From an optimization exercise on the open Yosys and OpenROAD flow, aimed at small area; shortcuts taken in it are not production practice. Only simulation tests tie the RTL to the original design; equivalence was not proved. The series may have gaps, and a smaller design here may also do less where the tests do not look. The clock cells of runs 6 to 8 come from the design's own scripts or RTL, not from TritonCTS. The clock port is modelled as an ideal driver, which makes a skipped or thinned clock tree look cheaper than it is; a real chip needs a root buffer or a tree.

==> flow/config.mk <==
export PLATFORM = sky130hd
export DESIGN_NAME = lab3_2
export DESIGN_NICKNAME = lab3_2
export VERILOG_FILES = /design/flow/design.v
export SDC_FILE = /design/flow/constraint.sdc
export NUM_CORES = 4
export LEC_CHECK = 0
export CAP_MARGIN = 20
export CORE_MARGIN = 2
export CORE_UTILIZATION = 40
export SLEW_MARGIN = 20
==> flow/constraint.sdc <==
create_clock -name core_clock -period 30.0 [get_ports {CLK}]
set_input_delay 6.0000 -clock core_clock [delete_from_list [all_inputs] [get_ports {CLK}]]
set_output_delay 6.0000 -clock core_clock [all_outputs]
set_load 0.01 [all_outputs]
==> flow/design.v <==
`timescale 1ns / 1ps 
module lab3_2(
			input[3:0] command,
			input CLK, 
			input mode,
			output total_time1,
			output [3:0] total_time0,
			output total_cost1,
			output [3:0] total_cost0,
			output reg [3:2] coord_x,
			output reg [1:0] coord_y,
			output reg warning
    );
reg [7:0] r_time1, r_time0, r_cost1, r_cost0;
assign total_time1 = r_time1[0];
assign total_time0 = r_time0[3:0];
assign total_cost1 = r_cost1[0];
assign total_cost0 = r_cost0[3:0];
always@(posedge CLK)
	if(mode == 0)
	begin
		warning = 0;
		r_time0 = r_time0 + 1;
		if(r_time1 == 1 && r_time0 == 10)
		begin
			r_time1 = 0;
			r_time0 = 0;
		end
		if(r_time1 == 0 && r_time0 == 10)
		begin
			r_time1 = 1;
			r_time0 = 0;
		end
		if(command == 0)
		begin
			r_cost0 = r_cost0 + 1;
			if(r_cost1 == 1 && r_cost0 > 9)
			begin
				r_cost1 = 0;
				r_cost0 = (r_cost0  - 10);
			end
			if(r_cost1 == 0 && r_cost0 > 9)
			begin
				r_cost1 = 1;
				r_cost0 = (r_cost0 - 10);
			end
		end
		if(command == 1)
		begin
			if((coord_x == 1 && coord_y == 0) || (coord_x == 1 && coord_y == 1) || (coord_x == 2 && coord_y == 0) || (coord_x == 2 && coord_y == 1))
			begin
				coord_x = coord_x - 1;
				coord_y = coord_y + 1;
				r_cost0 = r_cost0 + 3;
				if(r_cost1 == 1 && r_cost0 > 9)
				begin
					r_cost1 = 0;
					r_cost0 = (r_cost0  - 10);
				end
				if(r_cost1 == 0 && r_cost0 > 9)
				begin
					r_cost1 = 1;
					r_cost0 = (r_cost0 - 10);
				end
 			end
			else
			begin
				r_cost0 = r_cost0 + 1;
				if(r_cost1 == 1 && r_cost0 > 9)
				begin
					r_cost1 = 0;
					r_cost0 = (r_cost0  - 10);
				end
				if(r_cost1 == 0 && r_cost0 > 9)
				begin
					r_cost1 = 1;
					r_cost0 = (r_cost0 - 10);
				end
			end
		end
		if(command == 2)
		begin
			r_cost0 = r_cost0 + 2;
			if(r_cost1 == 1 && r_cost0 > 9)
			begin
				r_cost1 = 0;
				r_cost0 = (r_cost0  - 10);
			end
			if(r_cost1 == 0 && r_cost0 > 9)
			begin
				r_cost1 = 1;
				r_cost0 = (r_cost0 - 10);
			end
			if(coord_y == 2)
			begin
				coord_y = 0;
			end
			else
			begin
				coord_y = coord_y + 1;
			end
		end
		if(command == 3)
		begin
			if((coord_x == 0 && coord_y == 0) || (coord_x == 0 && coord_y == 1) || (coord_x == 1 && coord_y == 0) || (coord_x == 1 && coord_y == 1))
			begin
				coord_x = coord_x + 1;
				coord_y = coord_y +1;
				r_cost0 = r_cost0 + 3;
				if(r_cost1 == 1 && r_cost0 > 9)
				begin
					r_cost1 = 0;
					r_cost0 = (r_cost0  - 10);
				end
				if(r_cost1 == 0 && r_cost0 > 9)
				begin
					r_cost1 = 1;
					r_cost0 = (r_cost0 - 10);
				end
			end
			else
			begin
				r_cost0 = r_cost0 + 1;
				if(r_cost1 == 1 && r_cost0 > 9)
				begin
					r_cost1 = 0;
					r_cost0 = (r_cost0  - 10);
				end
				if(r_cost1 == 0 && r_cost0 > 9)
				begin
					r_cost1 = 1;
					r_cost0 = (r_cost0 - 10);
				end
			end
		end
		if(command == 4)
		begin
			r_cost0 = r_cost0 + 2;
			if(r_cost1 == 1 && r_cost0 > 9)
			begin
				r_cost1 = 0;
				r_cost0 = (r_cost0  - 10);
			end
			if(r_cost1 == 0 && r_cost0 > 9)
			begin
				r_cost1 = 1;
				r_cost0 = (r_cost0 - 10);
			end
			if(coord_x == 2)
			begin
				coord_x = 0;
			end
			else
			begin
				coord_x = coord_x +1;
			end
		end
		if(command == 5)
		begin
			if((coord_x == 0 && coord_y == 1) || (coord_x == 0 && coord_y == 2) || (coord_x == 1 && coord_y == 1) || (coord_x == 1 && coord_y == 2))
			begin
				coord_x = coord_x + 1;
				coord_y = coord_y - 1;
				r_cost0 = r_cost0 + 3;
				if(r_cost1 == 1 && r_cost0 > 9)
				begin
					r_cost1 = 0;
					r_cost0 = (r_cost0  - 10);
				end
				if(r_cost1 == 0 && r_cost0 > 9)
				begin
					r_cost1 = 1;
					r_cost0 = (r_cost0 - 10);
				end
			end
			else
			begin
				r_cost0 = r_cost0 + 1;
				if(r_cost1 == 1 && r_cost0 > 9)
				begin
					r_cost1 = 0;
					r_cost0 = (r_cost0  - 10);
				end
				if(r_cost1 == 0 && r_cost0 > 9)
				begin
					r_cost1 = 1;
					r_cost0 = (r_cost0 - 10);
				end
			end
		end
		if(command == 6)
		begin
		r_cost0 = r_cost0 + 2;
			if(r_cost1 == 1 && r_cost0 > 9)
			begin
				r_cost1 = 0;
				r_cost0 = (r_cost0  - 10);
			end
			if(r_cost1 == 0 && r_cost0 > 9)
			begin
				r_cost1 = 1;
				r_cost0 = (r_cost0 - 10);
			end
			if(coord_y == 0)
			begin
				coord_y = 2;
			end
			else
			begin
				coord_y = coord_y - 1;
			end
		end
		if(command == 7)
		begin
			if((coord_x == 1 && coord_y == 1) || (coord_x == 1 && coord_y == 2) || (coord_x == 2 && coord_y == 1) || (coord_x == 2 && coord_y == 2))
			begin
				r_cost0 = r_cost0 + 3;
				if(r_cost1 == 1 && r_cost0 > 9)
				begin
					r_cost1 = 0;
					r_cost0 = (r_cost0  - 10);
				end
				if(r_cost1 == 0 && r_cost0 > 9)
				begin
					r_cost1 = 1;
					r_cost0 = (r_cost0 - 10);
				end
				coord_x = coord_x - 1;
				coord_y = coord_y - 1;
			end
			else
			begin
				r_cost0 = r_cost0 + 1;
				if(r_cost1 == 1 && r_cost0 > 9)
				begin
					r_cost1 = 0;
					r_cost0 = (r_cost0  - 10);
				end
				if(r_cost1 == 0 && r_cost0 > 9)
				begin
					r_cost1 = 1;
					r_cost0 = (r_cost0 - 10);
				end
			end
		end
		if(command == 8)
		begin
			r_cost0 = r_cost0 + 2;
			if(r_cost1 == 1 && r_cost0 > 9)
			begin
				r_cost1 = 0;
				r_cost0 = (r_cost0  - 10);
			end
			if(r_cost1 == 0 && r_cost0 > 9)
			begin
				r_cost1 = 1;
				r_cost0 = (r_cost0 - 10);
			end
			if(coord_x == 0)
			begin
				coord_x = 2;
			end
			else
			begin
				coord_x = coord_x - 1;
			end
		end
	end
	else
		begin
			warning = 1;
			coord_x = 0;
			coord_y = 0;
			r_time1 = 0;
			r_time0 = 0;
			r_cost1 = 0;
			r_cost0 = 0;		
		end
endmodule
==> flow/run.sh <==
#!/bin/bash
# synth_recipe.tcl (not shown) runs the flow's synth.tcl, then flattens the netlist and writes it again
# the make line also repeats each setting of config.mk as NAME=value (left out here)
make -C /OpenROAD-flow-scripts/flow DESIGN_CONFIG=/design/flow/config.mk WORK_HOME=/design/flow/orfs CLKGATE_MAP_FILE= SYNTH_SCRIPT=/design/flow/synth_recipe.tcl finish
==> out/results.ini, run 1 <==
[route]
wl_met1_mm=24.55
wl_met2_mm=24.34
met3_length_mm=3.270
top_layer_used=met4
drc=0
drt-initial-drc-count=1634
vias=18298
drt_wl_total_mm=53.56
antenna_left=0
wl_per_cell_um=19.28
vias_per_cell=6.587

[sta]
tightestPinTransition_ns=0.9907
timing.final.crit_share=0.9606
hold_viol_final=0
whs_ns=0.4569
relSlewSlack=0.3395
setup_viol=0
max_freq_ghz=0.03470

[placement]
post-place-ws_ns=-0.7863
dp_hpwl_mm=41.62
gp_congestion=1.015
dp.cells=2743
placed_area_sq_mm=0.01652

[synth]
synth_area_leaders=ha_1 (6.4%), xnor2_1 (5.4%), nand2_1 (5.3%)
synthTopCellsByCount=nand2_1 (214), nor2_1 (194), a21oi_1 (119), nand3_1 (101), xnor2_1 (94)
yosys.area.top_type=ha_1
ys_seq_area_frac=0.04884
syn_nets=2268
synth_edf_count=0
netlist_area_sq_mm=0.01517
synth_top_cell_area_share=0.06353
ys.flop_type=dfxtp_1
yosysMostFrequentCell=nand2_1
yosys.cell_types.count=137
ys_ff_latch=37
async_flop_share=0
yosys_warnings=1
syn_avg_cell_area_sq_um=6.941
synth_cells=2185

[clock_tree]
cts_buffers=5
post_cts_buffers=1
postCtsHoldBufs=0
cts_tree=yes
clock_path_buffers=2
cts.sinks=37

[global_route]
grt-busiest-layer=met2
grt_pass1_vias=16334
grt_use_met2=0.4276
antenna_found_initial=1
grt_pass1_wl_mm=85.05
grt-ovfl-total=0
groute.layer.met1.usage=0.3573
grt_max_degree=43

[critical_path]
cp.required_ns=30.17
crit_slowest_cell=or4_1
crit_path_end_kind=flop
crit_buf_inv=10
cp-start-kind=input pin
worstSetupPathType=input pin to flop
cp_top_family=compound AO/OA/AOI/OAI gates
rrSetupSlack_ns=3.91
slowest_delay_ns=0.64

[floorplan]
ios=21
core.rowCount=71
initial_core_util=0.4045
die-area_sq_mm=0.03949

[outcome]
status=timing/DRC/antenna clean

[flow_run]
drv_cap=0

[hold_path]
hold_path_class=flop to flop

[cells_and_area]
fin_nets=2348
layout_commonest_cell=nand2_1
fin_area_sq_mm=0.01756

[run 1: layout make-up]
class | count | area (sq um)
fillers | 3860 | 19920
diodes | 1 | 2.502
repair buffers | 172 | 1349
multi-input cells | 1965 | 14330
clock inverters | 1 | 30.03
flip-flops and latches | 37 | 740.7
clock buffers | 7 | 142.6
well taps | 511 | 639.4
inverters | 84 | 327.8
[run 1: kinds of logic (layout without fill, tap and decap cells)]
group                    Yosys count  in the layout  synth area share
AO/OA/AOI/OAI                    783            784            0.3995
XOR/XNOR                         123            123           0.07466
adder cells (fa/ha/maj)           78             78           0.06427
buffers and inverters            184            264           0.05107
flip-flops                        37             37           0.04884
multiplexers                      70             70           0.04975
other                              0              1                 0
AND/OR/NAND/NOR                  910            910            0.3119
[run 1: state kept, by name, indices dropped and copies added (netlist names)]
register and flops:
coord_x 2, r_time0 8, r_time1 8, r_cost0 8, r_cost1 8, warning 1, coord_y 2
[run 1: worst paths after layout]
path,startpoint,cells after the start,to
max reg2reg,r_cost1[4],101,r_cost0[1]
min,r_time1[4],1,r_time1[4]
max,command[1],92,r_cost0[1]
min reg2reg,r_time1[4],1,r_time1[4]
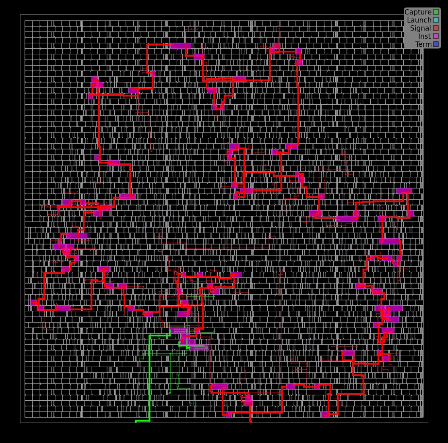
Figure 1: run 1, the worst timing path.
Tmin final: 28.82 ns
setup slack after layout: 1.183 ns
setup_tns: 0 ns
Non-Filler Instances: 2778
final core utilization: 0.4685

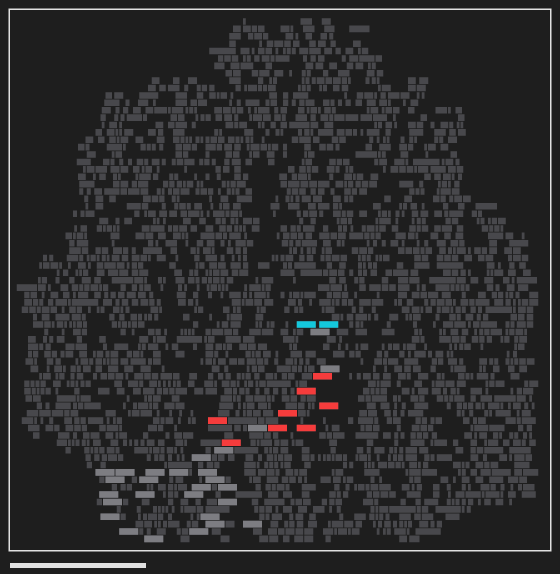
Figure 2: run 1, sequential cells colored by netlist name.
Scale bar: 50 um. Other sequential cells in the stronger gray, the rest of the logic in the fainter gray.
- cyan: coord_y (placed flops 2)
- red: r_cost0 (placed flops 8; where bottom middle)
- not colored: 27
Register Area: 740.7 sq um
Seq/total area: 0.04217

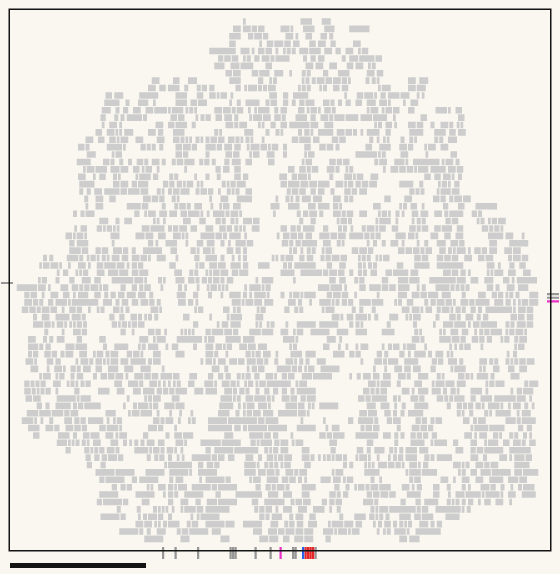
Figure 3: run 1, pin placement.
Scale bar: 50 um. Pins as bars across the die edge, other pins in gray.
- blue: total_cost1 (pins 1; direction output; edge bottom)
- magenta: coord_x (pins 2; direction output; edge 1 right, 1 bottom)
- red: total_cost0 (pins 4; direction output; edge bottom)
- all pins by edge: 17 bottom, 3 right, 1 left
Horiz. Die Dim: 198.7 um
number of port buffers: 20
die height: 198.7 um

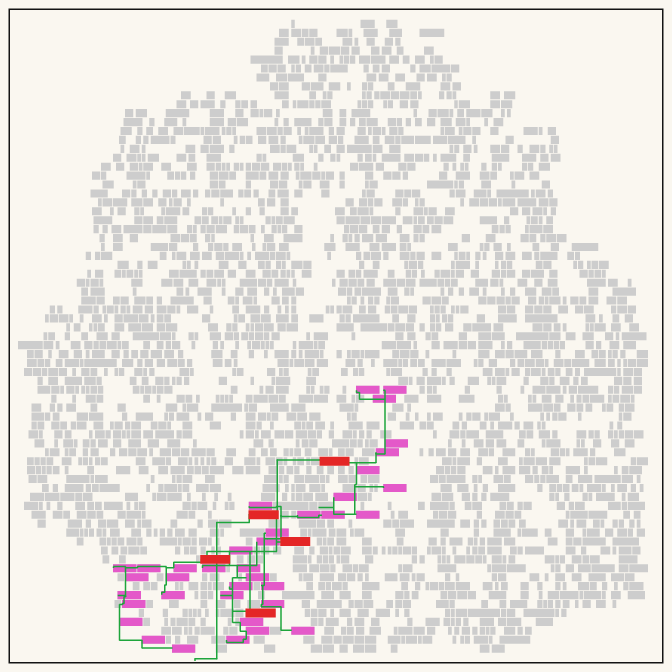
Figure 4: run 1, clock distribution.
- magenta: flip-flops (count 37)
- red: cells driving clock nets (count 5)
- green: clock wires (length 499 um)
- routed clock nets: 6
clock skew: 0.002754 ns
clk latency of the worst-skew pair: 0.28 ns

## Run 2: what changed since run 1
==> flow/design.v (replaced) <==
`timescale 1ns / 1ps
module lab3_2(
			input[3:0] command,
			input CLK,
			input mode,
			output reg total_time1,
			output reg [3:0] total_time0,
			output reg total_cost1,
			output reg [3:0] total_cost0,
			output reg [3:2] coord_x,
			output reg [1:0] coord_y,
			output reg warning
    );
wire x1 = coord_x[3], x0 = coord_x[2];
wire y1 = coord_y[1], y0 = coord_y[0];
wire [3:0] c = command;
wire odd  = ~c[3] & c[0];
wire dxp  = c[1] ^ c[2];           
wire dyp  = ~c[2];                 
wire okx  = dxp ? ~x1 : (x1 | x0);
wire oky  = dyp ? ~y1 : (y1 | y0);
wire diag = odd & okx & oky;
wire incx = (diag & dxp)  | (c == 4'd4);
wire decx = (diag & ~dxp) | (c == 4'd8);
wire incy = (diag & dyp)  | (c == 4'd2);
wire decy = (diag & ~dyp) | (c == 4'd6);
wire xz = ~x1 & ~x0;
wire yz = ~y1 & ~y0;
wire [1:0] nx = incx ? {x0, xz} : decx ? {xz, x1} : {x1, x0};
wire [1:0] ny = incy ? {y0, yz} : decy ? {yz, y1} : {y1, y0};
wire k0 = ~c[3] & (c[0] | (~c[2] & ~c[1]));
wire k1 = diag | (~c[0] & (c[3] ? (~c[2] & ~c[1]) : (c[2] | c[1])));
wire [3:0] d = total_cost0;
wire cy1 = d[0] & k0;
wire s0 = d[0] ^ k0;
wire s1 = d[1] ^ k1 ^ cy1;
wire cy2 = (d[1] & k1) | (cy1 & (d[1] | k1));
wire s2 = d[2] ^ cy2;
wire cy3 = d[2] & cy2;
wire s3 = d[3] ^ cy3;
wire cwrap = d[3] & (k1 | (d[0] & k0)) | (d[2] & d[1] & d[0] & k1 & k0);
wire [3:0] t = total_time0;
wire twrap = t[3] & t[0];
always @(posedge CLK)
	if (mode) begin
		warning <= 1'b1;
		coord_x <= 2'd0;
		coord_y <= 2'd0;
		total_time1 <= 1'b0;
		total_time0 <= 4'd0;
		total_cost1 <= 1'b0;
		total_cost0 <= 4'd0;
	end else begin
		warning <= 1'b0;
		coord_x <= nx;
		coord_y <= ny;
		total_time1 <= total_time1 ^ twrap;
		total_time0 <= {t[3] ? ~t[0] : (t[2] & t[1] & t[0]),
		                t[2] ^ (t[1] & t[0]),
		                ~t[3] & (t[1] ^ t[0]),
		                ~t[0]};
		total_cost1 <= total_cost1 ^ cwrap;
		total_cost0 <= {~cwrap & s3, ~cwrap & s2, cwrap ? s2 : s1, s0};
	end
endmodule
==> flow/flow/run.sh (new file) <==
#!/bin/bash
# The standard layout, with the port buffers made from the smallest buffer
# cell and power recovery (downsizing of non-critical cells) after routing.
set -euo pipefail
bash standard.sh \
  'BUFFER_PORTS_ARGS=-buffer_cell sky130_fd_sc_hd__buf_1' \
  RECOVER_POWER=100 \
  finish > standard.log 2>&1
==> flow/standard.sh (new file) <==
#!/bin/bash
# synth_recipe.tcl (not shown) runs the flow's synth.tcl, then flattens the netlist and writes it again
# the make line also repeats each setting of config.mk as NAME=value (left out here)
make -C /OpenROAD-flow-scripts/flow DESIGN_CONFIG=/design/flow/config.mk WORK_HOME=/design/flow/orfs CLKGATE_MAP_FILE= SYNTH_SCRIPT=/design/flow/synth_recipe.tcl "${@:-finish}"
--- a/flow/config.mk
+++ b/flow/config.mk
@@ -6,6 +6,7 @@
 export NUM_CORES = 4
 export LEC_CHECK = 0
+export ABC_AREA = 1
 export CAP_MARGIN = 20
-export CORE_MARGIN = 2
-export CORE_UTILIZATION = 40
+export CORE_AREA = 5 5 65 65
+export DIE_AREA = 0 0 70 70
 export SLEW_MARGIN = 20
removed: flow/run.sh
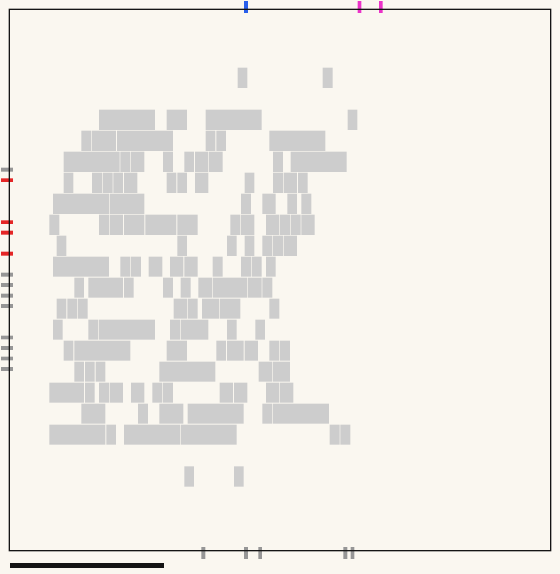
Figure 5: run 2, pin placement.
Scale bar: 20 um. Pins as bars across the die edge, other pins in gray.
- blue: total_cost1 (pins 1; direction output; edge top)
- magenta: coord_x (pins 2; direction output; edge top)
- red: total_cost0 (pins 4; direction output; edge left)
- all pins by edge: 13 left, 5 bottom, 3 top
die height: 70 um
Horiz. Die Dim: 70 um

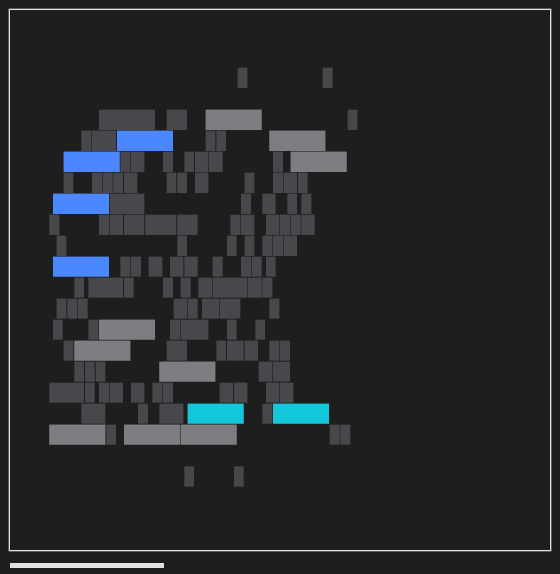
Figure 6: run 2, sequential cells colored by netlist name.
Scale bar: 20 um. Other sequential cells in the stronger gray, the rest of the logic in the fainter gray.
- cyan: coord_y (placed flops 2)
- blue: total_cost0 (placed flops 4)
- not colored: 9
Seq/total area: 0.3221
final core utilization: 0.2729

==> run 2 against run 1 <==
- area after synthesis shrank 95%
- sequential cell count shrank 22
- final cell count shrank 94%
- global-route usage shrank 18 points
- wire length shrank 97%
- sequential share of layout area grew 28 points
- non-clock buffer count shrank 152
- critical path type unchanged
- highest routed layer unchanged
==> out/results.ini, run 2 <==
[outcome]
status=timing/DRC/antenna clean

[synth]
synth_top_cell_area_share=0.3704
syn_nets=122
ys_ff_latch=15
synth_cells=111
synth_edf_count=0
yosys_warnings=1
synthTopCellsByCount=inv_1 (17), nand2_1 (16), dfxtp_1 (15), nor2_1 (14), nand3_1 (13)
syn_avg_cell_area_sq_um=7.304
synth_area_leaders=dfxtp_1 (37%), nand3_1 (8.0%), inv_1 (7.9%)
ys_seq_area_frac=0.3704
yosys.area.top_type=dfxtp_1
yosys.cell_types.count=21
ys.flop_type=dfxtp_1
netlist_area_sq_um=810.8
async_flop_share=0

[clock_tree]
cts.sinks=15
htree_levels=1
cts_tree=yes
postCtsHoldBufs=0
clock_latency_ns=0.28
clock_path_buffers=2
post_cts_buffers=0
cts_buffers=3

[critical_path]
crit_path_end_kind=flop
crit_path_start=command[2]
worstSetupPathType=input pin to flop
rrSetupSlack_ns=28.07
rr_endpoint=total_cost0[1]
crit_slowest_cell=fa_1
cp.required_ns=30.18
cp_top_family=adder cells
slowest_delay_ns=0.43
r2r_cells=10
crit_end=total_cost0[1]
worst-path-stages=12
timing.rr.start=coord_x[3]
cp-start-kind=input pin
crit_path_cell_trace=clkbuf_1 > inv_1 > ha_1 > nand2_1 > nand3_2 > nor2_1 > nand2_1 > nand2_1 > fa_1 > ha_1 > a21oi_1 > nor2_1

[global_route]
grt-ovfl-total=0
grt_max_degree=9
grt_pass1_wl_mm=3.001
grt_pass1_vias=716

[cells_and_area]
finalNonFillerCells=177
reg_top3=total_cost0 (4), total_time0 (4)
fin_nets=143
antenna_cells=0
fin_area_sq_um=932.1

[sta]
max_freq_ghz=0.1282
whs_ns=0.4949
setup_viol=0
tightestPinTransition_ns=0.2923
skew_ns=0.001856
hold_viol_final=0
min_period_ns=7.801
setup_slack_ns=22.20
setup_tns_ns=0
relSlewSlack=0.8051
timing.final.crit_share=0.2600

[route]
antenna_left=0
drc=0
vias_per_cell=4.119
drt-initial-drc-count=15
wl_per_cell_um=9.107
drt_wl_total_mm=1.612

[placement]
dp_hpwl_mm=1.311
placed_area_sq_um=913.4
dp.cells=173
portBuffers=20
post-place-ws_ns=21.98
gp_congestion=0.8045

[flow_run]
drv_cap=0

[hold_path]
hold_start=total_time0[0]
whs_path_depth=1
hold_path_class=flop to flop
holdPathEnd=total_time0[0]

[floorplan]
die-area_sq_mm=0.004900
core.rowCount=21
initial_core_util=0.2374

[run 2: cell type report]
class / instances / area, sq um
clock buffer: 4 / 26.28
sequential: 15 / 300.3
timing repair buffer: 20 / 75.07
fill: 398 / 2484
multi-input combinational: 74 / 405.4
tap: 46 / 57.56
inverter: 18 / 67.56
[run 2: metal layers]
layer | up-vias | global-route usage | share of wire
li1 | 391 | - | -
met5 | - | 0 | 0
met1 | 309 | 0.09343 | 0.50
met2 | 23 | 0.1091 | 0.42
met3 | 6 | 0.02152 | 0.054
met4 | 0 | 0.04894 | 0.024
[run 2: cell families after synthesis]
logic type / after synthesis / synth area share
buf+inv: 22 / 0.1204
flops: 15 / 0.3704
simple gates: 51 / 0.2917
xor+xnor: 3 / 0.03241
compound gates: 15 / 0.09877
fa+ha+maj: 5 / 0.08642
## Run 3: what changed since run 2
==> flow/run.sh (new file) <==
#!/bin/bash
# synth_recipe.tcl (not shown) runs the flow's synth.tcl, then flattens the netlist and writes it again
# the make line also repeats each setting of config.mk as NAME=value (left out here)
make -C /OpenROAD-flow-scripts/flow DESIGN_CONFIG=/design/flow/config.mk WORK_HOME=/design/flow/orfs CLKGATE_MAP_FILE= SYNTH_SCRIPT=/design/flow/synth_recipe.tcl finish
removed: flow/flow/run.sh
removed: flow/standard.sh
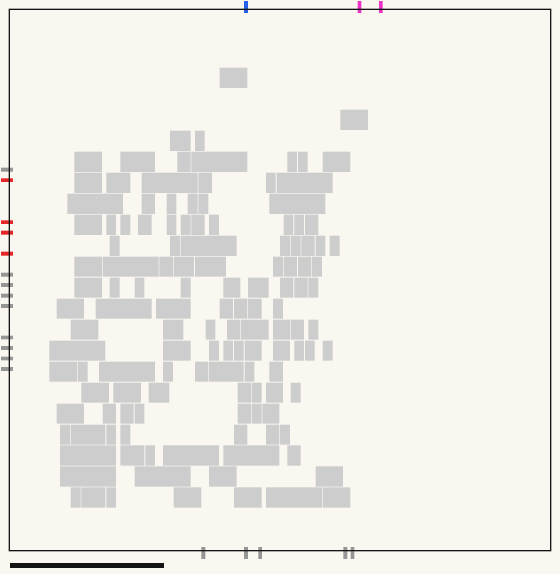
Figure 7: run 3, pin placement.
Scale bar: 20 um. Pins as bars across the die edge, other pins in gray.
- blue: total_cost1 (pins 1; direction output; edge top)
- magenta: coord_x (pins 2; direction output; edge top)
- red: total_cost0 (pins 4; direction output; edge left)
- all pins by edge: 13 left, 5 bottom, 3 top

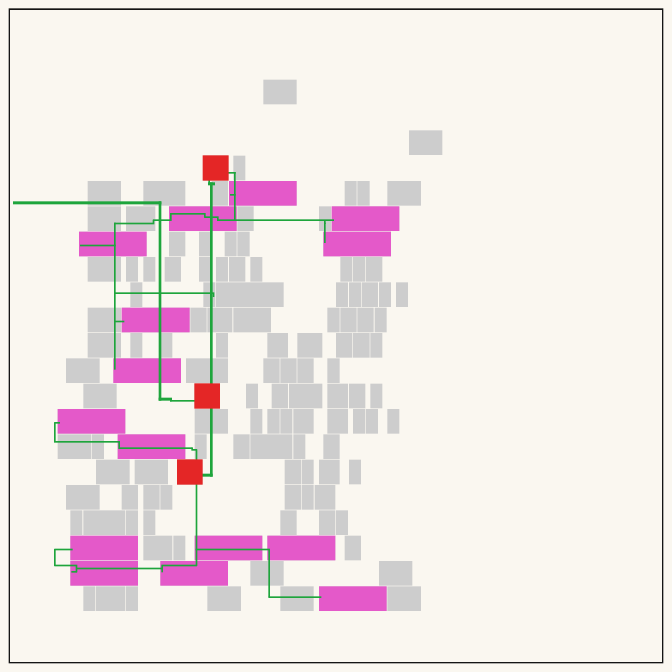
Figure 8: run 3, clock distribution.
- magenta: flip-flops (count 15)
- red: cells driving clock nets (count 3)
- green: clock wires (length 215 um)
- routed clock nets: 4
clock skew: 0.001172 ns

==> run 3 against run 2 <==
- still clean on timing, DRC and antenna
- first-iteration DRC count fell by 33%
- via count up 3.3%
- register-to-register slack improved by 0.05 ns
- worst hold slack worse by 0.0079 ns
- wire length rose by 11%
- synthesized cell count unchanged
- sequential share of layout area down 4.0 points
==> out/results.ini, run 3 <==
[sta]
whs_ns=0.4870
relSlewSlack=0.8313
setup_tns_ns=0
min_period_ns=8.103
setup_viol=0
timing.final.crit_share=0.2701
max_freq_ghz=0.1234
hold_viol_final=0

[synth]
yosys_warnings=1
yosys.cell_types.count=21
yosysMostFrequentCell=inv_1
syn_nets=122
synth_top_cell_area_share=0.3704
synth_area_leaders=dfxtp_1 (37%), nand3_1 (8.0%), inv_1 (7.9%)
synthTopCellsByCount=inv_1 (17), nand2_1 (16), dfxtp_1 (15), nor2_1 (14), nand3_1 (13)
yosys.area.top_type=dfxtp_1
synth_top_family_by_area=simple AND/OR/NAND/NOR gates
netlist_area_sq_um=810.8
ys.flop_type=dfxtp_1
syn_avg_cell_area_sq_um=7.304
ys_seq_area_frac=0.3704
synthSimpleGateAreaFrac=0.2917
synth-compound-area-share=0.09877
synthAdderAreaFrac=0.08642

[route]
wl_per_cell_um=10.11
vias_per_cell=4.254
vias=753
drc=0
drt_wl_total_mm=1.790
drt-initial-drc-count=10

[critical_path]
r2r_cells=10
crit_slowest_cell=clkdlybuf4s50_1
crit_buf_inv=4
cp.required_ns=30.19
worst-path-stages=13
cp-start-kind=input pin
worstSetupPathType=input pin to flop
cp_top_family=adder cells
crit_path_end_kind=flop

[cells_and_area]
reg_top3=total_cost0 (4), total_time0 (4)
fin_area_sq_mm=0.001065
finalNonFillerCells=177
layout_commonest_cell=clkdlybuf4s50_1
antenna_cells=0
fin_nets=143

[floorplan]
core.rowCount=21
ios=21
die-area_sq_mm=0.004900
fp.dieW_um=70
chipHeight_um=70
initial_core_util=0.2374

[outcome]
status=timing/DRC/antenna clean

[global_route]
grt_pass1_wl_mm=3.229
antenna_found_initial=0
grt-ovfl-total=0

[hold_path]
whs_path_depth=1
hold_path_class=flop to flop

[clock_tree]
clock_path_buffers=2
cts_buffers=3
cts_tree=yes
htree_levels=1
postCtsHoldBufs=0

[placement]
post-place-ws_ns=21.59
portBuffers=20
placed_area_sq_mm=0.001039
dp.cells=173
dp_hpwl_mm=1.423

[flow_run]
drv_cap=0

## run 3: cell counts after synthesis
No cell type changed its count.
## run 3: layer usage
metal,global-route usage,wire length [um]
met1,0.08426,805
met2,0.1417,846
met3,0.02009,86
met4,0.05319,52
met5,0,0
## run 3: worst paths after layout
kind | start | to | slack, ns
max | command[2] | total_cost0[1] | 21.90
min | total_time0[0] | total_time0[0] | 0.49
max reg2reg | coord_x[3] | total_cost0[1] | 28.12
min reg2reg | total_time0[0] | total_time0[0] | 0.49
## run 3: cells by family (layout without fill, tap and decap cells)
family                   Yosys count  after routing
flip-flops                        15             15
AND/OR/NAND/NOR                   51             51
adder cells (fa/ha/maj)            5              5
AO/OA/AOI/OAI                     15             15
XOR/XNOR                           3              3
buffers and inverters             22             42
## run 3: layout make-up
class	count	area, sq um
repair buffers	20	200.2
fillers	391	2351
multi-input cells	74	412.9
flip-flops and latches	15	300.3
inverters	18	67.56
well taps	46	57.56
clock buffers	4	26.28
## Run 4: what changed since run 3
==> flow/flow/run.sh (new file) <==
#!/bin/bash
# The standard layout (standard.sh) with these changes:
# - synthesis maps with an area-oriented ABC script (flow/area.abc) and
#   without the separate full/half-adder extraction;
# - the port buffers use the smallest buffer cell;
# - CTS drives all flip-flops from one cluster without a dummy load;
# - power recovery (downsizing non-critical cells) after global routing.
set -euo pipefail
here=$(pwd)
export FLOW_ABC_SCRIPT=$here/flow/area.abc
bash standard.sh \
  SYNTH_SCRIPT=$here/flow/synth.tcl \
  ADDER_MAP_FILE= \
  'BUFFER_PORTS_ARGS=-buffer_cell sky130_fd_sc_hd__buf_1' \
  'CTS_ARGS=-sink_clustering_enable -sink_clustering_size 20 -sink_clustering_max_diameter 500 -root_buf sky130_fd_sc_hd__clkbuf_4 -buf_list sky130_fd_sc_hd__clkbuf_4 -dont_use_dummy_load -repair_clock_nets' \
  RECOVER_POWER=100 \
  finish > standard.log 2>&1
==> flow/flow/area.abc (new file) <==
strash
&get -n
&deepsyn -T 10 -S 1
&put
dch -f
amap
topo
==> flow/flow/synth.tcl (new file) <==
# The standard flow's synthesis script (synth_recipe.tcl), with ABC's technology mapping
# run from an area-oriented script instead of ORFS's speed script.
proc synth {args} { yosys synth -nofsm -noshare {*}$args }
proc abc {args} {
  set i [lsearch $args -script]
  if { $i >= 0 } {
    set args [lreplace $args $i [expr {$i + 1}] -script $::env(FLOW_ABC_SCRIPT)]
  }
  yosys abc {*}$args
}
source $::env(SCRIPTS_DIR)/synth.tcl
# left out here: clear keep_hierarchy, flatten, clean up, hide names made inside functions, write 1_2_yosys.v
==> flow/standard.sh (new file) <==
#!/bin/bash
# synth_recipe.tcl (not shown) runs the flow's synth.tcl, then flattens the netlist and writes it again
# the make line also repeats each setting of config.mk as NAME=value (left out here)
make -C /OpenROAD-flow-scripts/flow DESIGN_CONFIG=/design/flow/config.mk WORK_HOME=/design/flow/orfs CLKGATE_MAP_FILE= SYNTH_SCRIPT=/design/flow/synth_recipe.tcl "${@:-finish}"
--- a/flow/config.mk
+++ b/flow/config.mk
@@ -6,5 +6,4 @@
 export NUM_CORES = 4
 export LEC_CHECK = 0
-export ABC_AREA = 1
 export CAP_MARGIN = 20
 export CORE_AREA = 5 5 65 65
removed: flow/run.sh
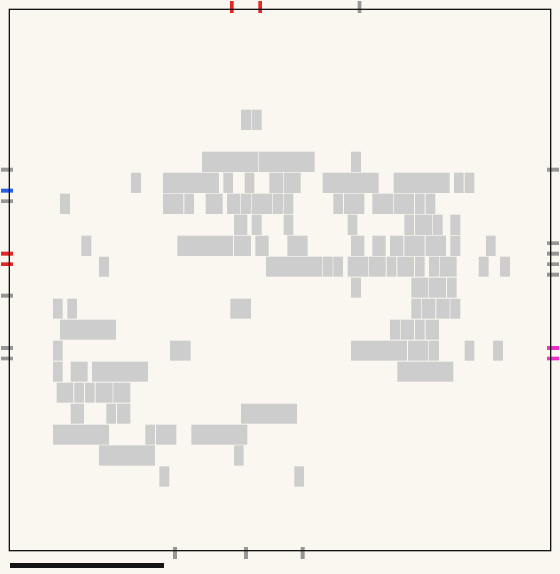
Figure 9: run 4, pin placement.
Scale bar: 20 um. Pins as bars across the die edge, other pins in gray.
- magenta: coord_x (pins 2; direction output; edge right)
- red: total_cost0 (pins 4; direction output; edge 2 left, 2 top)
- blue: total_cost1 (pins 1; direction output; edge left)
- all pins by edge: 8 left, 7 right, 3 top, 3 bottom

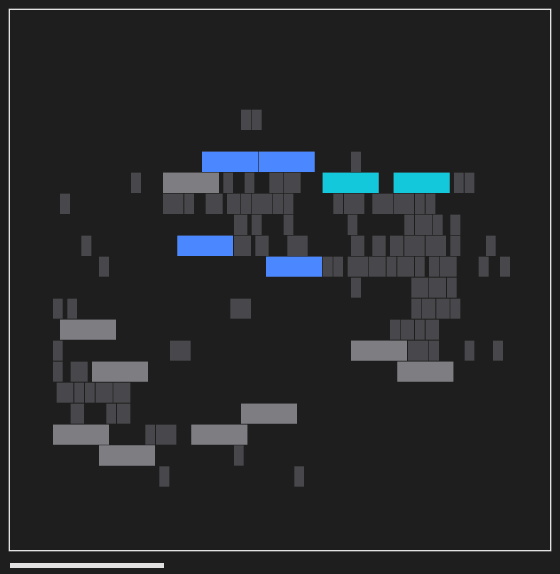
Figure 10: run 4, sequential cells colored by netlist name.
Scale bar: 20 um. Other sequential cells in the stronger gray, the rest of the logic in the fainter gray.
- blue: total_cost0 (placed flops 4)
- cyan: coord_y (placed flops 2)
- not colored: 9
Seq/total area: 0.3750
Register Area: 300.3 sq um
final core utilization: 0.2344

==> run 4 against run 3 <==
- wire length fell by 20%
- non-clock buffer count did not move
- still clean
- clock skew rose by 0.0075 ns
- clock-buffer cell count fell by 1
- register-to-register slack got worse by 0.75 ns
- design area fell by 25%
==> out/results.ini, run 4 <==
[sta]
whs_ns=0.4724
setup_slack_ns=21.64
timing.final.crit_share=0.2788
setup_tns_ns=0
relSlewSlack=0.5789
max_freq_ghz=0.1196
hold_viol_final=0
rsz0062_at_grt=false
min_period_ns=8.363
setup_viol=0
tightestPinTransition_ns=0.6259
slew_violations=0
skew_ns=0.008698

[placement]
placed_area_sq_um=778.2
portBuffers=20
post-place-ws_ns=21.34
dp.cells=150
dp_hpwl_mm=1.086
gp_congestion=0.7726

[clock_tree]
post_cts_buffers=0
root_buffer=clkbuf_4
cts.clk_slew.worst_paths_ns=0.09
htree_levels=1
cts.sinks=15
cts_tree=yes
clock_path_buffers=2
postCtsHoldBufs=0
cts_resized=0
clock_latency_ns=0.28
cts_buffers=3

[cells_and_area]
fin_area_sq_um=800.8
antenna_cells=0
synthToLayoutAreaGrowth_pct=18.52
finalNonFillerCells=153
drive_above_1_share=0.02804
multi_input_area_sq_um=304.0
fin_nets=115
final_cell_mix=nor2_1 (19), buf_1 (19), dfxtp_1 (15)
reg_top3=total_cost0 (4), total_time0 (4)
nFillCells=402

[flow_run]
drv_cap=0

[synth]
ys_ff_latch=15
yosysMostFrequentCell=nor2_1
ys.flop_type=dfxtp_1
yosys.cell_types.count=20
synth_edf_count=0
yosys.area.top_type=dfxtp_1
synthTopCellsByCount=nor2_1 (19), dfxtp_1 (15), clkinv_1 (11), nor3_1 (7), a21oi_1 (5)
syn_avg_cell_area_sq_um=7.678
async_flop_share=0
syn_nets=94
ys_seq_area_frac=0.4444
yosys_warnings=1
netlist_area_sq_um=675.6
synth_top_cell_area_share=0.4444
synth_area_leaders=dfxtp_1 (44%), nor2_1 (11%), clkinv_1 (6.1%)
synth_cells=88

[critical_path]
timing.rr.start=coord_y[1]
crit_path_start=command[2]
crit_buf_inv=5
worstSetupPathType=input pin to flop
cp_top_family=simple AND/OR/NAND/NOR gates
crit_path_end_kind=flop
cp.required_ns=30.21
arrival_ns=8.57
slowest_delay_ns=0.33
rrSetupSlack_ns=27.37
cp_common_cell=clkinv_1
r2r_cells=14
worstPathMaxFanout=6
crit_slowest_cell=a31oi_1
cp-start-kind=input pin
worst-path-stages=16
crit_path_cell_trace=buf_1 > clkinv_1 > o22ai_1 > clkinv_1 > nor3_1 > nor4_1 > a31oi_1 > clkinv_1 > a21oi_1 > nor2_1 > clkinv_1 > nor2b_1 > nor2_1 > nor3_1 > or2_0 > nor3_1
crit_end=total_cost0[2]
rr_endpoint=total_cost1

[route]
vias_per_cell=3.987
drc=0
drt-initial-drc-count=36
vias=610
drt_wl_total_mm=1.427
antenna_left=0
wl_per_cell_um=9.327
drt-pass1-iter-count=6

[floorplan]
die-area_sq_mm=0.004900
fp.dieW_um=70
ios=21
initial_core_util=0.1978
core_area_sq_mm=0.003416
chipHeight_um=70
core.rowCount=21

[hold_path]
holdPathEnd=total_time1
whs_path_depth=1
hold_path_class=flop to flop
hold_start=total_time1

[global_route]
grt_pass1_vias=498
grt-ovfl-total=0
grt_util_all_layers=0.06050
grt_pass1_wl_mm=2.325
antenna_found_initial=0
grt_max_degree=15

[outcome]
status=timing/DRC/antenna clean

run 4: cell count changes in the layout (fill, tap and decap cells not counted), sizes merged, moves of 4 or more:
cell,delta
o21ai,-4
nor3,+7
clkdlybuf4s50,-20
ha,-4
inv,-18
a211oi,+4
nand2,-16
clkinv,+11
nand3,-14
buf,+19
run 4: metal layers:
layer / routed length, um / share of wire / global-route usage
met3: 119 / 0.083 / 0.03443
met4: 14 / 0.0098 / 0.03191
met2: 544 / 0.38 / 0.07765
met1: 748 / 0.52 / 0.07831
met5: 0 / 0 / 0
run 4: final cells by class:
cell class | count | area share
multi-input combinational | 58 | 0.3797
clock buffer | 3 | 0.02812
timing repair buffer | 20 | 0.09375
sequential | 15 | 0.3750
tap | 46 | 0.07188
inverter | 11 | 0.05156
run 4: cells by family (layout without fill, tap and decap cells):
logic type,count (synthesis),count (layout),share of synthesized area
DFF,15,15,0.4444
and+or+nand+nor,39,39,0.2685
AOI/OAI and AO/OA,19,19,0.1815
buffers and inverters,15,34,0.1056
## Run 5: what changed since run 4
==> flow/flow/run.sh (replaced) <==
#!/bin/bash
# The standard layout (standard.sh) with these changes:
# - synthesis maps with an area-oriented ABC script (flow/area.abc) and
#   without the separate full/half-adder extraction;
# - the port buffers use the smallest buffer cell;
# - the clock port drives the leaf clock buffers directly, each sized
#   to its load (flow/cts_leaves.tcl, run after CTS);
# - power recovery (downsizing non-critical cells) after global routing.
set -euo pipefail
here=$(pwd)
export FLOW_ABC_SCRIPT=$here/flow/area.abc
bash standard.sh \
  SYNTH_SCRIPT=$here/flow/synth.tcl \
  ADDER_MAP_FILE= \
  'BUFFER_PORTS_ARGS=-buffer_cell sky130_fd_sc_hd__buf_1' \
  'CTS_ARGS=-sink_clustering_enable -sink_clustering_size 20 -sink_clustering_max_diameter 500 -root_buf sky130_fd_sc_hd__clkbuf_4 -buf_list sky130_fd_sc_hd__clkbuf_4 -dont_use_dummy_load' \
  POST_CTS_TCL=$here/flow/cts_leaves.tcl \
  RECOVER_POWER=100 \
  finish > standard.log 2>&1
==> flow/flow/cts_leaves.tcl (new file) <==
# POST_CTS hook: the clock port drives the leaf clock buffers directly. The
# root clock buffer CTS made is removed and the leaves' inputs moved onto the
# clock port's net (the port then feeds only the leaves); each leaf is then
# given the smallest clock buffer that keeps its flip-flops' clock-pin slew
# within 110 ps.
set block [ord::get_db_block]
set db [ord::get_db]
set root [$block findInst clkbuf_0_CLK]
set clknet [[$root findITerm A] getNet]
set rootnet [[$root findITerm X] getNet]
set leaves {}
foreach it [$rootnet getITerms] {
  set inst [$it getInst]
  if { $inst == $root } { continue }
  $it disconnect
  $it connect $clknet
  lappend leaves $inst
}
puts "cts_leaves: removed [$root getName], [llength $leaves] leaves on the clock port"
odb::dbInst_destroy $root
odb::dbNet_destroy $rootnet
proc leaf_slew { leaf } {
  estimate_parasitics -placement
  set mx 0
  foreach it [[[$leaf findITerm X] getNet] getITerms] {
    if { [$it getInst] == $leaf } { continue }
    set p [get_pins [[$it getInst] getName]/[[$it getMTerm] getName]]
    set s [get_property $p slew_max]
    if { $s > $mx } { set mx $s }
  }
  return $mx
}
foreach leaf $leaves {
  foreach size {1 2 4 8 16} {
    $leaf swapMaster [$db findMaster sky130_fd_sc_hd__clkbuf_$size]
    set s [leaf_slew $leaf]
    puts "cts_leaves: [$leaf getName] clkbuf_$size, clock-pin slew $s"
    if { $s <= 0.110 } { break }
  }
}
detailed_placement
check_placement -verbose
--- a/flow/config.mk
+++ b/flow/config.mk
@@ -9,3 +9,4 @@
 export CORE_AREA = 5 5 65 65
 export DIE_AREA = 0 0 70 70
+export PLACE_DENSITY = 0.9
 export SLEW_MARGIN = 20
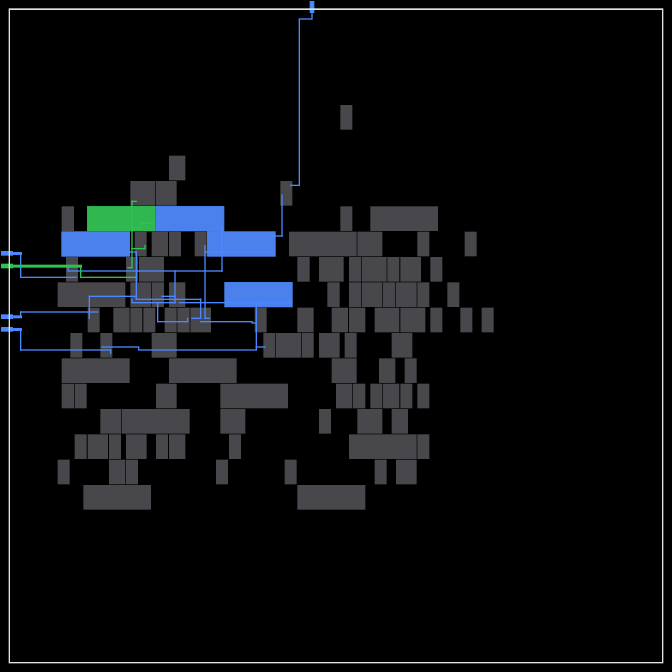
Figure 11: run 5, port wiring.
- blue: total_cost0 (bits 4; direction output; edge 3 left, 1 top; end cells 4; buffers 4; wire 175 um)
- green: total_cost1 (bits 1; direction output; edge left; end cells 1; buffers 1; wire 26.9 um)
IO Count: 21

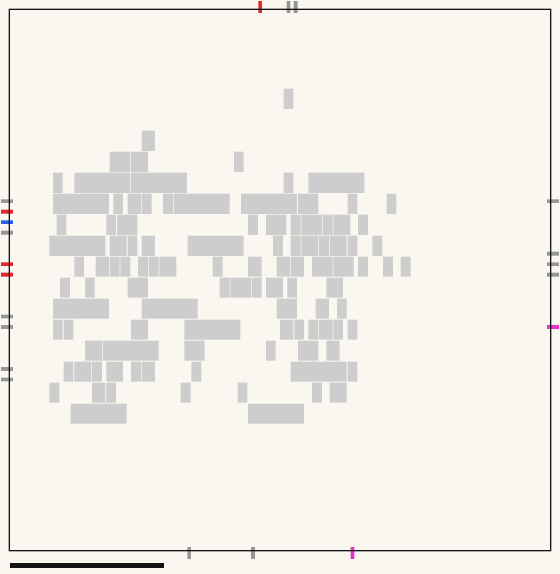
Figure 12: run 5, pin placement.
Scale bar: 20 um. Pins as bars across the die edge, other pins in gray.
- magenta: coord_x (pins 2; direction output; edge 1 right, 1 bottom)
- red: total_cost0 (pins 4; direction output; edge 3 left, 1 top)
- blue: total_cost1 (pins 1; direction output; edge left)
- all pins by edge: 10 left, 5 right, 3 top, 3 bottom

==> run 5 against run 4 <==
- critical endpoint unchanged
- synthesized cell count unchanged
- highest routed layer unchanged
- sequential cell count unchanged
- setup slack worse by 0.25 ns
- wire length grew 10%
- first-iteration DRC count is 86% lower
- sequential share of layout area up 0.35 points
- still clean on timing, DRC and antenna
- critical path depth unchanged
- fmax fell by 2.9%
- utilization decreased by 0.22 points
- register-to-register slack worse by 0.08 ns
==> out/results.ini, run 5 <==
[cells_and_area]
finalNonFillerCells=152
fin_nets=114
synthToLayoutAreaGrowth_pct=17.41
final_cell_mix=nor2_1 (19), buf_1 (19), dfxtp_1 (15)
seq_area_sq_um=300.3
drive_above_1_share=0.01887
fin_area_sq_um=793.3
antenna_cells=0
multi_input_area_sq_um=304.0
utilization=0.2322
reg_top3=total_cost0 (4), total_time0 (4)
nFillCells=406

[critical_path]
worstSetupPathType=input pin to flop
worstPathMaxFanout=6
crit_path_end_kind=flop
cp.required_ns=30.09
cp-start-kind=input pin
arrival_ns=8.71

[route]
drc=0
wl_per_cell_um=10.32
drt-pass1-iter-count=4
top_layer_used=met4
drt-initial-drc-count=5
drt_wl_total_mm=1.569
antenna_left=0
vias_per_cell=4.217
vias=641
wl_met2_um=685
wl_met1_um=798
met3_length_um=76

[sta]
setup_viol=0
whs_ns=0.4709
rsz0062_at_grt=false
setup_tns_ns=0
min_period_ns=8.616
slew_violations=0
timing.final.crit_share=0.2872
setup_slack_ns=21.38
relSlewSlack=0.5568
skew_ns=0.01822
max_freq_ghz=0.1161
tightestPinTransition_ns=0.6587
hold_viol_final=0

[synth]
synth_area_leaders=dfxtp_1 (44%), nor2_1 (11%), clkinv_1 (6.1%)
ys.flop_type=dfxtp_1
ys_ff_latch=15
syn_avg_cell_area_sq_um=7.678
async_flop_share=0
synthTopCellsByCount=nor2_1 (19), dfxtp_1 (15), clkinv_1 (11), nor3_1 (7), a21oi_1 (5)
yosysMostFrequentCell=nor2_1
yosys.cell_types.count=20
synth_cells=88
synth_top_cell_area_share=0.4444
yosys_warnings=1
synth_edf_count=0
ys_seq_area_frac=0.4444
netlist_area_sq_um=675.6
syn_nets=94
yosys.area.top_type=dfxtp_1

[clock_tree]
cts.sinks=15
cts.clk_slew.worst_paths_ns=0.10
clock_latency_ns=0.16

[outcome]
status=timing/DRC/antenna clean

[placement]
post-place-ws_ns=21.23
dp_hpwl_mm=1.234
portBuffers=20
dp.cells=150
placed_area_sq_um=778.2
gp_congestion=0.7883

[global_route]
grt_pass1_vias=622
grt_max_degree=15
grt_use_met2=0.1123
antenna_found_initial=0
grt_util_all_layers=0.06700
grt-ovfl-total=0
met3_usage=0.02152
groute.layer.met1.usage=0.08426
grt-busiest-layer=met2
grt_pass1_wl_mm=2.697

[floorplan]
initial_core_util=0.1978
core.rowCount=21
chipHeight_um=70
fp.dieW_um=70
die-area_sq_mm=0.004900
core_area_sq_mm=0.003416

[flow_run]
drv_cap=0

[hold_path]
hold_path_class=flop to flop

run 5: worst paths after layout:
kind | slack [ns] | end | cells past startpoint | start
setup / recovery | 21.38 | total_cost0[2] | 16 | command[2]
hold / removal | 0.47 | total_time1 | 1 | total_time1
setup reg to reg | 27.29 | total_cost1 | 14 | coord_y[1]
hold reg to reg | 0.47 | total_time1 | 1 | total_time1
run 5: layout make-up:
type | instances | share of cell area
sequential | 15 | 0.3785
multi-input combinational | 58 | 0.3833
tap | 46 | 0.07256
timing repair buffer | 20 | 0.09464
clock buffer | 2 | 0.01893
inverter | 11 | 0.05205
run 5: critical path, stage by stage:
cell,delay [ns]
buf_1,0.16
clkinv_1,0.18
o22ai_1,0.25
clkinv_1,0.14
nor3_1,0.24
nor4_1,0.13
a31oi_1,0.31
clkinv_1,0.15
a21oi_1,0.28
nor2_1,0.11
clkinv_1,0.07
nor2b_1,0.05
nor2_1,0.13
nor3_1,0.09
or2_0,0.24
nor3_1,0.17
run 5: logic make-up after synthesis:
family,Yosys count,synth area share
buffers and inverters,15,0.1056
flip-flops,15,0.4444
AO/OA/AOI/OAI,19,0.1815
AND/OR/NAND/NOR,39,0.2685
## Run 6: what changed since run 5
--- a/flow/flow/run.sh
+++ b/flow/flow/run.sh
@@ -4,6 +4,6 @@
 #   without the separate full/half-adder extraction;
 # - the port buffers use the smallest buffer cell;
-# - the clock port drives the leaf clock buffers directly, each sized
-#   to its load (flow/cts_leaves.tcl, run after CTS);
+# - the clock tree is one clock buffer driving every flip-flop
+#   (flow/cts_collapse.tcl, run after CTS);
 # - power recovery (downsizing non-critical cells) after global routing.
 set -euo pipefail
@@ -15,5 +15,5 @@
   'BUFFER_PORTS_ARGS=-buffer_cell sky130_fd_sc_hd__buf_1' \
   'CTS_ARGS=-sink_clustering_enable -sink_clustering_size 20 -sink_clustering_max_diameter 500 -root_buf sky130_fd_sc_hd__clkbuf_4 -buf_list sky130_fd_sc_hd__clkbuf_4 -dont_use_dummy_load' \
-  POST_CTS_TCL=$here/flow/cts_leaves.tcl \
+  POST_CTS_TCL=$here/flow/cts_collapse.tcl \
   RECOVER_POWER=100 \
   finish > standard.log 2>&1
==> flow/flow/cts_collapse.tcl (new file) <==
# POST_CTS hook: drive every clock sink from the root clock buffer. The leaf
# clock buffers CTS made under the root are removed and their loads moved onto
# the root's net; the root is then sized up until the flip-flop clock pins'
# slew is within 110 ps.
set block [ord::get_db_block]
set root [$block findInst clkbuf_0_CLK]
set rootnet [[$root findITerm X] getNet]
foreach it [$rootnet getITerms] {
  set inst [$it getInst]
  if { $inst == $root || [$it isOutputSignal] } { continue }
  set master [[$inst getMaster] getName]
  if { ![string match "sky130_fd_sc_hd__clkbuf_*" $master] } { continue }
  set outnet [[$inst findITerm X] getNet]
  foreach load [$outnet getITerms] {
    if { [$load getInst] == $inst } { continue }
    $load disconnect
    $load connect $rootnet
  }
  puts "cts_collapse: removed [$inst getName]"
  odb::dbInst_destroy $inst
  odb::dbNet_destroy $outnet
}
proc clk_pin_slew { } {
  estimate_parasitics -placement
  set mx 0
  foreach p [get_pins -hierarchical */CLK] {
    set s [get_property $p slew_max]
    if { $s > $mx } { set mx $s }
  }
  return $mx
}
set db [ord::get_db]
foreach size {4 8 16} {
  $root swapMaster [$db findMaster sky130_fd_sc_hd__clkbuf_$size]
  set s [clk_pin_slew]
  puts "cts_collapse: root clkbuf_$size, flip-flop clock slew $s"
  if { $s <= 0.110 } { break }
}
detailed_placement
check_placement -verbose
removed: flow/flow/cts_leaves.tcl
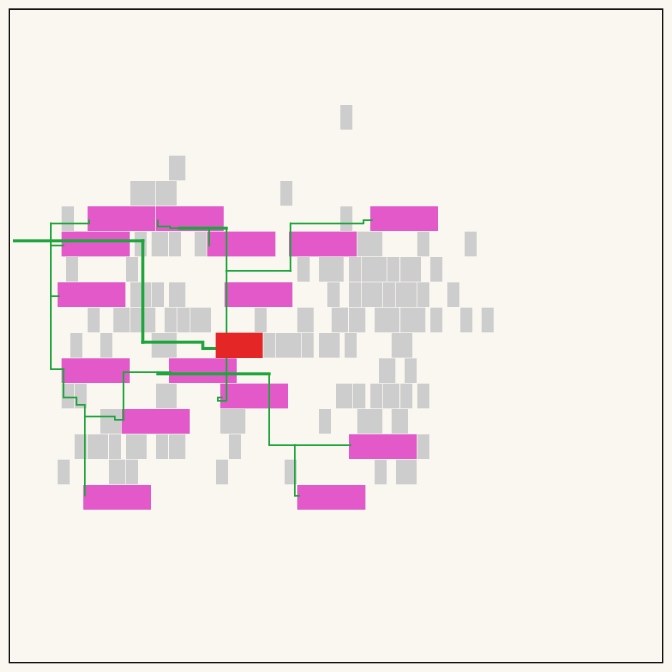
Figure 13: run 6, clock distribution.
- red: cells driving clock nets (count 1)
- magenta: flip-flops (count 15)
- green: clock wires (length 177 um)
- routed clock nets: 2
clock skew: 0.001122 ns
clk latency of the worst-skew pair: 0.15 ns

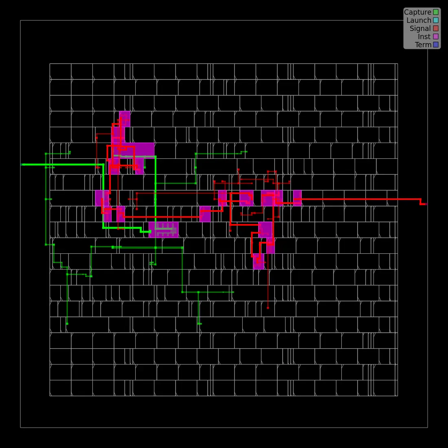
Figure 14: run 6, the worst timing path.
setup slack after layout: 21.33 ns
Tmin final: 8.673 ns

==> run 6 against run 5 <==
- still clean on timing, DRC and antenna
- critical path depth unchanged
- setup slack worse by 0.057 ns
- synthesized cell count unchanged
- wire length up 0.19%
- critical endpoint unchanged
- largest cell class unchanged
==> out/results.ini, run 6 <==
[outcome]
status=timing/DRC/antenna clean

[cells_and_area]
fin_nets=113
antenna_cells=0
synthToLayoutAreaGrowth_pct=17.22
reg_top3=total_cost0 (4), total_time0 (4)
fin_area_sq_um=792.0
final_cell_mix=nor2_1 (19), buf_1 (19), dfxtp_1 (15)
drive_above_1_share=0.009524
utilization=0.2319
finalNonFillerCells=151
nFillCells=404
seq_area_sq_um=300.3

[global_route]
grt_use_met2=0.1207
grt_util_all_layers=0.07530
grt_pass1_wl_mm=2.656
grt_pass1_vias=617
met3_usage=0.01291
groute.layer.met1.usage=0.1066

[synth]
yosys.area.top_type=dfxtp_1
synth_edf_count=0
synth_top_cell_area_share=0.4444
synth_area_leaders=dfxtp_1 (44%), nor2_1 (11%), clkinv_1 (6.1%)
ys.flop_type=dfxtp_1
yosys_warnings=1
synthTopCellsByCount=nor2_1 (19), dfxtp_1 (15), clkinv_1 (11), nor3_1 (7), a21oi_1 (5)
netlist_area_sq_um=675.6
async_flop_share=0
yosys.cell_types.count=20
syn_avg_cell_area_sq_um=7.678
yosysMostFrequentCell=nor2_1
ys_ff_latch=15
synth_cells=88

[sta]
setup_viol=0
setup_tns_ns=0
slew_violations=0
tightestPinTransition_ns=0.6911
timing.final.crit_share=0.2891
relSlewSlack=0.5350

[placement]
gp_congestion=0.7883
post-place-ws_ns=21.23
dp_hpwl_mm=1.234
placed_area_sq_um=778.2
dp.cells=150

[route]
drt-initial-drc-count=26
wl_met2_um=694
met3_length_um=70
vias=646
wl_met1_um=796
top_layer_used=met4
drt-pass1-iter-count=5

[floorplan]
chipHeight_um=70
core.rowCount=21
initial_core_util=0.1978
ios=21

[flow_run]
drv_cap=0

[critical_path]
crit_end=total_cost0[2]
cp.required_ns=30.08
arrival_ns=8.75
cp-start-kind=input pin
rr_endpoint=total_cost1
crit_path_end_kind=flop
crit_path_start=command[2]
worstSetupPathType=input pin to flop
r2r_cells=14

[clock_tree]
cts.sinks=15
cts.clk_slew.worst_paths_ns=0.09

[hold_path]
hold_path_class=flop to flop

==> run 6: kinds of logic (layout without fill, tap and decap cells) <==
kind of cell,after synthesis,count (layout),share of synthesized area
buffers and inverters,15,32,0.1056
AOI/OAI and AO/OA,19,19,0.1815
DFF,15,15,0.4444
and+or+nand+nor,39,39,0.2685
==> run 6: worst min path at each step <==
| stage | end | slack (ns) | cells after the start |
|---|---|---|---|
| floorplan | coord_y[1] | 0.46 | 2 |
| global placement | total_time1 | 0.45 | 1 |
| detailed placement | total_cost1 | 0.46 | 1 |
| global route | total_time1 | 0.51 | 1 |
| finish | total_time1 | 0.47 | 1 |
==> run 6: worst max-delay path, cell delays in order <==
cell and delay [ns]:
buf_1 0.16, clkinv_1 0.18, o22ai_1 0.25, clkinv_1 0.14
nor3_1 0.24, nor4_1 0.14, a31oi_1 0.31, clkinv_1 0.15
a21oi_1 0.29, nor2_1 0.11, clkinv_1 0.07, nor2b_1 0.05
nor2_1 0.13, nor3_1 0.09, or2_0 0.24, nor3_1 0.19
==> run 6: cell type report <==
type                    instances  area share
well taps                      46     0.07267
flip-flops and latches         15      0.3791
repair buffers                 20     0.09479
clock buffers                   1     0.01738
multi-input cells              58      0.3839
inverters                      11     0.05213
## Run 7: what changed since run 6
==> flow/design.v (replaced) <==
`timescale 1ns / 1ps
module lab3_2(
			input[3:0] command,
			input CLK,
			input mode,
			output reg total_time1,
			output reg [3:0] total_time0,
			output reg total_cost1,
			output reg [3:0] total_cost0,
			output reg [3:2] coord_x,
			output reg [1:0] coord_y,
			output reg warning
    );
wire n_tt1, n_t0, n_t1, n_t2, n_t3, n_tc1, n_d0, n_d1, n_d2, n_d3, n_x0, n_x1, n_y0, n_y1, n_w;
wire c0 = command[0], c1 = command[1], c2 = command[2], c3 = command[3];
wire m = mode;
wire T1 = total_time1, t0 = total_time0[0], t1 = total_time0[1], t2 = total_time0[2], t3 = total_time0[3];
wire C1 = total_cost1, d0 = total_cost0[0], d1 = total_cost0[1], d2 = total_cost0[2], d3 = total_cost0[3];
wire x0 = coord_x[2], x1 = coord_x[3], y0 = coord_y[0], y1 = coord_y[1];
wire g20 = t3 & t0;
wire g21 = g20 & T1;
wire g22 = ~g20 & ~T1;
wire g23 = ~g22 & ~m;
wire g24 = g23 & ~g21;
wire g25 = ~t0 & ~m;
wire g26 = ~g20 & ~m;
wire g27 = t1 & t0;
wire g28 = ~t1 & ~t0;
wire g29 = ~g28 & ~g27;
wire g30 = g29 & g26;
wire g31 = g27 & ~t2;
wire g32 = ~g27 & ~t3;
wire g33 = g32 & t2;
wire g34 = ~g33 & ~g31;
wire g35 = ~g34 & g26;
wire g36 = ~g31 & g26;
wire g37 = g36 & ~g32;
wire g38 = ~c2 & ~c1;
wire g39 = ~g38 & ~c0;
wire g40 = ~g39 & ~c3;
wire g41 = c2 & c1;
wire g42 = ~g41 & ~g38;
wire g43 = g42 & x1;
wire g44 = ~x1 & ~x0;
wire g45 = g44 & ~g42;
wire g46 = ~g45 & ~g43;
wire g47 = ~y1 & ~y0;
wire g48 = g47 & ~c2;
wire g49 = y1 & c2;
wire g50 = ~g49 & ~g48;
wire g51 = g50 & ~y0;
wire g52 = ~g51 & g46;
wire g53 = ~g52 & g40;
wire g54 = g38 & ~c0;
wire g55 = ~g54 & ~c3;
wire g56 = g54 & c3;
wire g57 = ~g56 & ~g55;
wire g58 = ~g57 & ~m;
wire g59 = g58 & ~g53;
wire g60 = ~g59 & ~d1;
wire g61 = g40 & d0;
wire g62 = g59 & d1;
wire g63 = ~g62 & ~g60;
wire g64 = g63 & ~g61;
wire g65 = ~g64 & ~g60;
wire g66 = g65 & d2;
wire g67 = ~g66 & ~m;
wire g68 = g67 & ~d3;
wire g69 = ~g65 & d3;
wire g70 = ~g69 & g67;
wire g71 = ~g63 & g61;
wire g72 = ~g71 & ~g64;
wire g73 = g72 & ~m;
wire g74 = g73 & ~g70;
wire g75 = ~g74 & ~g68;
wire g76 = ~g75 & ~C1;
wire g77 = g75 & C1;
wire g78 = ~g77 & ~m;
wire g79 = g78 & ~g76;
wire g80 = ~g40 & ~d0;
wire g81 = ~g61 & ~m;
wire g82 = g81 & ~g80;
wire g83 = g72 & ~d3;
wire g84 = ~g83 & g70;
wire g85 = ~g65 & ~d2;
wire g86 = ~g85 & g68;
wire g87 = c1 & ~c0;
wire g88 = ~g87 & g59;
wire g89 = ~g88 & ~m;
wire g90 = g89 & x0;
wire g91 = g46 & ~x0;
wire g92 = g91 & g88;
wire g93 = ~g92 & ~g90;
wire g94 = g42 & x0;
wire g95 = ~g94 & ~g45;
wire g96 = ~g95 & g88;
wire g97 = g89 & x1;
wire g98 = ~g97 & ~g96;
wire g99 = ~c1 & ~c0;
wire g100 = ~g99 & g59;
wire g101 = g100 & ~g50;
wire g102 = ~g100 & ~m;
wire g103 = g102 & y0;
wire g104 = ~g103 & ~g101;
wire g105 = g102 & y1;
wire g106 = ~y0 & ~c2;
wire g107 = ~g47 & c2;
wire g108 = ~g107 & ~g106;
wire g109 = g108 & g100;
wire g110 = ~g109 & ~g105;
assign n_tt1 = g24;
assign n_t0 = g25;
assign n_t1 = g30;
assign n_t2 = g35;
assign n_t3 = g37;
assign n_tc1 = g79;
assign n_d0 = g82;
assign n_d1 = g84;
assign n_d2 = g86;
assign n_d3 = g74;
assign n_x0 = ~g93;
assign n_x1 = ~g98;
assign n_y0 = ~g104;
assign n_y1 = ~g110;
assign n_w = m;
always @(posedge CLK) begin
	warning <= n_w;
	total_time1 <= n_tt1;
	total_time0 <= {n_t3, n_t2, n_t1, n_t0};
	total_cost1 <= n_tc1;
	total_cost0 <= {n_d3, n_d2, n_d1, n_d0};
	coord_x <= {n_x1, n_x0};
	coord_y <= {n_y1, n_y0};
end
endmodule
==> flow/flow/area.abc (replaced) <==
strash
dch -f
amap
topo
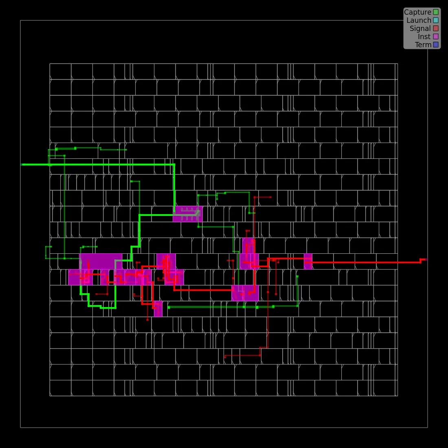
Figure 15: run 7, the worst timing path.
Tmin final: 8.406 ns
Non-Filler Instances: 144

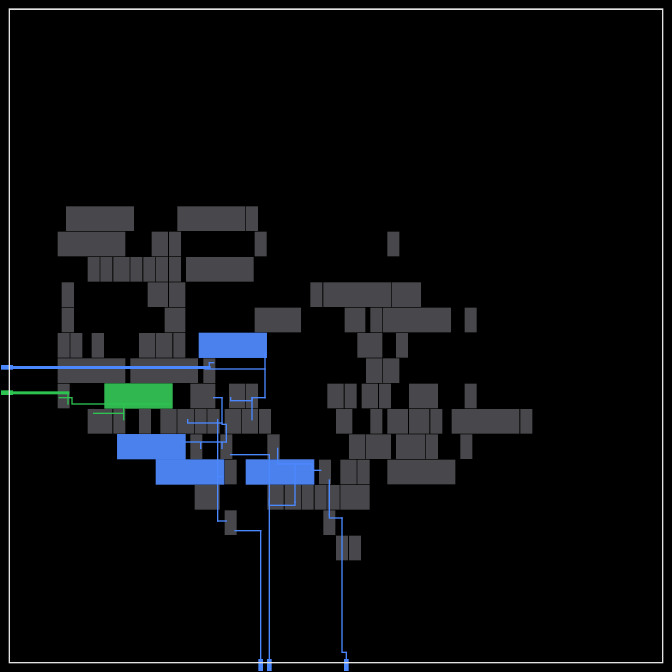
Figure 16: run 7, port wiring.
- blue: total_cost0 (bits 4; direction output; edge 3 bottom, 1 left; end cells 4; buffers 4; wire 147 um)
- green: total_cost1 (bits 1; direction output; edge left; end cells 1; buffers 1; wire 24.5 um)

==> run 7 against run 6 <==
- still clean
- clock-buffer cell count unchanged
- final cell count shrank 4.6%
- first-iteration DRC count rose by 15%
- via count fell by 6.2%
- fmax is 3.2% higher
- design area fell by 4.7%
- die area is the same
- setup slack improved by 0.27 ns
- worst hold slack worse by 0.013 ns
- critical endpoint is now total_cost1
==> out/results.ini, run 7 <==
[critical_path]
cp.required_ns=30.08
rr_endpoint=total_cost1
r2r_cells=17
worstSetupPathType=input pin to flop
rrSetupSlack_ns=27.48
worstPathMaxFanout=5
worst-path-stages=18
crit_path_end_kind=flop
crit_end=total_cost1
crit_buf_inv=3
timing.rr.start=coord_x[2]
cp_top_family=compound AO/OA/AOI/OAI gates
arrival_ns=8.48
crit_path_start=command[2]
cp-start-kind=input pin
crit_path_cell_trace=buf_1 > clkinv_1 > o21ai_0 > o21ai_0 > a21o_1 > a21oi_1 > nor2_1 > a21oi_1 > nand2_1 > o21ai_0 > clkinv_1 > nand2_1 > nand2_1 > a21oi_1 > nor3_1 > nor2_1 > nor2_1 > a211oi_1
slowest_delay_ns=0.28
crit_slowest_cell=a21oi_1

[cells_and_area]
fin_nets=106
fin_area_sq_um=754.5
drive_above_1_share=0.01020
nFillCells=394
layout_commonest_cell=buf_1
final_cell_mix=buf_1 (19), dfxtp_1 (15), nor2_1 (12)
reg_top3=total_cost0 (4), total_time0 (4)
synthToLayoutAreaGrowth_pct=8.065
antenna_cells=0
utilization=0.2209

[route]
wl_per_cell_um=10.05
wl_met1_um=645
vias_per_cell=4.208
top_layer_used=met3
vias=606
drt_wl_total_mm=1.447
drc=0
wl_met2_um=679
drt-pass1-iter-count=4
met3_length_um=121
antenna_left=0
drt-initial-drc-count=30

[floorplan]
die-area_sq_mm=0.004900
core_area_sq_mm=0.003416
chipHeight_um=70
fp.dieW_um=70
initial_core_util=0.2044
ios=21
core.rowCount=21

[global_route]
groute.layer.met1.usage=0.09302
grt_use_met2=0.1102
antenna_found_initial=0
met3_usage=0.01865
grt_util_all_layers=0.06793
grt_max_degree=16
grt-ovfl-total=0
grt_pass1_wl_mm=2.304
grt_pass1_vias=530
grt-busiest-layer=met2

[hold_path]
hold_path_class=flop to flop
whs_path_depth=1

[synth]
yosys.area.top_type=dfxtp_1
yosysMostFrequentCell=dfxtp_1
ys.flop_type=dfxtp_1
synthSimpleGateAreaFrac=0.1487
synth_top_cell_area_share=0.4301
synth_top_family_by_area=compound AO/OA/AOI/OAI gates
yosys.cell_types.count=18
syn_nets=95
ys_seq_area_frac=0.4301
synth_area_leaders=dfxtp_1 (43%), buf_4 (13%), o21ai_0 (6.5%)
synth-compound-area-share=0.2384
synthAdderAreaFrac=0
yosys_warnings=1
ys_ff_latch=15
syn_avg_cell_area_sq_um=7.845
async_flop_share=0
synth-xor-area-share=0
synth_cells=89
netlist_area_sq_um=698.2
synth_edf_count=0
synthMuxAreaShare=0
synthTopCellsByCount=dfxtp_1 (15), buf_4 (12), nor2_1 (12), clkinv_1 (10), o21ai_0 (9)

[sta]
whs_ns=0.4615
max_freq_ghz=0.1190
setup_slack_ns=21.59
hold_viol_final=0
setup_tns_ns=0
skew_ns=0.002058
slew_violations=0
tightestPinTransition_ns=0.3383
timing.final.crit_share=0.2802
rsz0062_at_grt=false
relSlewSlack=0.7721
setup_viol=0

[placement]
gp_congestion=0.7710
dp_hpwl_mm=1.151
dp.cells=143
post-place-ws_ns=21.40
portBuffers=20
placed_area_sq_um=740.7

[clock_tree]
cts.clk_slew.worst_paths_ns=0.10
cts.sinks=15
clock_latency_ns=0.15

[outcome]
status=timing/DRC/antenna clean

[flow_run]
drv_cap=0

-- run 7: cell types whose count changed after synthesis, moves of 2 or more --
cell | before | now
nor2b_1 | 3 | 0
buf_4 | 4 | 12
nor3_1 | 7 | 3
nor4_1 | 2 | 0
nor2_1 | 19 | 12
nand2_1 | 3 | 7
a32oi_1 | 0 | 2
a31oi_1 | 2 | 0
o211ai_1 | 2 | 0
o21ai_0 | 1 | 9
a211oi_1 | 4 | 1
-- run 7: area by class of cell --
| cell class | instances | area (sq um) | area share |
|---|---|---|---|
| Sequential cell | 15 | 300.3 | 0.3980 |
| Multi-Input combinational cell | 52 | 270.3 | 0.3582 |
| Timing Repair Buffer | 20 | 75.07 | 0.09950 |
| Tap cell | 46 | 57.56 | 0.07629 |
| Inverter | 10 | 37.54 | 0.04975 |
| Clock buffer | 1 | 13.76 | 0.01824 |
-- run 7: worst min path at each step --
stage	start	end
3_5_place_dp	total_time1	total_time1
6_report	total_time1	total_time1
2_1_floorplan	total_time0[0]	total_time0[0]
3_3_place_gp	total_time0[0]	total_time0[0]
5_1_grt	total_time1	total_time1
## Run 8: what changed since run 7
--- a/flow/flow/run.sh
+++ b/flow/flow/run.sh
@@ -6,4 +6,5 @@
 # - the clock tree is one clock buffer driving every flip-flop
 #   (flow/cts_collapse.tcl, run after CTS);
+# - all pins on the middle of the bottom edge (flow/io_pins.tcl);
 # - power recovery (downsizing non-critical cells) after global routing.
 set -euo pipefail
@@ -15,4 +16,5 @@
   'BUFFER_PORTS_ARGS=-buffer_cell sky130_fd_sc_hd__buf_1' \
   'CTS_ARGS=-sink_clustering_enable -sink_clustering_size 20 -sink_clustering_max_diameter 500 -root_buf sky130_fd_sc_hd__clkbuf_4 -buf_list sky130_fd_sc_hd__clkbuf_4 -dont_use_dummy_load' \
+  PRE_IO_PLACEMENT_TCL=$here/flow/io_pins.tcl \
   POST_CTS_TCL=$here/flow/cts_collapse.tcl \
   RECOVER_POWER=100 \
--- a/flow/flow/cts_collapse.tcl
+++ b/flow/flow/cts_collapse.tcl
@@ -31,5 +31,5 @@
 }
 set db [ord::get_db]
-foreach size {4 8 16} {
+foreach size {2 4 8 16} {
   $root swapMaster [$db findMaster sky130_fd_sc_hd__clkbuf_$size]
   set s [clk_pin_slew]
==> flow/flow/io_pins.tcl (new file) <==
# PRE_IO_PLACEMENT hook: put every pin on the bottom edge, near its middle,
# so the design's cells (and its flip-flops) sit close together.
set die [[ord::get_db_block] getDieArea]
set w [expr {[$die dx] / 1000.0}]
set lo [expr {$w / 2 - 15}]
set hi [expr {$w / 2 + 15}]
set_io_pin_constraint -pin_names [get_ports *] -region bottom:$lo-$hi
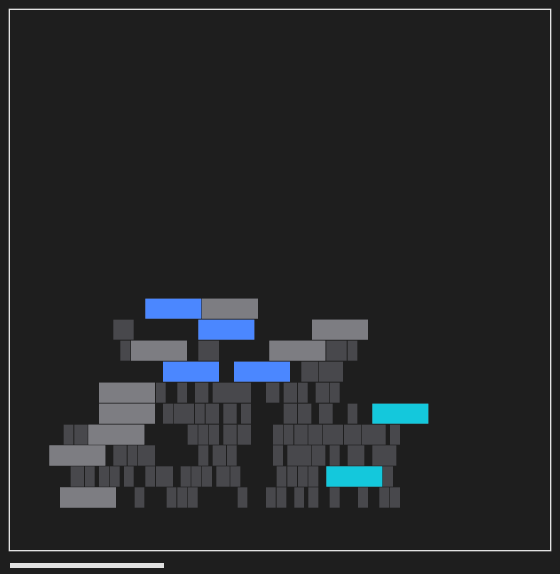
Figure 17: run 8, sequential cells colored by netlist name.
Scale bar: 20 um. Other sequential cells in the stronger gray, the rest of the logic in the fainter gray.
- cyan: coord_y (placed flops 2)
- blue: total_cost0 (placed flops 4)
- not colored: 9
Seq/total area: 0.3980
final core utilization: 0.2209

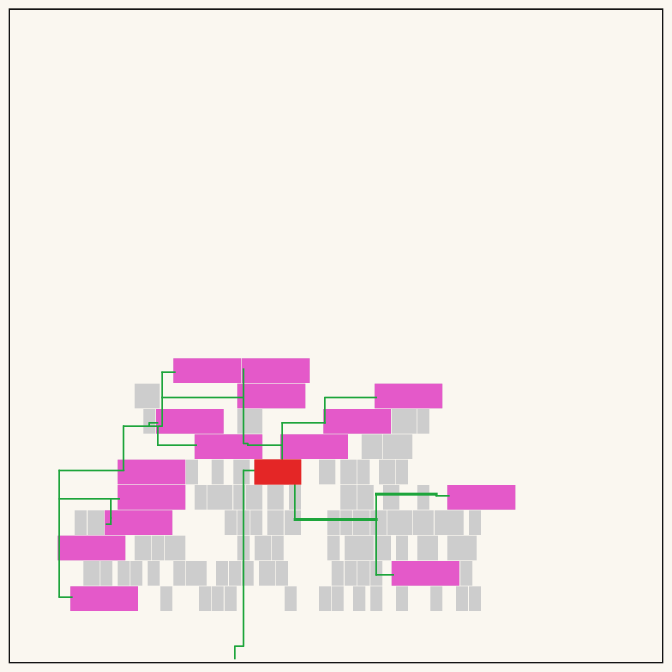
Figure 18: run 8, clock distribution.
- green: clock wires (length 150 um)
- red: cells driving clock nets (count 1)
- magenta: flip-flops (count 15)
- routed clock nets: 2
clock skew: 0.001561 ns

==> run 8 against run 7 <==
- critical path depth did not move
- largest cell class unchanged
- critical path type unchanged
- register-to-register slack got worse by 0.05 ns
- still clean
- fmax down 0.71%
- area after synthesis unchanged
==> out/results.ini, run 8 <==
[critical_path]
r2r_cells=17
arrival_ns=8.53
slowest_delay_ns=0.30
cp_top_family=compound AO/OA/AOI/OAI gates
rrSetupSlack_ns=27.43
crit_slowest_cell=o21ai_0
worstSetupPathType=input pin to flop
worstPathMaxFanout=5
crit_buf_inv=3

[global_route]
grt_pass1_vias=533
grt_pass1_wl_mm=2.152
grt_util_all_layers=0.05814

[clock_tree]
cts.sinks=15
cts.clk_slew.worst_paths_ns=0.09
clock_latency_ns=0.15

[synth]
yosysMostFrequentCell=dfxtp_1
synth-compound-area-share=0.2384
synth-xor-area-share=0
yosys_warnings=1
yosys.cell_types.count=18
ys.flop_type=dfxtp_1
ys_ff_latch=15
synth_top_family_by_area=compound AO/OA/AOI/OAI gates
syn_avg_cell_area_sq_um=7.845
synth_cells=89
synth_top_cell_area_share=0.4301
synth_edf_count=0
synth_area_leaders=dfxtp_1 (43%), buf_4 (13%), o21ai_0 (6.5%)
netlist_area_sq_um=698.2
synthMuxAreaShare=0
syn_nets=95
synthAdderAreaFrac=0

[route]
vias=600
antenna_left=0
vias_per_cell=4.167
drt-pass1-iter-count=5
drt-initial-drc-count=26
drc=0

[sta]
slew_violations=0
timing.final.crit_share=0.2822
setup_slack_ns=21.53
hold_viol_final=0
max_freq_ghz=0.1181
min_period_ns=8.466
setup_viol=0
rsz0062_at_grt=false
relSlewSlack=0.7798

[hold_path]
holdPathEnd=total_time0[0]
hold_path_class=flop to flop
hold_start=total_time0[0]
whs_path_depth=1

[floorplan]
initial_core_util=0.2044
core.rowCount=21
core_area_sq_mm=0.003416

[cells_and_area]
synthToLayoutAreaGrowth_pct=8.065
antenna_cells=0
reg_top3=total_cost0 (4), total_time0 (4)
final_cell_mix=buf_1 (19), dfxtp_1 (15), nor2_1 (12)
finalNonFillerCells=144

[placement]
dp.cells=143
portBuffers=20
post-place-ws_ns=21.46

[flow_run]
drv_cap=0

[outcome]
status=timing/DRC/antenna clean

run 8: worst max path at each step:
| stage | cells after the start | start | end |
|---|---|---|---|
| 3_5_place_dp | 18 | command[2] | total_cost1 |
| 5_1_grt | 18 | command[2] | total_cost1 |
| 3_3_place_gp | 18 | command[2] | total_cost1 |
| 2_1_floorplan | 18 | command[1] | total_cost1 |
| 6_report | 18 | command[2] | total_cost1 |
run 8: per-layer routing:
layer  global-route usage  share of wire
met5                    0              0
met4              0.01277              0
met3                    0          0.019
met2               0.1238           0.57
met1              0.06202           0.41
run 8: through the flow:
step	instance area (sq um)	hold slack, ns	util
after floorplan	698.2	0.4190	-
after global placement	740.7	0.4322	0.2169
after detailed placement	740.7	0.4479	0.2169
after global routing	754.5	0.5014	0.2209
final	754.5	0.4701	0.2209
run 8: area by class of cell:
type	instances	area (sq um)
inverter	10	37.54
fill	399	2661
clock buffer	1	13.76
timing repair buffer	20	75.07
sequential	15	300.3
multi-input combinational	52	270.3
tap	46	57.56
## Run 9: what changed since run 8
--- a/flow/flow/run.sh
+++ b/flow/flow/run.sh
@@ -4,6 +4,6 @@
 #   without the separate full/half-adder extraction;
 # - the port buffers use the smallest buffer cell;
-# - the clock tree is one clock buffer driving every flip-flop
-#   (flow/cts_collapse.tcl, run after CTS);
+# - the clock port drives the leaf clock buffers directly, each sized
+#   to its load (flow/cts_leaves.tcl, run after CTS);
 # - all pins on the middle of the bottom edge (flow/io_pins.tcl);
 # - power recovery (downsizing non-critical cells) after global routing.
@@ -17,5 +17,5 @@
   'CTS_ARGS=-sink_clustering_enable -sink_clustering_size 20 -sink_clustering_max_diameter 500 -root_buf sky130_fd_sc_hd__clkbuf_4 -buf_list sky130_fd_sc_hd__clkbuf_4 -dont_use_dummy_load' \
   PRE_IO_PLACEMENT_TCL=$here/flow/io_pins.tcl \
-  POST_CTS_TCL=$here/flow/cts_collapse.tcl \
+  POST_CTS_TCL=$here/flow/cts_leaves.tcl \
   RECOVER_POWER=100 \
   finish > standard.log 2>&1
==> flow/flow/cts_leaves.tcl (new file) <==
# POST_CTS hook: the clock port drives the leaf clock buffers directly. The
# root clock buffer CTS made is removed and the leaves' inputs moved onto the
# clock port's net (the port then feeds only the leaves); each leaf is then
# given the smallest clock buffer that keeps its flip-flops' clock-pin slew
# within 115 ps.
set block [ord::get_db_block]
set db [ord::get_db]
set root [$block findInst clkbuf_0_CLK]
set clknet [[$root findITerm A] getNet]
set rootnet [[$root findITerm X] getNet]
set leaves {}
foreach it [$rootnet getITerms] {
  set inst [$it getInst]
  if { $inst == $root } { continue }
  $it disconnect
  $it connect $clknet
  lappend leaves $inst
}
puts "cts_leaves: removed [$root getName], [llength $leaves] leaves on the clock port"
odb::dbInst_destroy $root
odb::dbNet_destroy $rootnet
proc leaf_slew { leaf } {
  estimate_parasitics -placement
  set mx 0
  foreach it [[[$leaf findITerm X] getNet] getITerms] {
    if { [$it getInst] == $leaf } { continue }
    set p [get_pins [[$it getInst] getName]/[[$it getMTerm] getName]]
    set s [get_property $p slew_max]
    if { $s > $mx } { set mx $s }
  }
  return $mx
}
foreach leaf $leaves {
  foreach size {1 2 4 8 16} {
    $leaf swapMaster [$db findMaster sky130_fd_sc_hd__clkbuf_$size]
    set s [leaf_slew $leaf]
    puts "cts_leaves: [$leaf getName] clkbuf_$size, clock-pin slew $s"
    if { $s <= 0.115 } { break }
  }
}
detailed_placement
check_placement -verbose
removed: flow/flow/cts_collapse.tcl
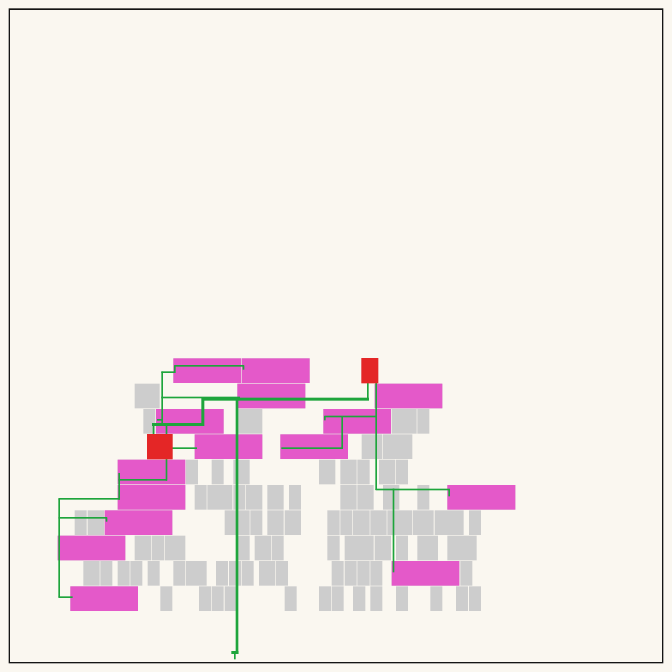
Figure 19: run 9, clock distribution.
- red: cells driving clock nets (count 2)
- green: clock wires (length 170 um)
- magenta: flip-flops (count 15)
- routed clock nets: 3
clock skew: 0.02794 ns

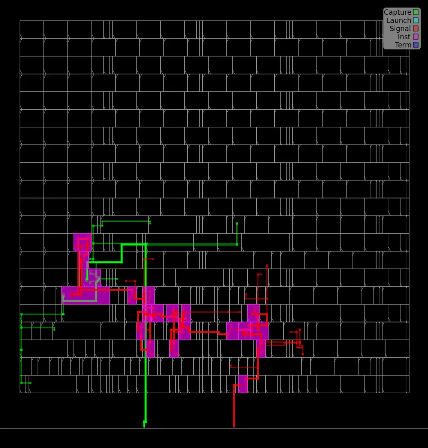
Figure 20: run 9, the worst timing path.
Non-Filler Instances: 145
setup slack after layout: 21.55 ns

==> run 9 against run 8 <==
- still clean
- clock-buffer cell count rose by 1
- worst hold slack lost 0.00077 ns
- final cell count increased by 0.69%
- wire length grew 0.16%
- area after synthesis did not move
- highest routed layer is now met4
==> out/results.ini, run 9 <==
[cells_and_area]
antenna_cells=0
layout_commonest_cell=buf_1
utilization=0.2205
synthToLayoutAreaGrowth_pct=7.885
drive_above_1_share=0.02020
reg_top3=total_cost0 (4), total_time0 (4)
fin_area_sq_um=753.2
final_cell_mix=buf_1 (19), dfxtp_1 (15), nor2_1 (12)
fin_nets=107

[critical_path]
worstSetupPathType=input pin to flop
crit_path_cell_trace=buf_1 > clkinv_1 > o21ai_0 > o21ai_0 > a21o_1 > a21oi_1 > nor2_1 > a21oi_1 > nand2_1 > o21ai_0 > clkinv_1 > nand2_1 > nand2_1 > a21oi_1 > nor3_1 > nor2_1 > nor2_1 > a211oi_1
arrival_ns=8.53
crit_slowest_cell=o21ai_0
worstPathMaxFanout=5
cp_top_family=compound AO/OA/AOI/OAI gates
crit_path_end_kind=flop
slowest_delay_ns=0.31
cp.required_ns=30.07
crit_buf_inv=3
cp-start-kind=input pin

[synth]
syn_nets=95
yosys.area.top_type=dfxtp_1
synthTopCellsByCount=dfxtp_1 (15), buf_4 (12), nor2_1 (12), clkinv_1 (10), o21ai_0 (9)
syn_avg_cell_area_sq_um=7.845
yosys_warnings=1
ys_seq_area_frac=0.4301
ys.flop_type=dfxtp_1
async_flop_share=0
yosysMostFrequentCell=dfxtp_1
synth_edf_count=0
synth_cells=89
synth_top_cell_area_share=0.4301
netlist_area_sq_um=698.2
synth_area_leaders=dfxtp_1 (43%), buf_4 (13%), o21ai_0 (6.5%)
yosys.cell_types.count=18
ys_ff_latch=15

[sta]
slew_violations=0
timing.final.crit_share=0.2817
max_freq_ghz=0.1183
setup_tns_ns=0
rsz0062_at_grt=false
whs_ns=0.4693
relSlewSlack=0.7771
min_period_ns=8.452
setup_viol=0
tightestPinTransition_ns=0.3309
hold_viol_final=0

[route]
wl_per_cell_um=8.862
drt_wl_total_mm=1.285
drt-initial-drc-count=15
antenna_left=0
vias_per_cell=4.124
vias=598
drt-pass1-iter-count=4
drc=0

[floorplan]
fp.dieW_um=70
core.rowCount=21
die-area_sq_mm=0.004900
ios=21
chipHeight_um=70
initial_core_util=0.2044
core_area_sq_mm=0.003416

[global_route]
grt_pass1_vias=532
grt-ovfl-total=0
grt_max_degree=11
antenna_found_initial=0
grt_util_all_layers=0.05369
grt_pass1_wl_mm=2.180

[clock_tree]
cts.sinks=15
cts.clk_slew.worst_paths_ns=0.09
clock_latency_ns=0.15

[placement]
placed_area_sq_um=740.7
dp.cells=143
gp_congestion=0.7626
dp_hpwl_mm=1.075
post-place-ws_ns=21.46
portBuffers=20

[outcome]
status=timing/DRC/antenna clean

[hold_path]
hold_path_class=flop to flop

[flow_run]
drv_cap=0

## run 9: cell count changes in the layout (fill, tap and decap cells not counted), sizes merged
cell / previous run / this run
clkbuf: 2 / 3
## run 9: final cells by class
cell class              count  area (sq um)
flip-flops and latches     15         300.3
repair buffers             20         75.07
multi-input cells          52         270.3
clock buffers               2         12.51
well taps                  46         57.56
fillers                   401          2663
inverters                  10         37.54
## run 9: cell families after synthesis
group | count (synthesis) | share of synthesized area
DFF | 15 | 0.4301
buffers and inverters | 22 | 0.1828
and+or+nand+nor | 25 | 0.1487
AOI/OAI and AO/OA | 27 | 0.2384
## run 9: per-layer routing
metal	vias to the layer above	routed length, um	GRT usage
met3	2	38	0.01291
li1	313	-	-
met1	273	512	0.04823
met2	10	706	0.1091
met4	0	27	0.02553
met5	-	0	0
## run 9: final timing paths
path	from	to	slack, ns	depth (start not counted)
min reg2reg	total_time0[0]	total_time0[0]	0.47	1
max reg2reg	coord_x[2]	total_cost1	27.47	17
max	command[2]	total_cost1	21.55	18
min	total_time0[0]	total_time0[0]	0.47	1

==> layout pictures side by side <==
Sequential cells colored by netlist name.
Scale bar: 20 um. Other sequential cells in the stronger gray, the rest of the logic in the fainter gray.
(a)
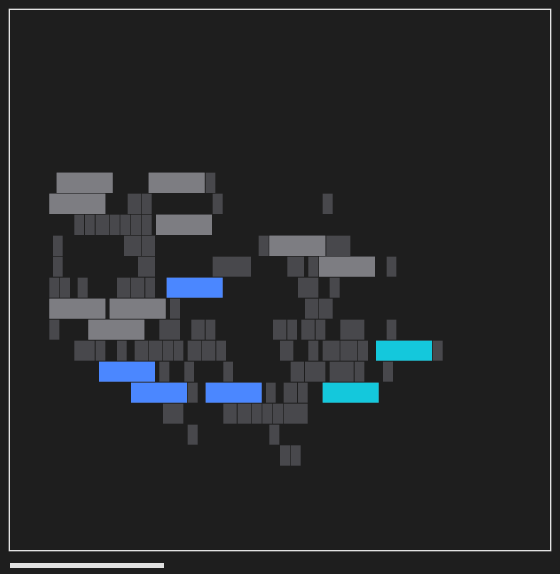
(b)
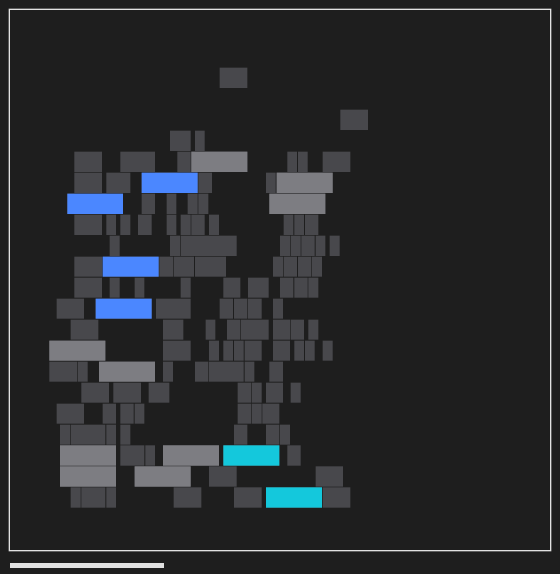
(c)
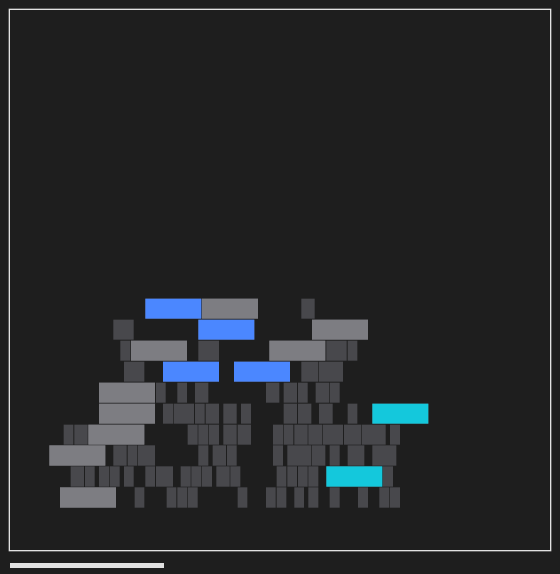
(d)
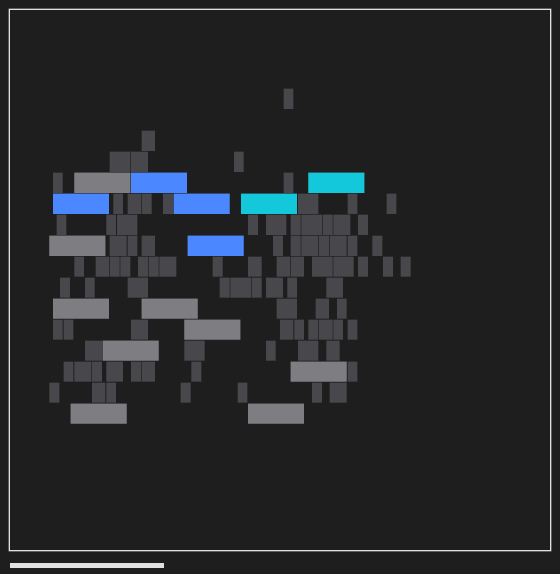
run 9 -> (c)
run 7 -> (a)
run 3 -> (b)
run 5 -> (d)
- most cells: (b)

Key to (a):
- cyan: coord_y (placed flops 2)
- blue: total_cost0 (placed flops 4)


==> notes/layouts.md <==
Pictures saved along the way, in no particular order.

The worst timing path.
panel A
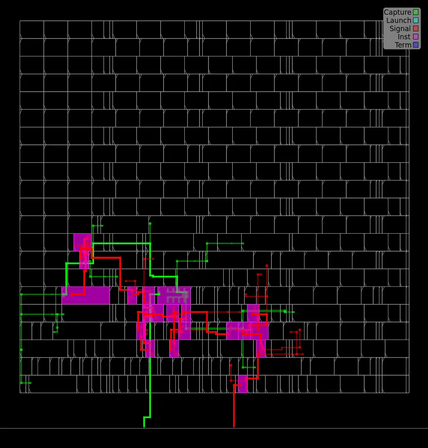
panel B
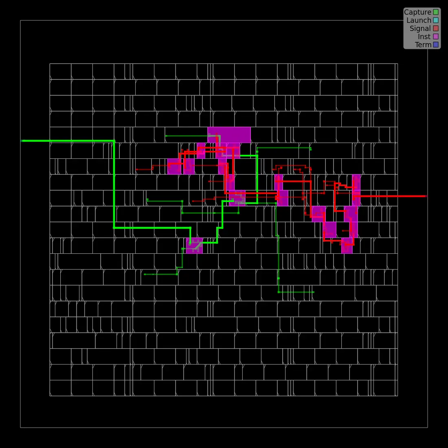
| from | picture |
|---|---|
| run 4 | panel B |
| run 8 | panel A |

-- static timing again, ports no longer ideal --
In the flow no input, the clock included, has a driving cell. The finished layouts below were timed again as built, in two steps. Step 1 assumes that a clkbuf_16 drives the clock port and a buf_2 every other input. Step 2 times the ports against the registers' clock, not the clock port: input delays grow and output delays shrink by t, the midpoint of the rising clock arrivals with the driver on. a / b / c = ideal ports / drivers / drivers and shift; a / b = the first two.
run	t (ns)	setup slack, ns	worst setup path at the end	worst register clock-pin slew, ns	worst data-port slew with drivers (ns)
run 1	0.309	1.183 / 1.141 / 0.832	input to register	0.06 / 0.06	0.07
run 2	0.297	22.199 / 22.180 / 21.883	input to register	0.09 / 0.09	0.04
run 3	0.304	21.897 / 21.892 / 21.587	input to register	0.09 / 0.09	0.04
run 4	0.293	21.637 / 21.628 / 21.335	input to register	0.09 / 0.09	0.03
run 5	0.174	21.384 / 21.376 / 21.202	input to register	0.10 / 0.10	0.04
run 6	0.171	21.327 / 21.315 / 21.145	input to register	0.09 / 0.09	0.04
run 7	0.174	21.594 / 21.583 / 21.409	input to register	0.10 / 0.10	0.03
run 8	0.166	21.534 / 21.530 / 21.364	input to register	0.09 / 0.09	0.03
run 9	0.168	21.548 / 21.552 / 21.384	input to register	0.10 / 0.10	0.03
After both steps every run listed still meets setup and hold. For run 1, which loses most, drivers alone change the setup slack by -0.042 ns; drivers and shift together by -0.351 ns.
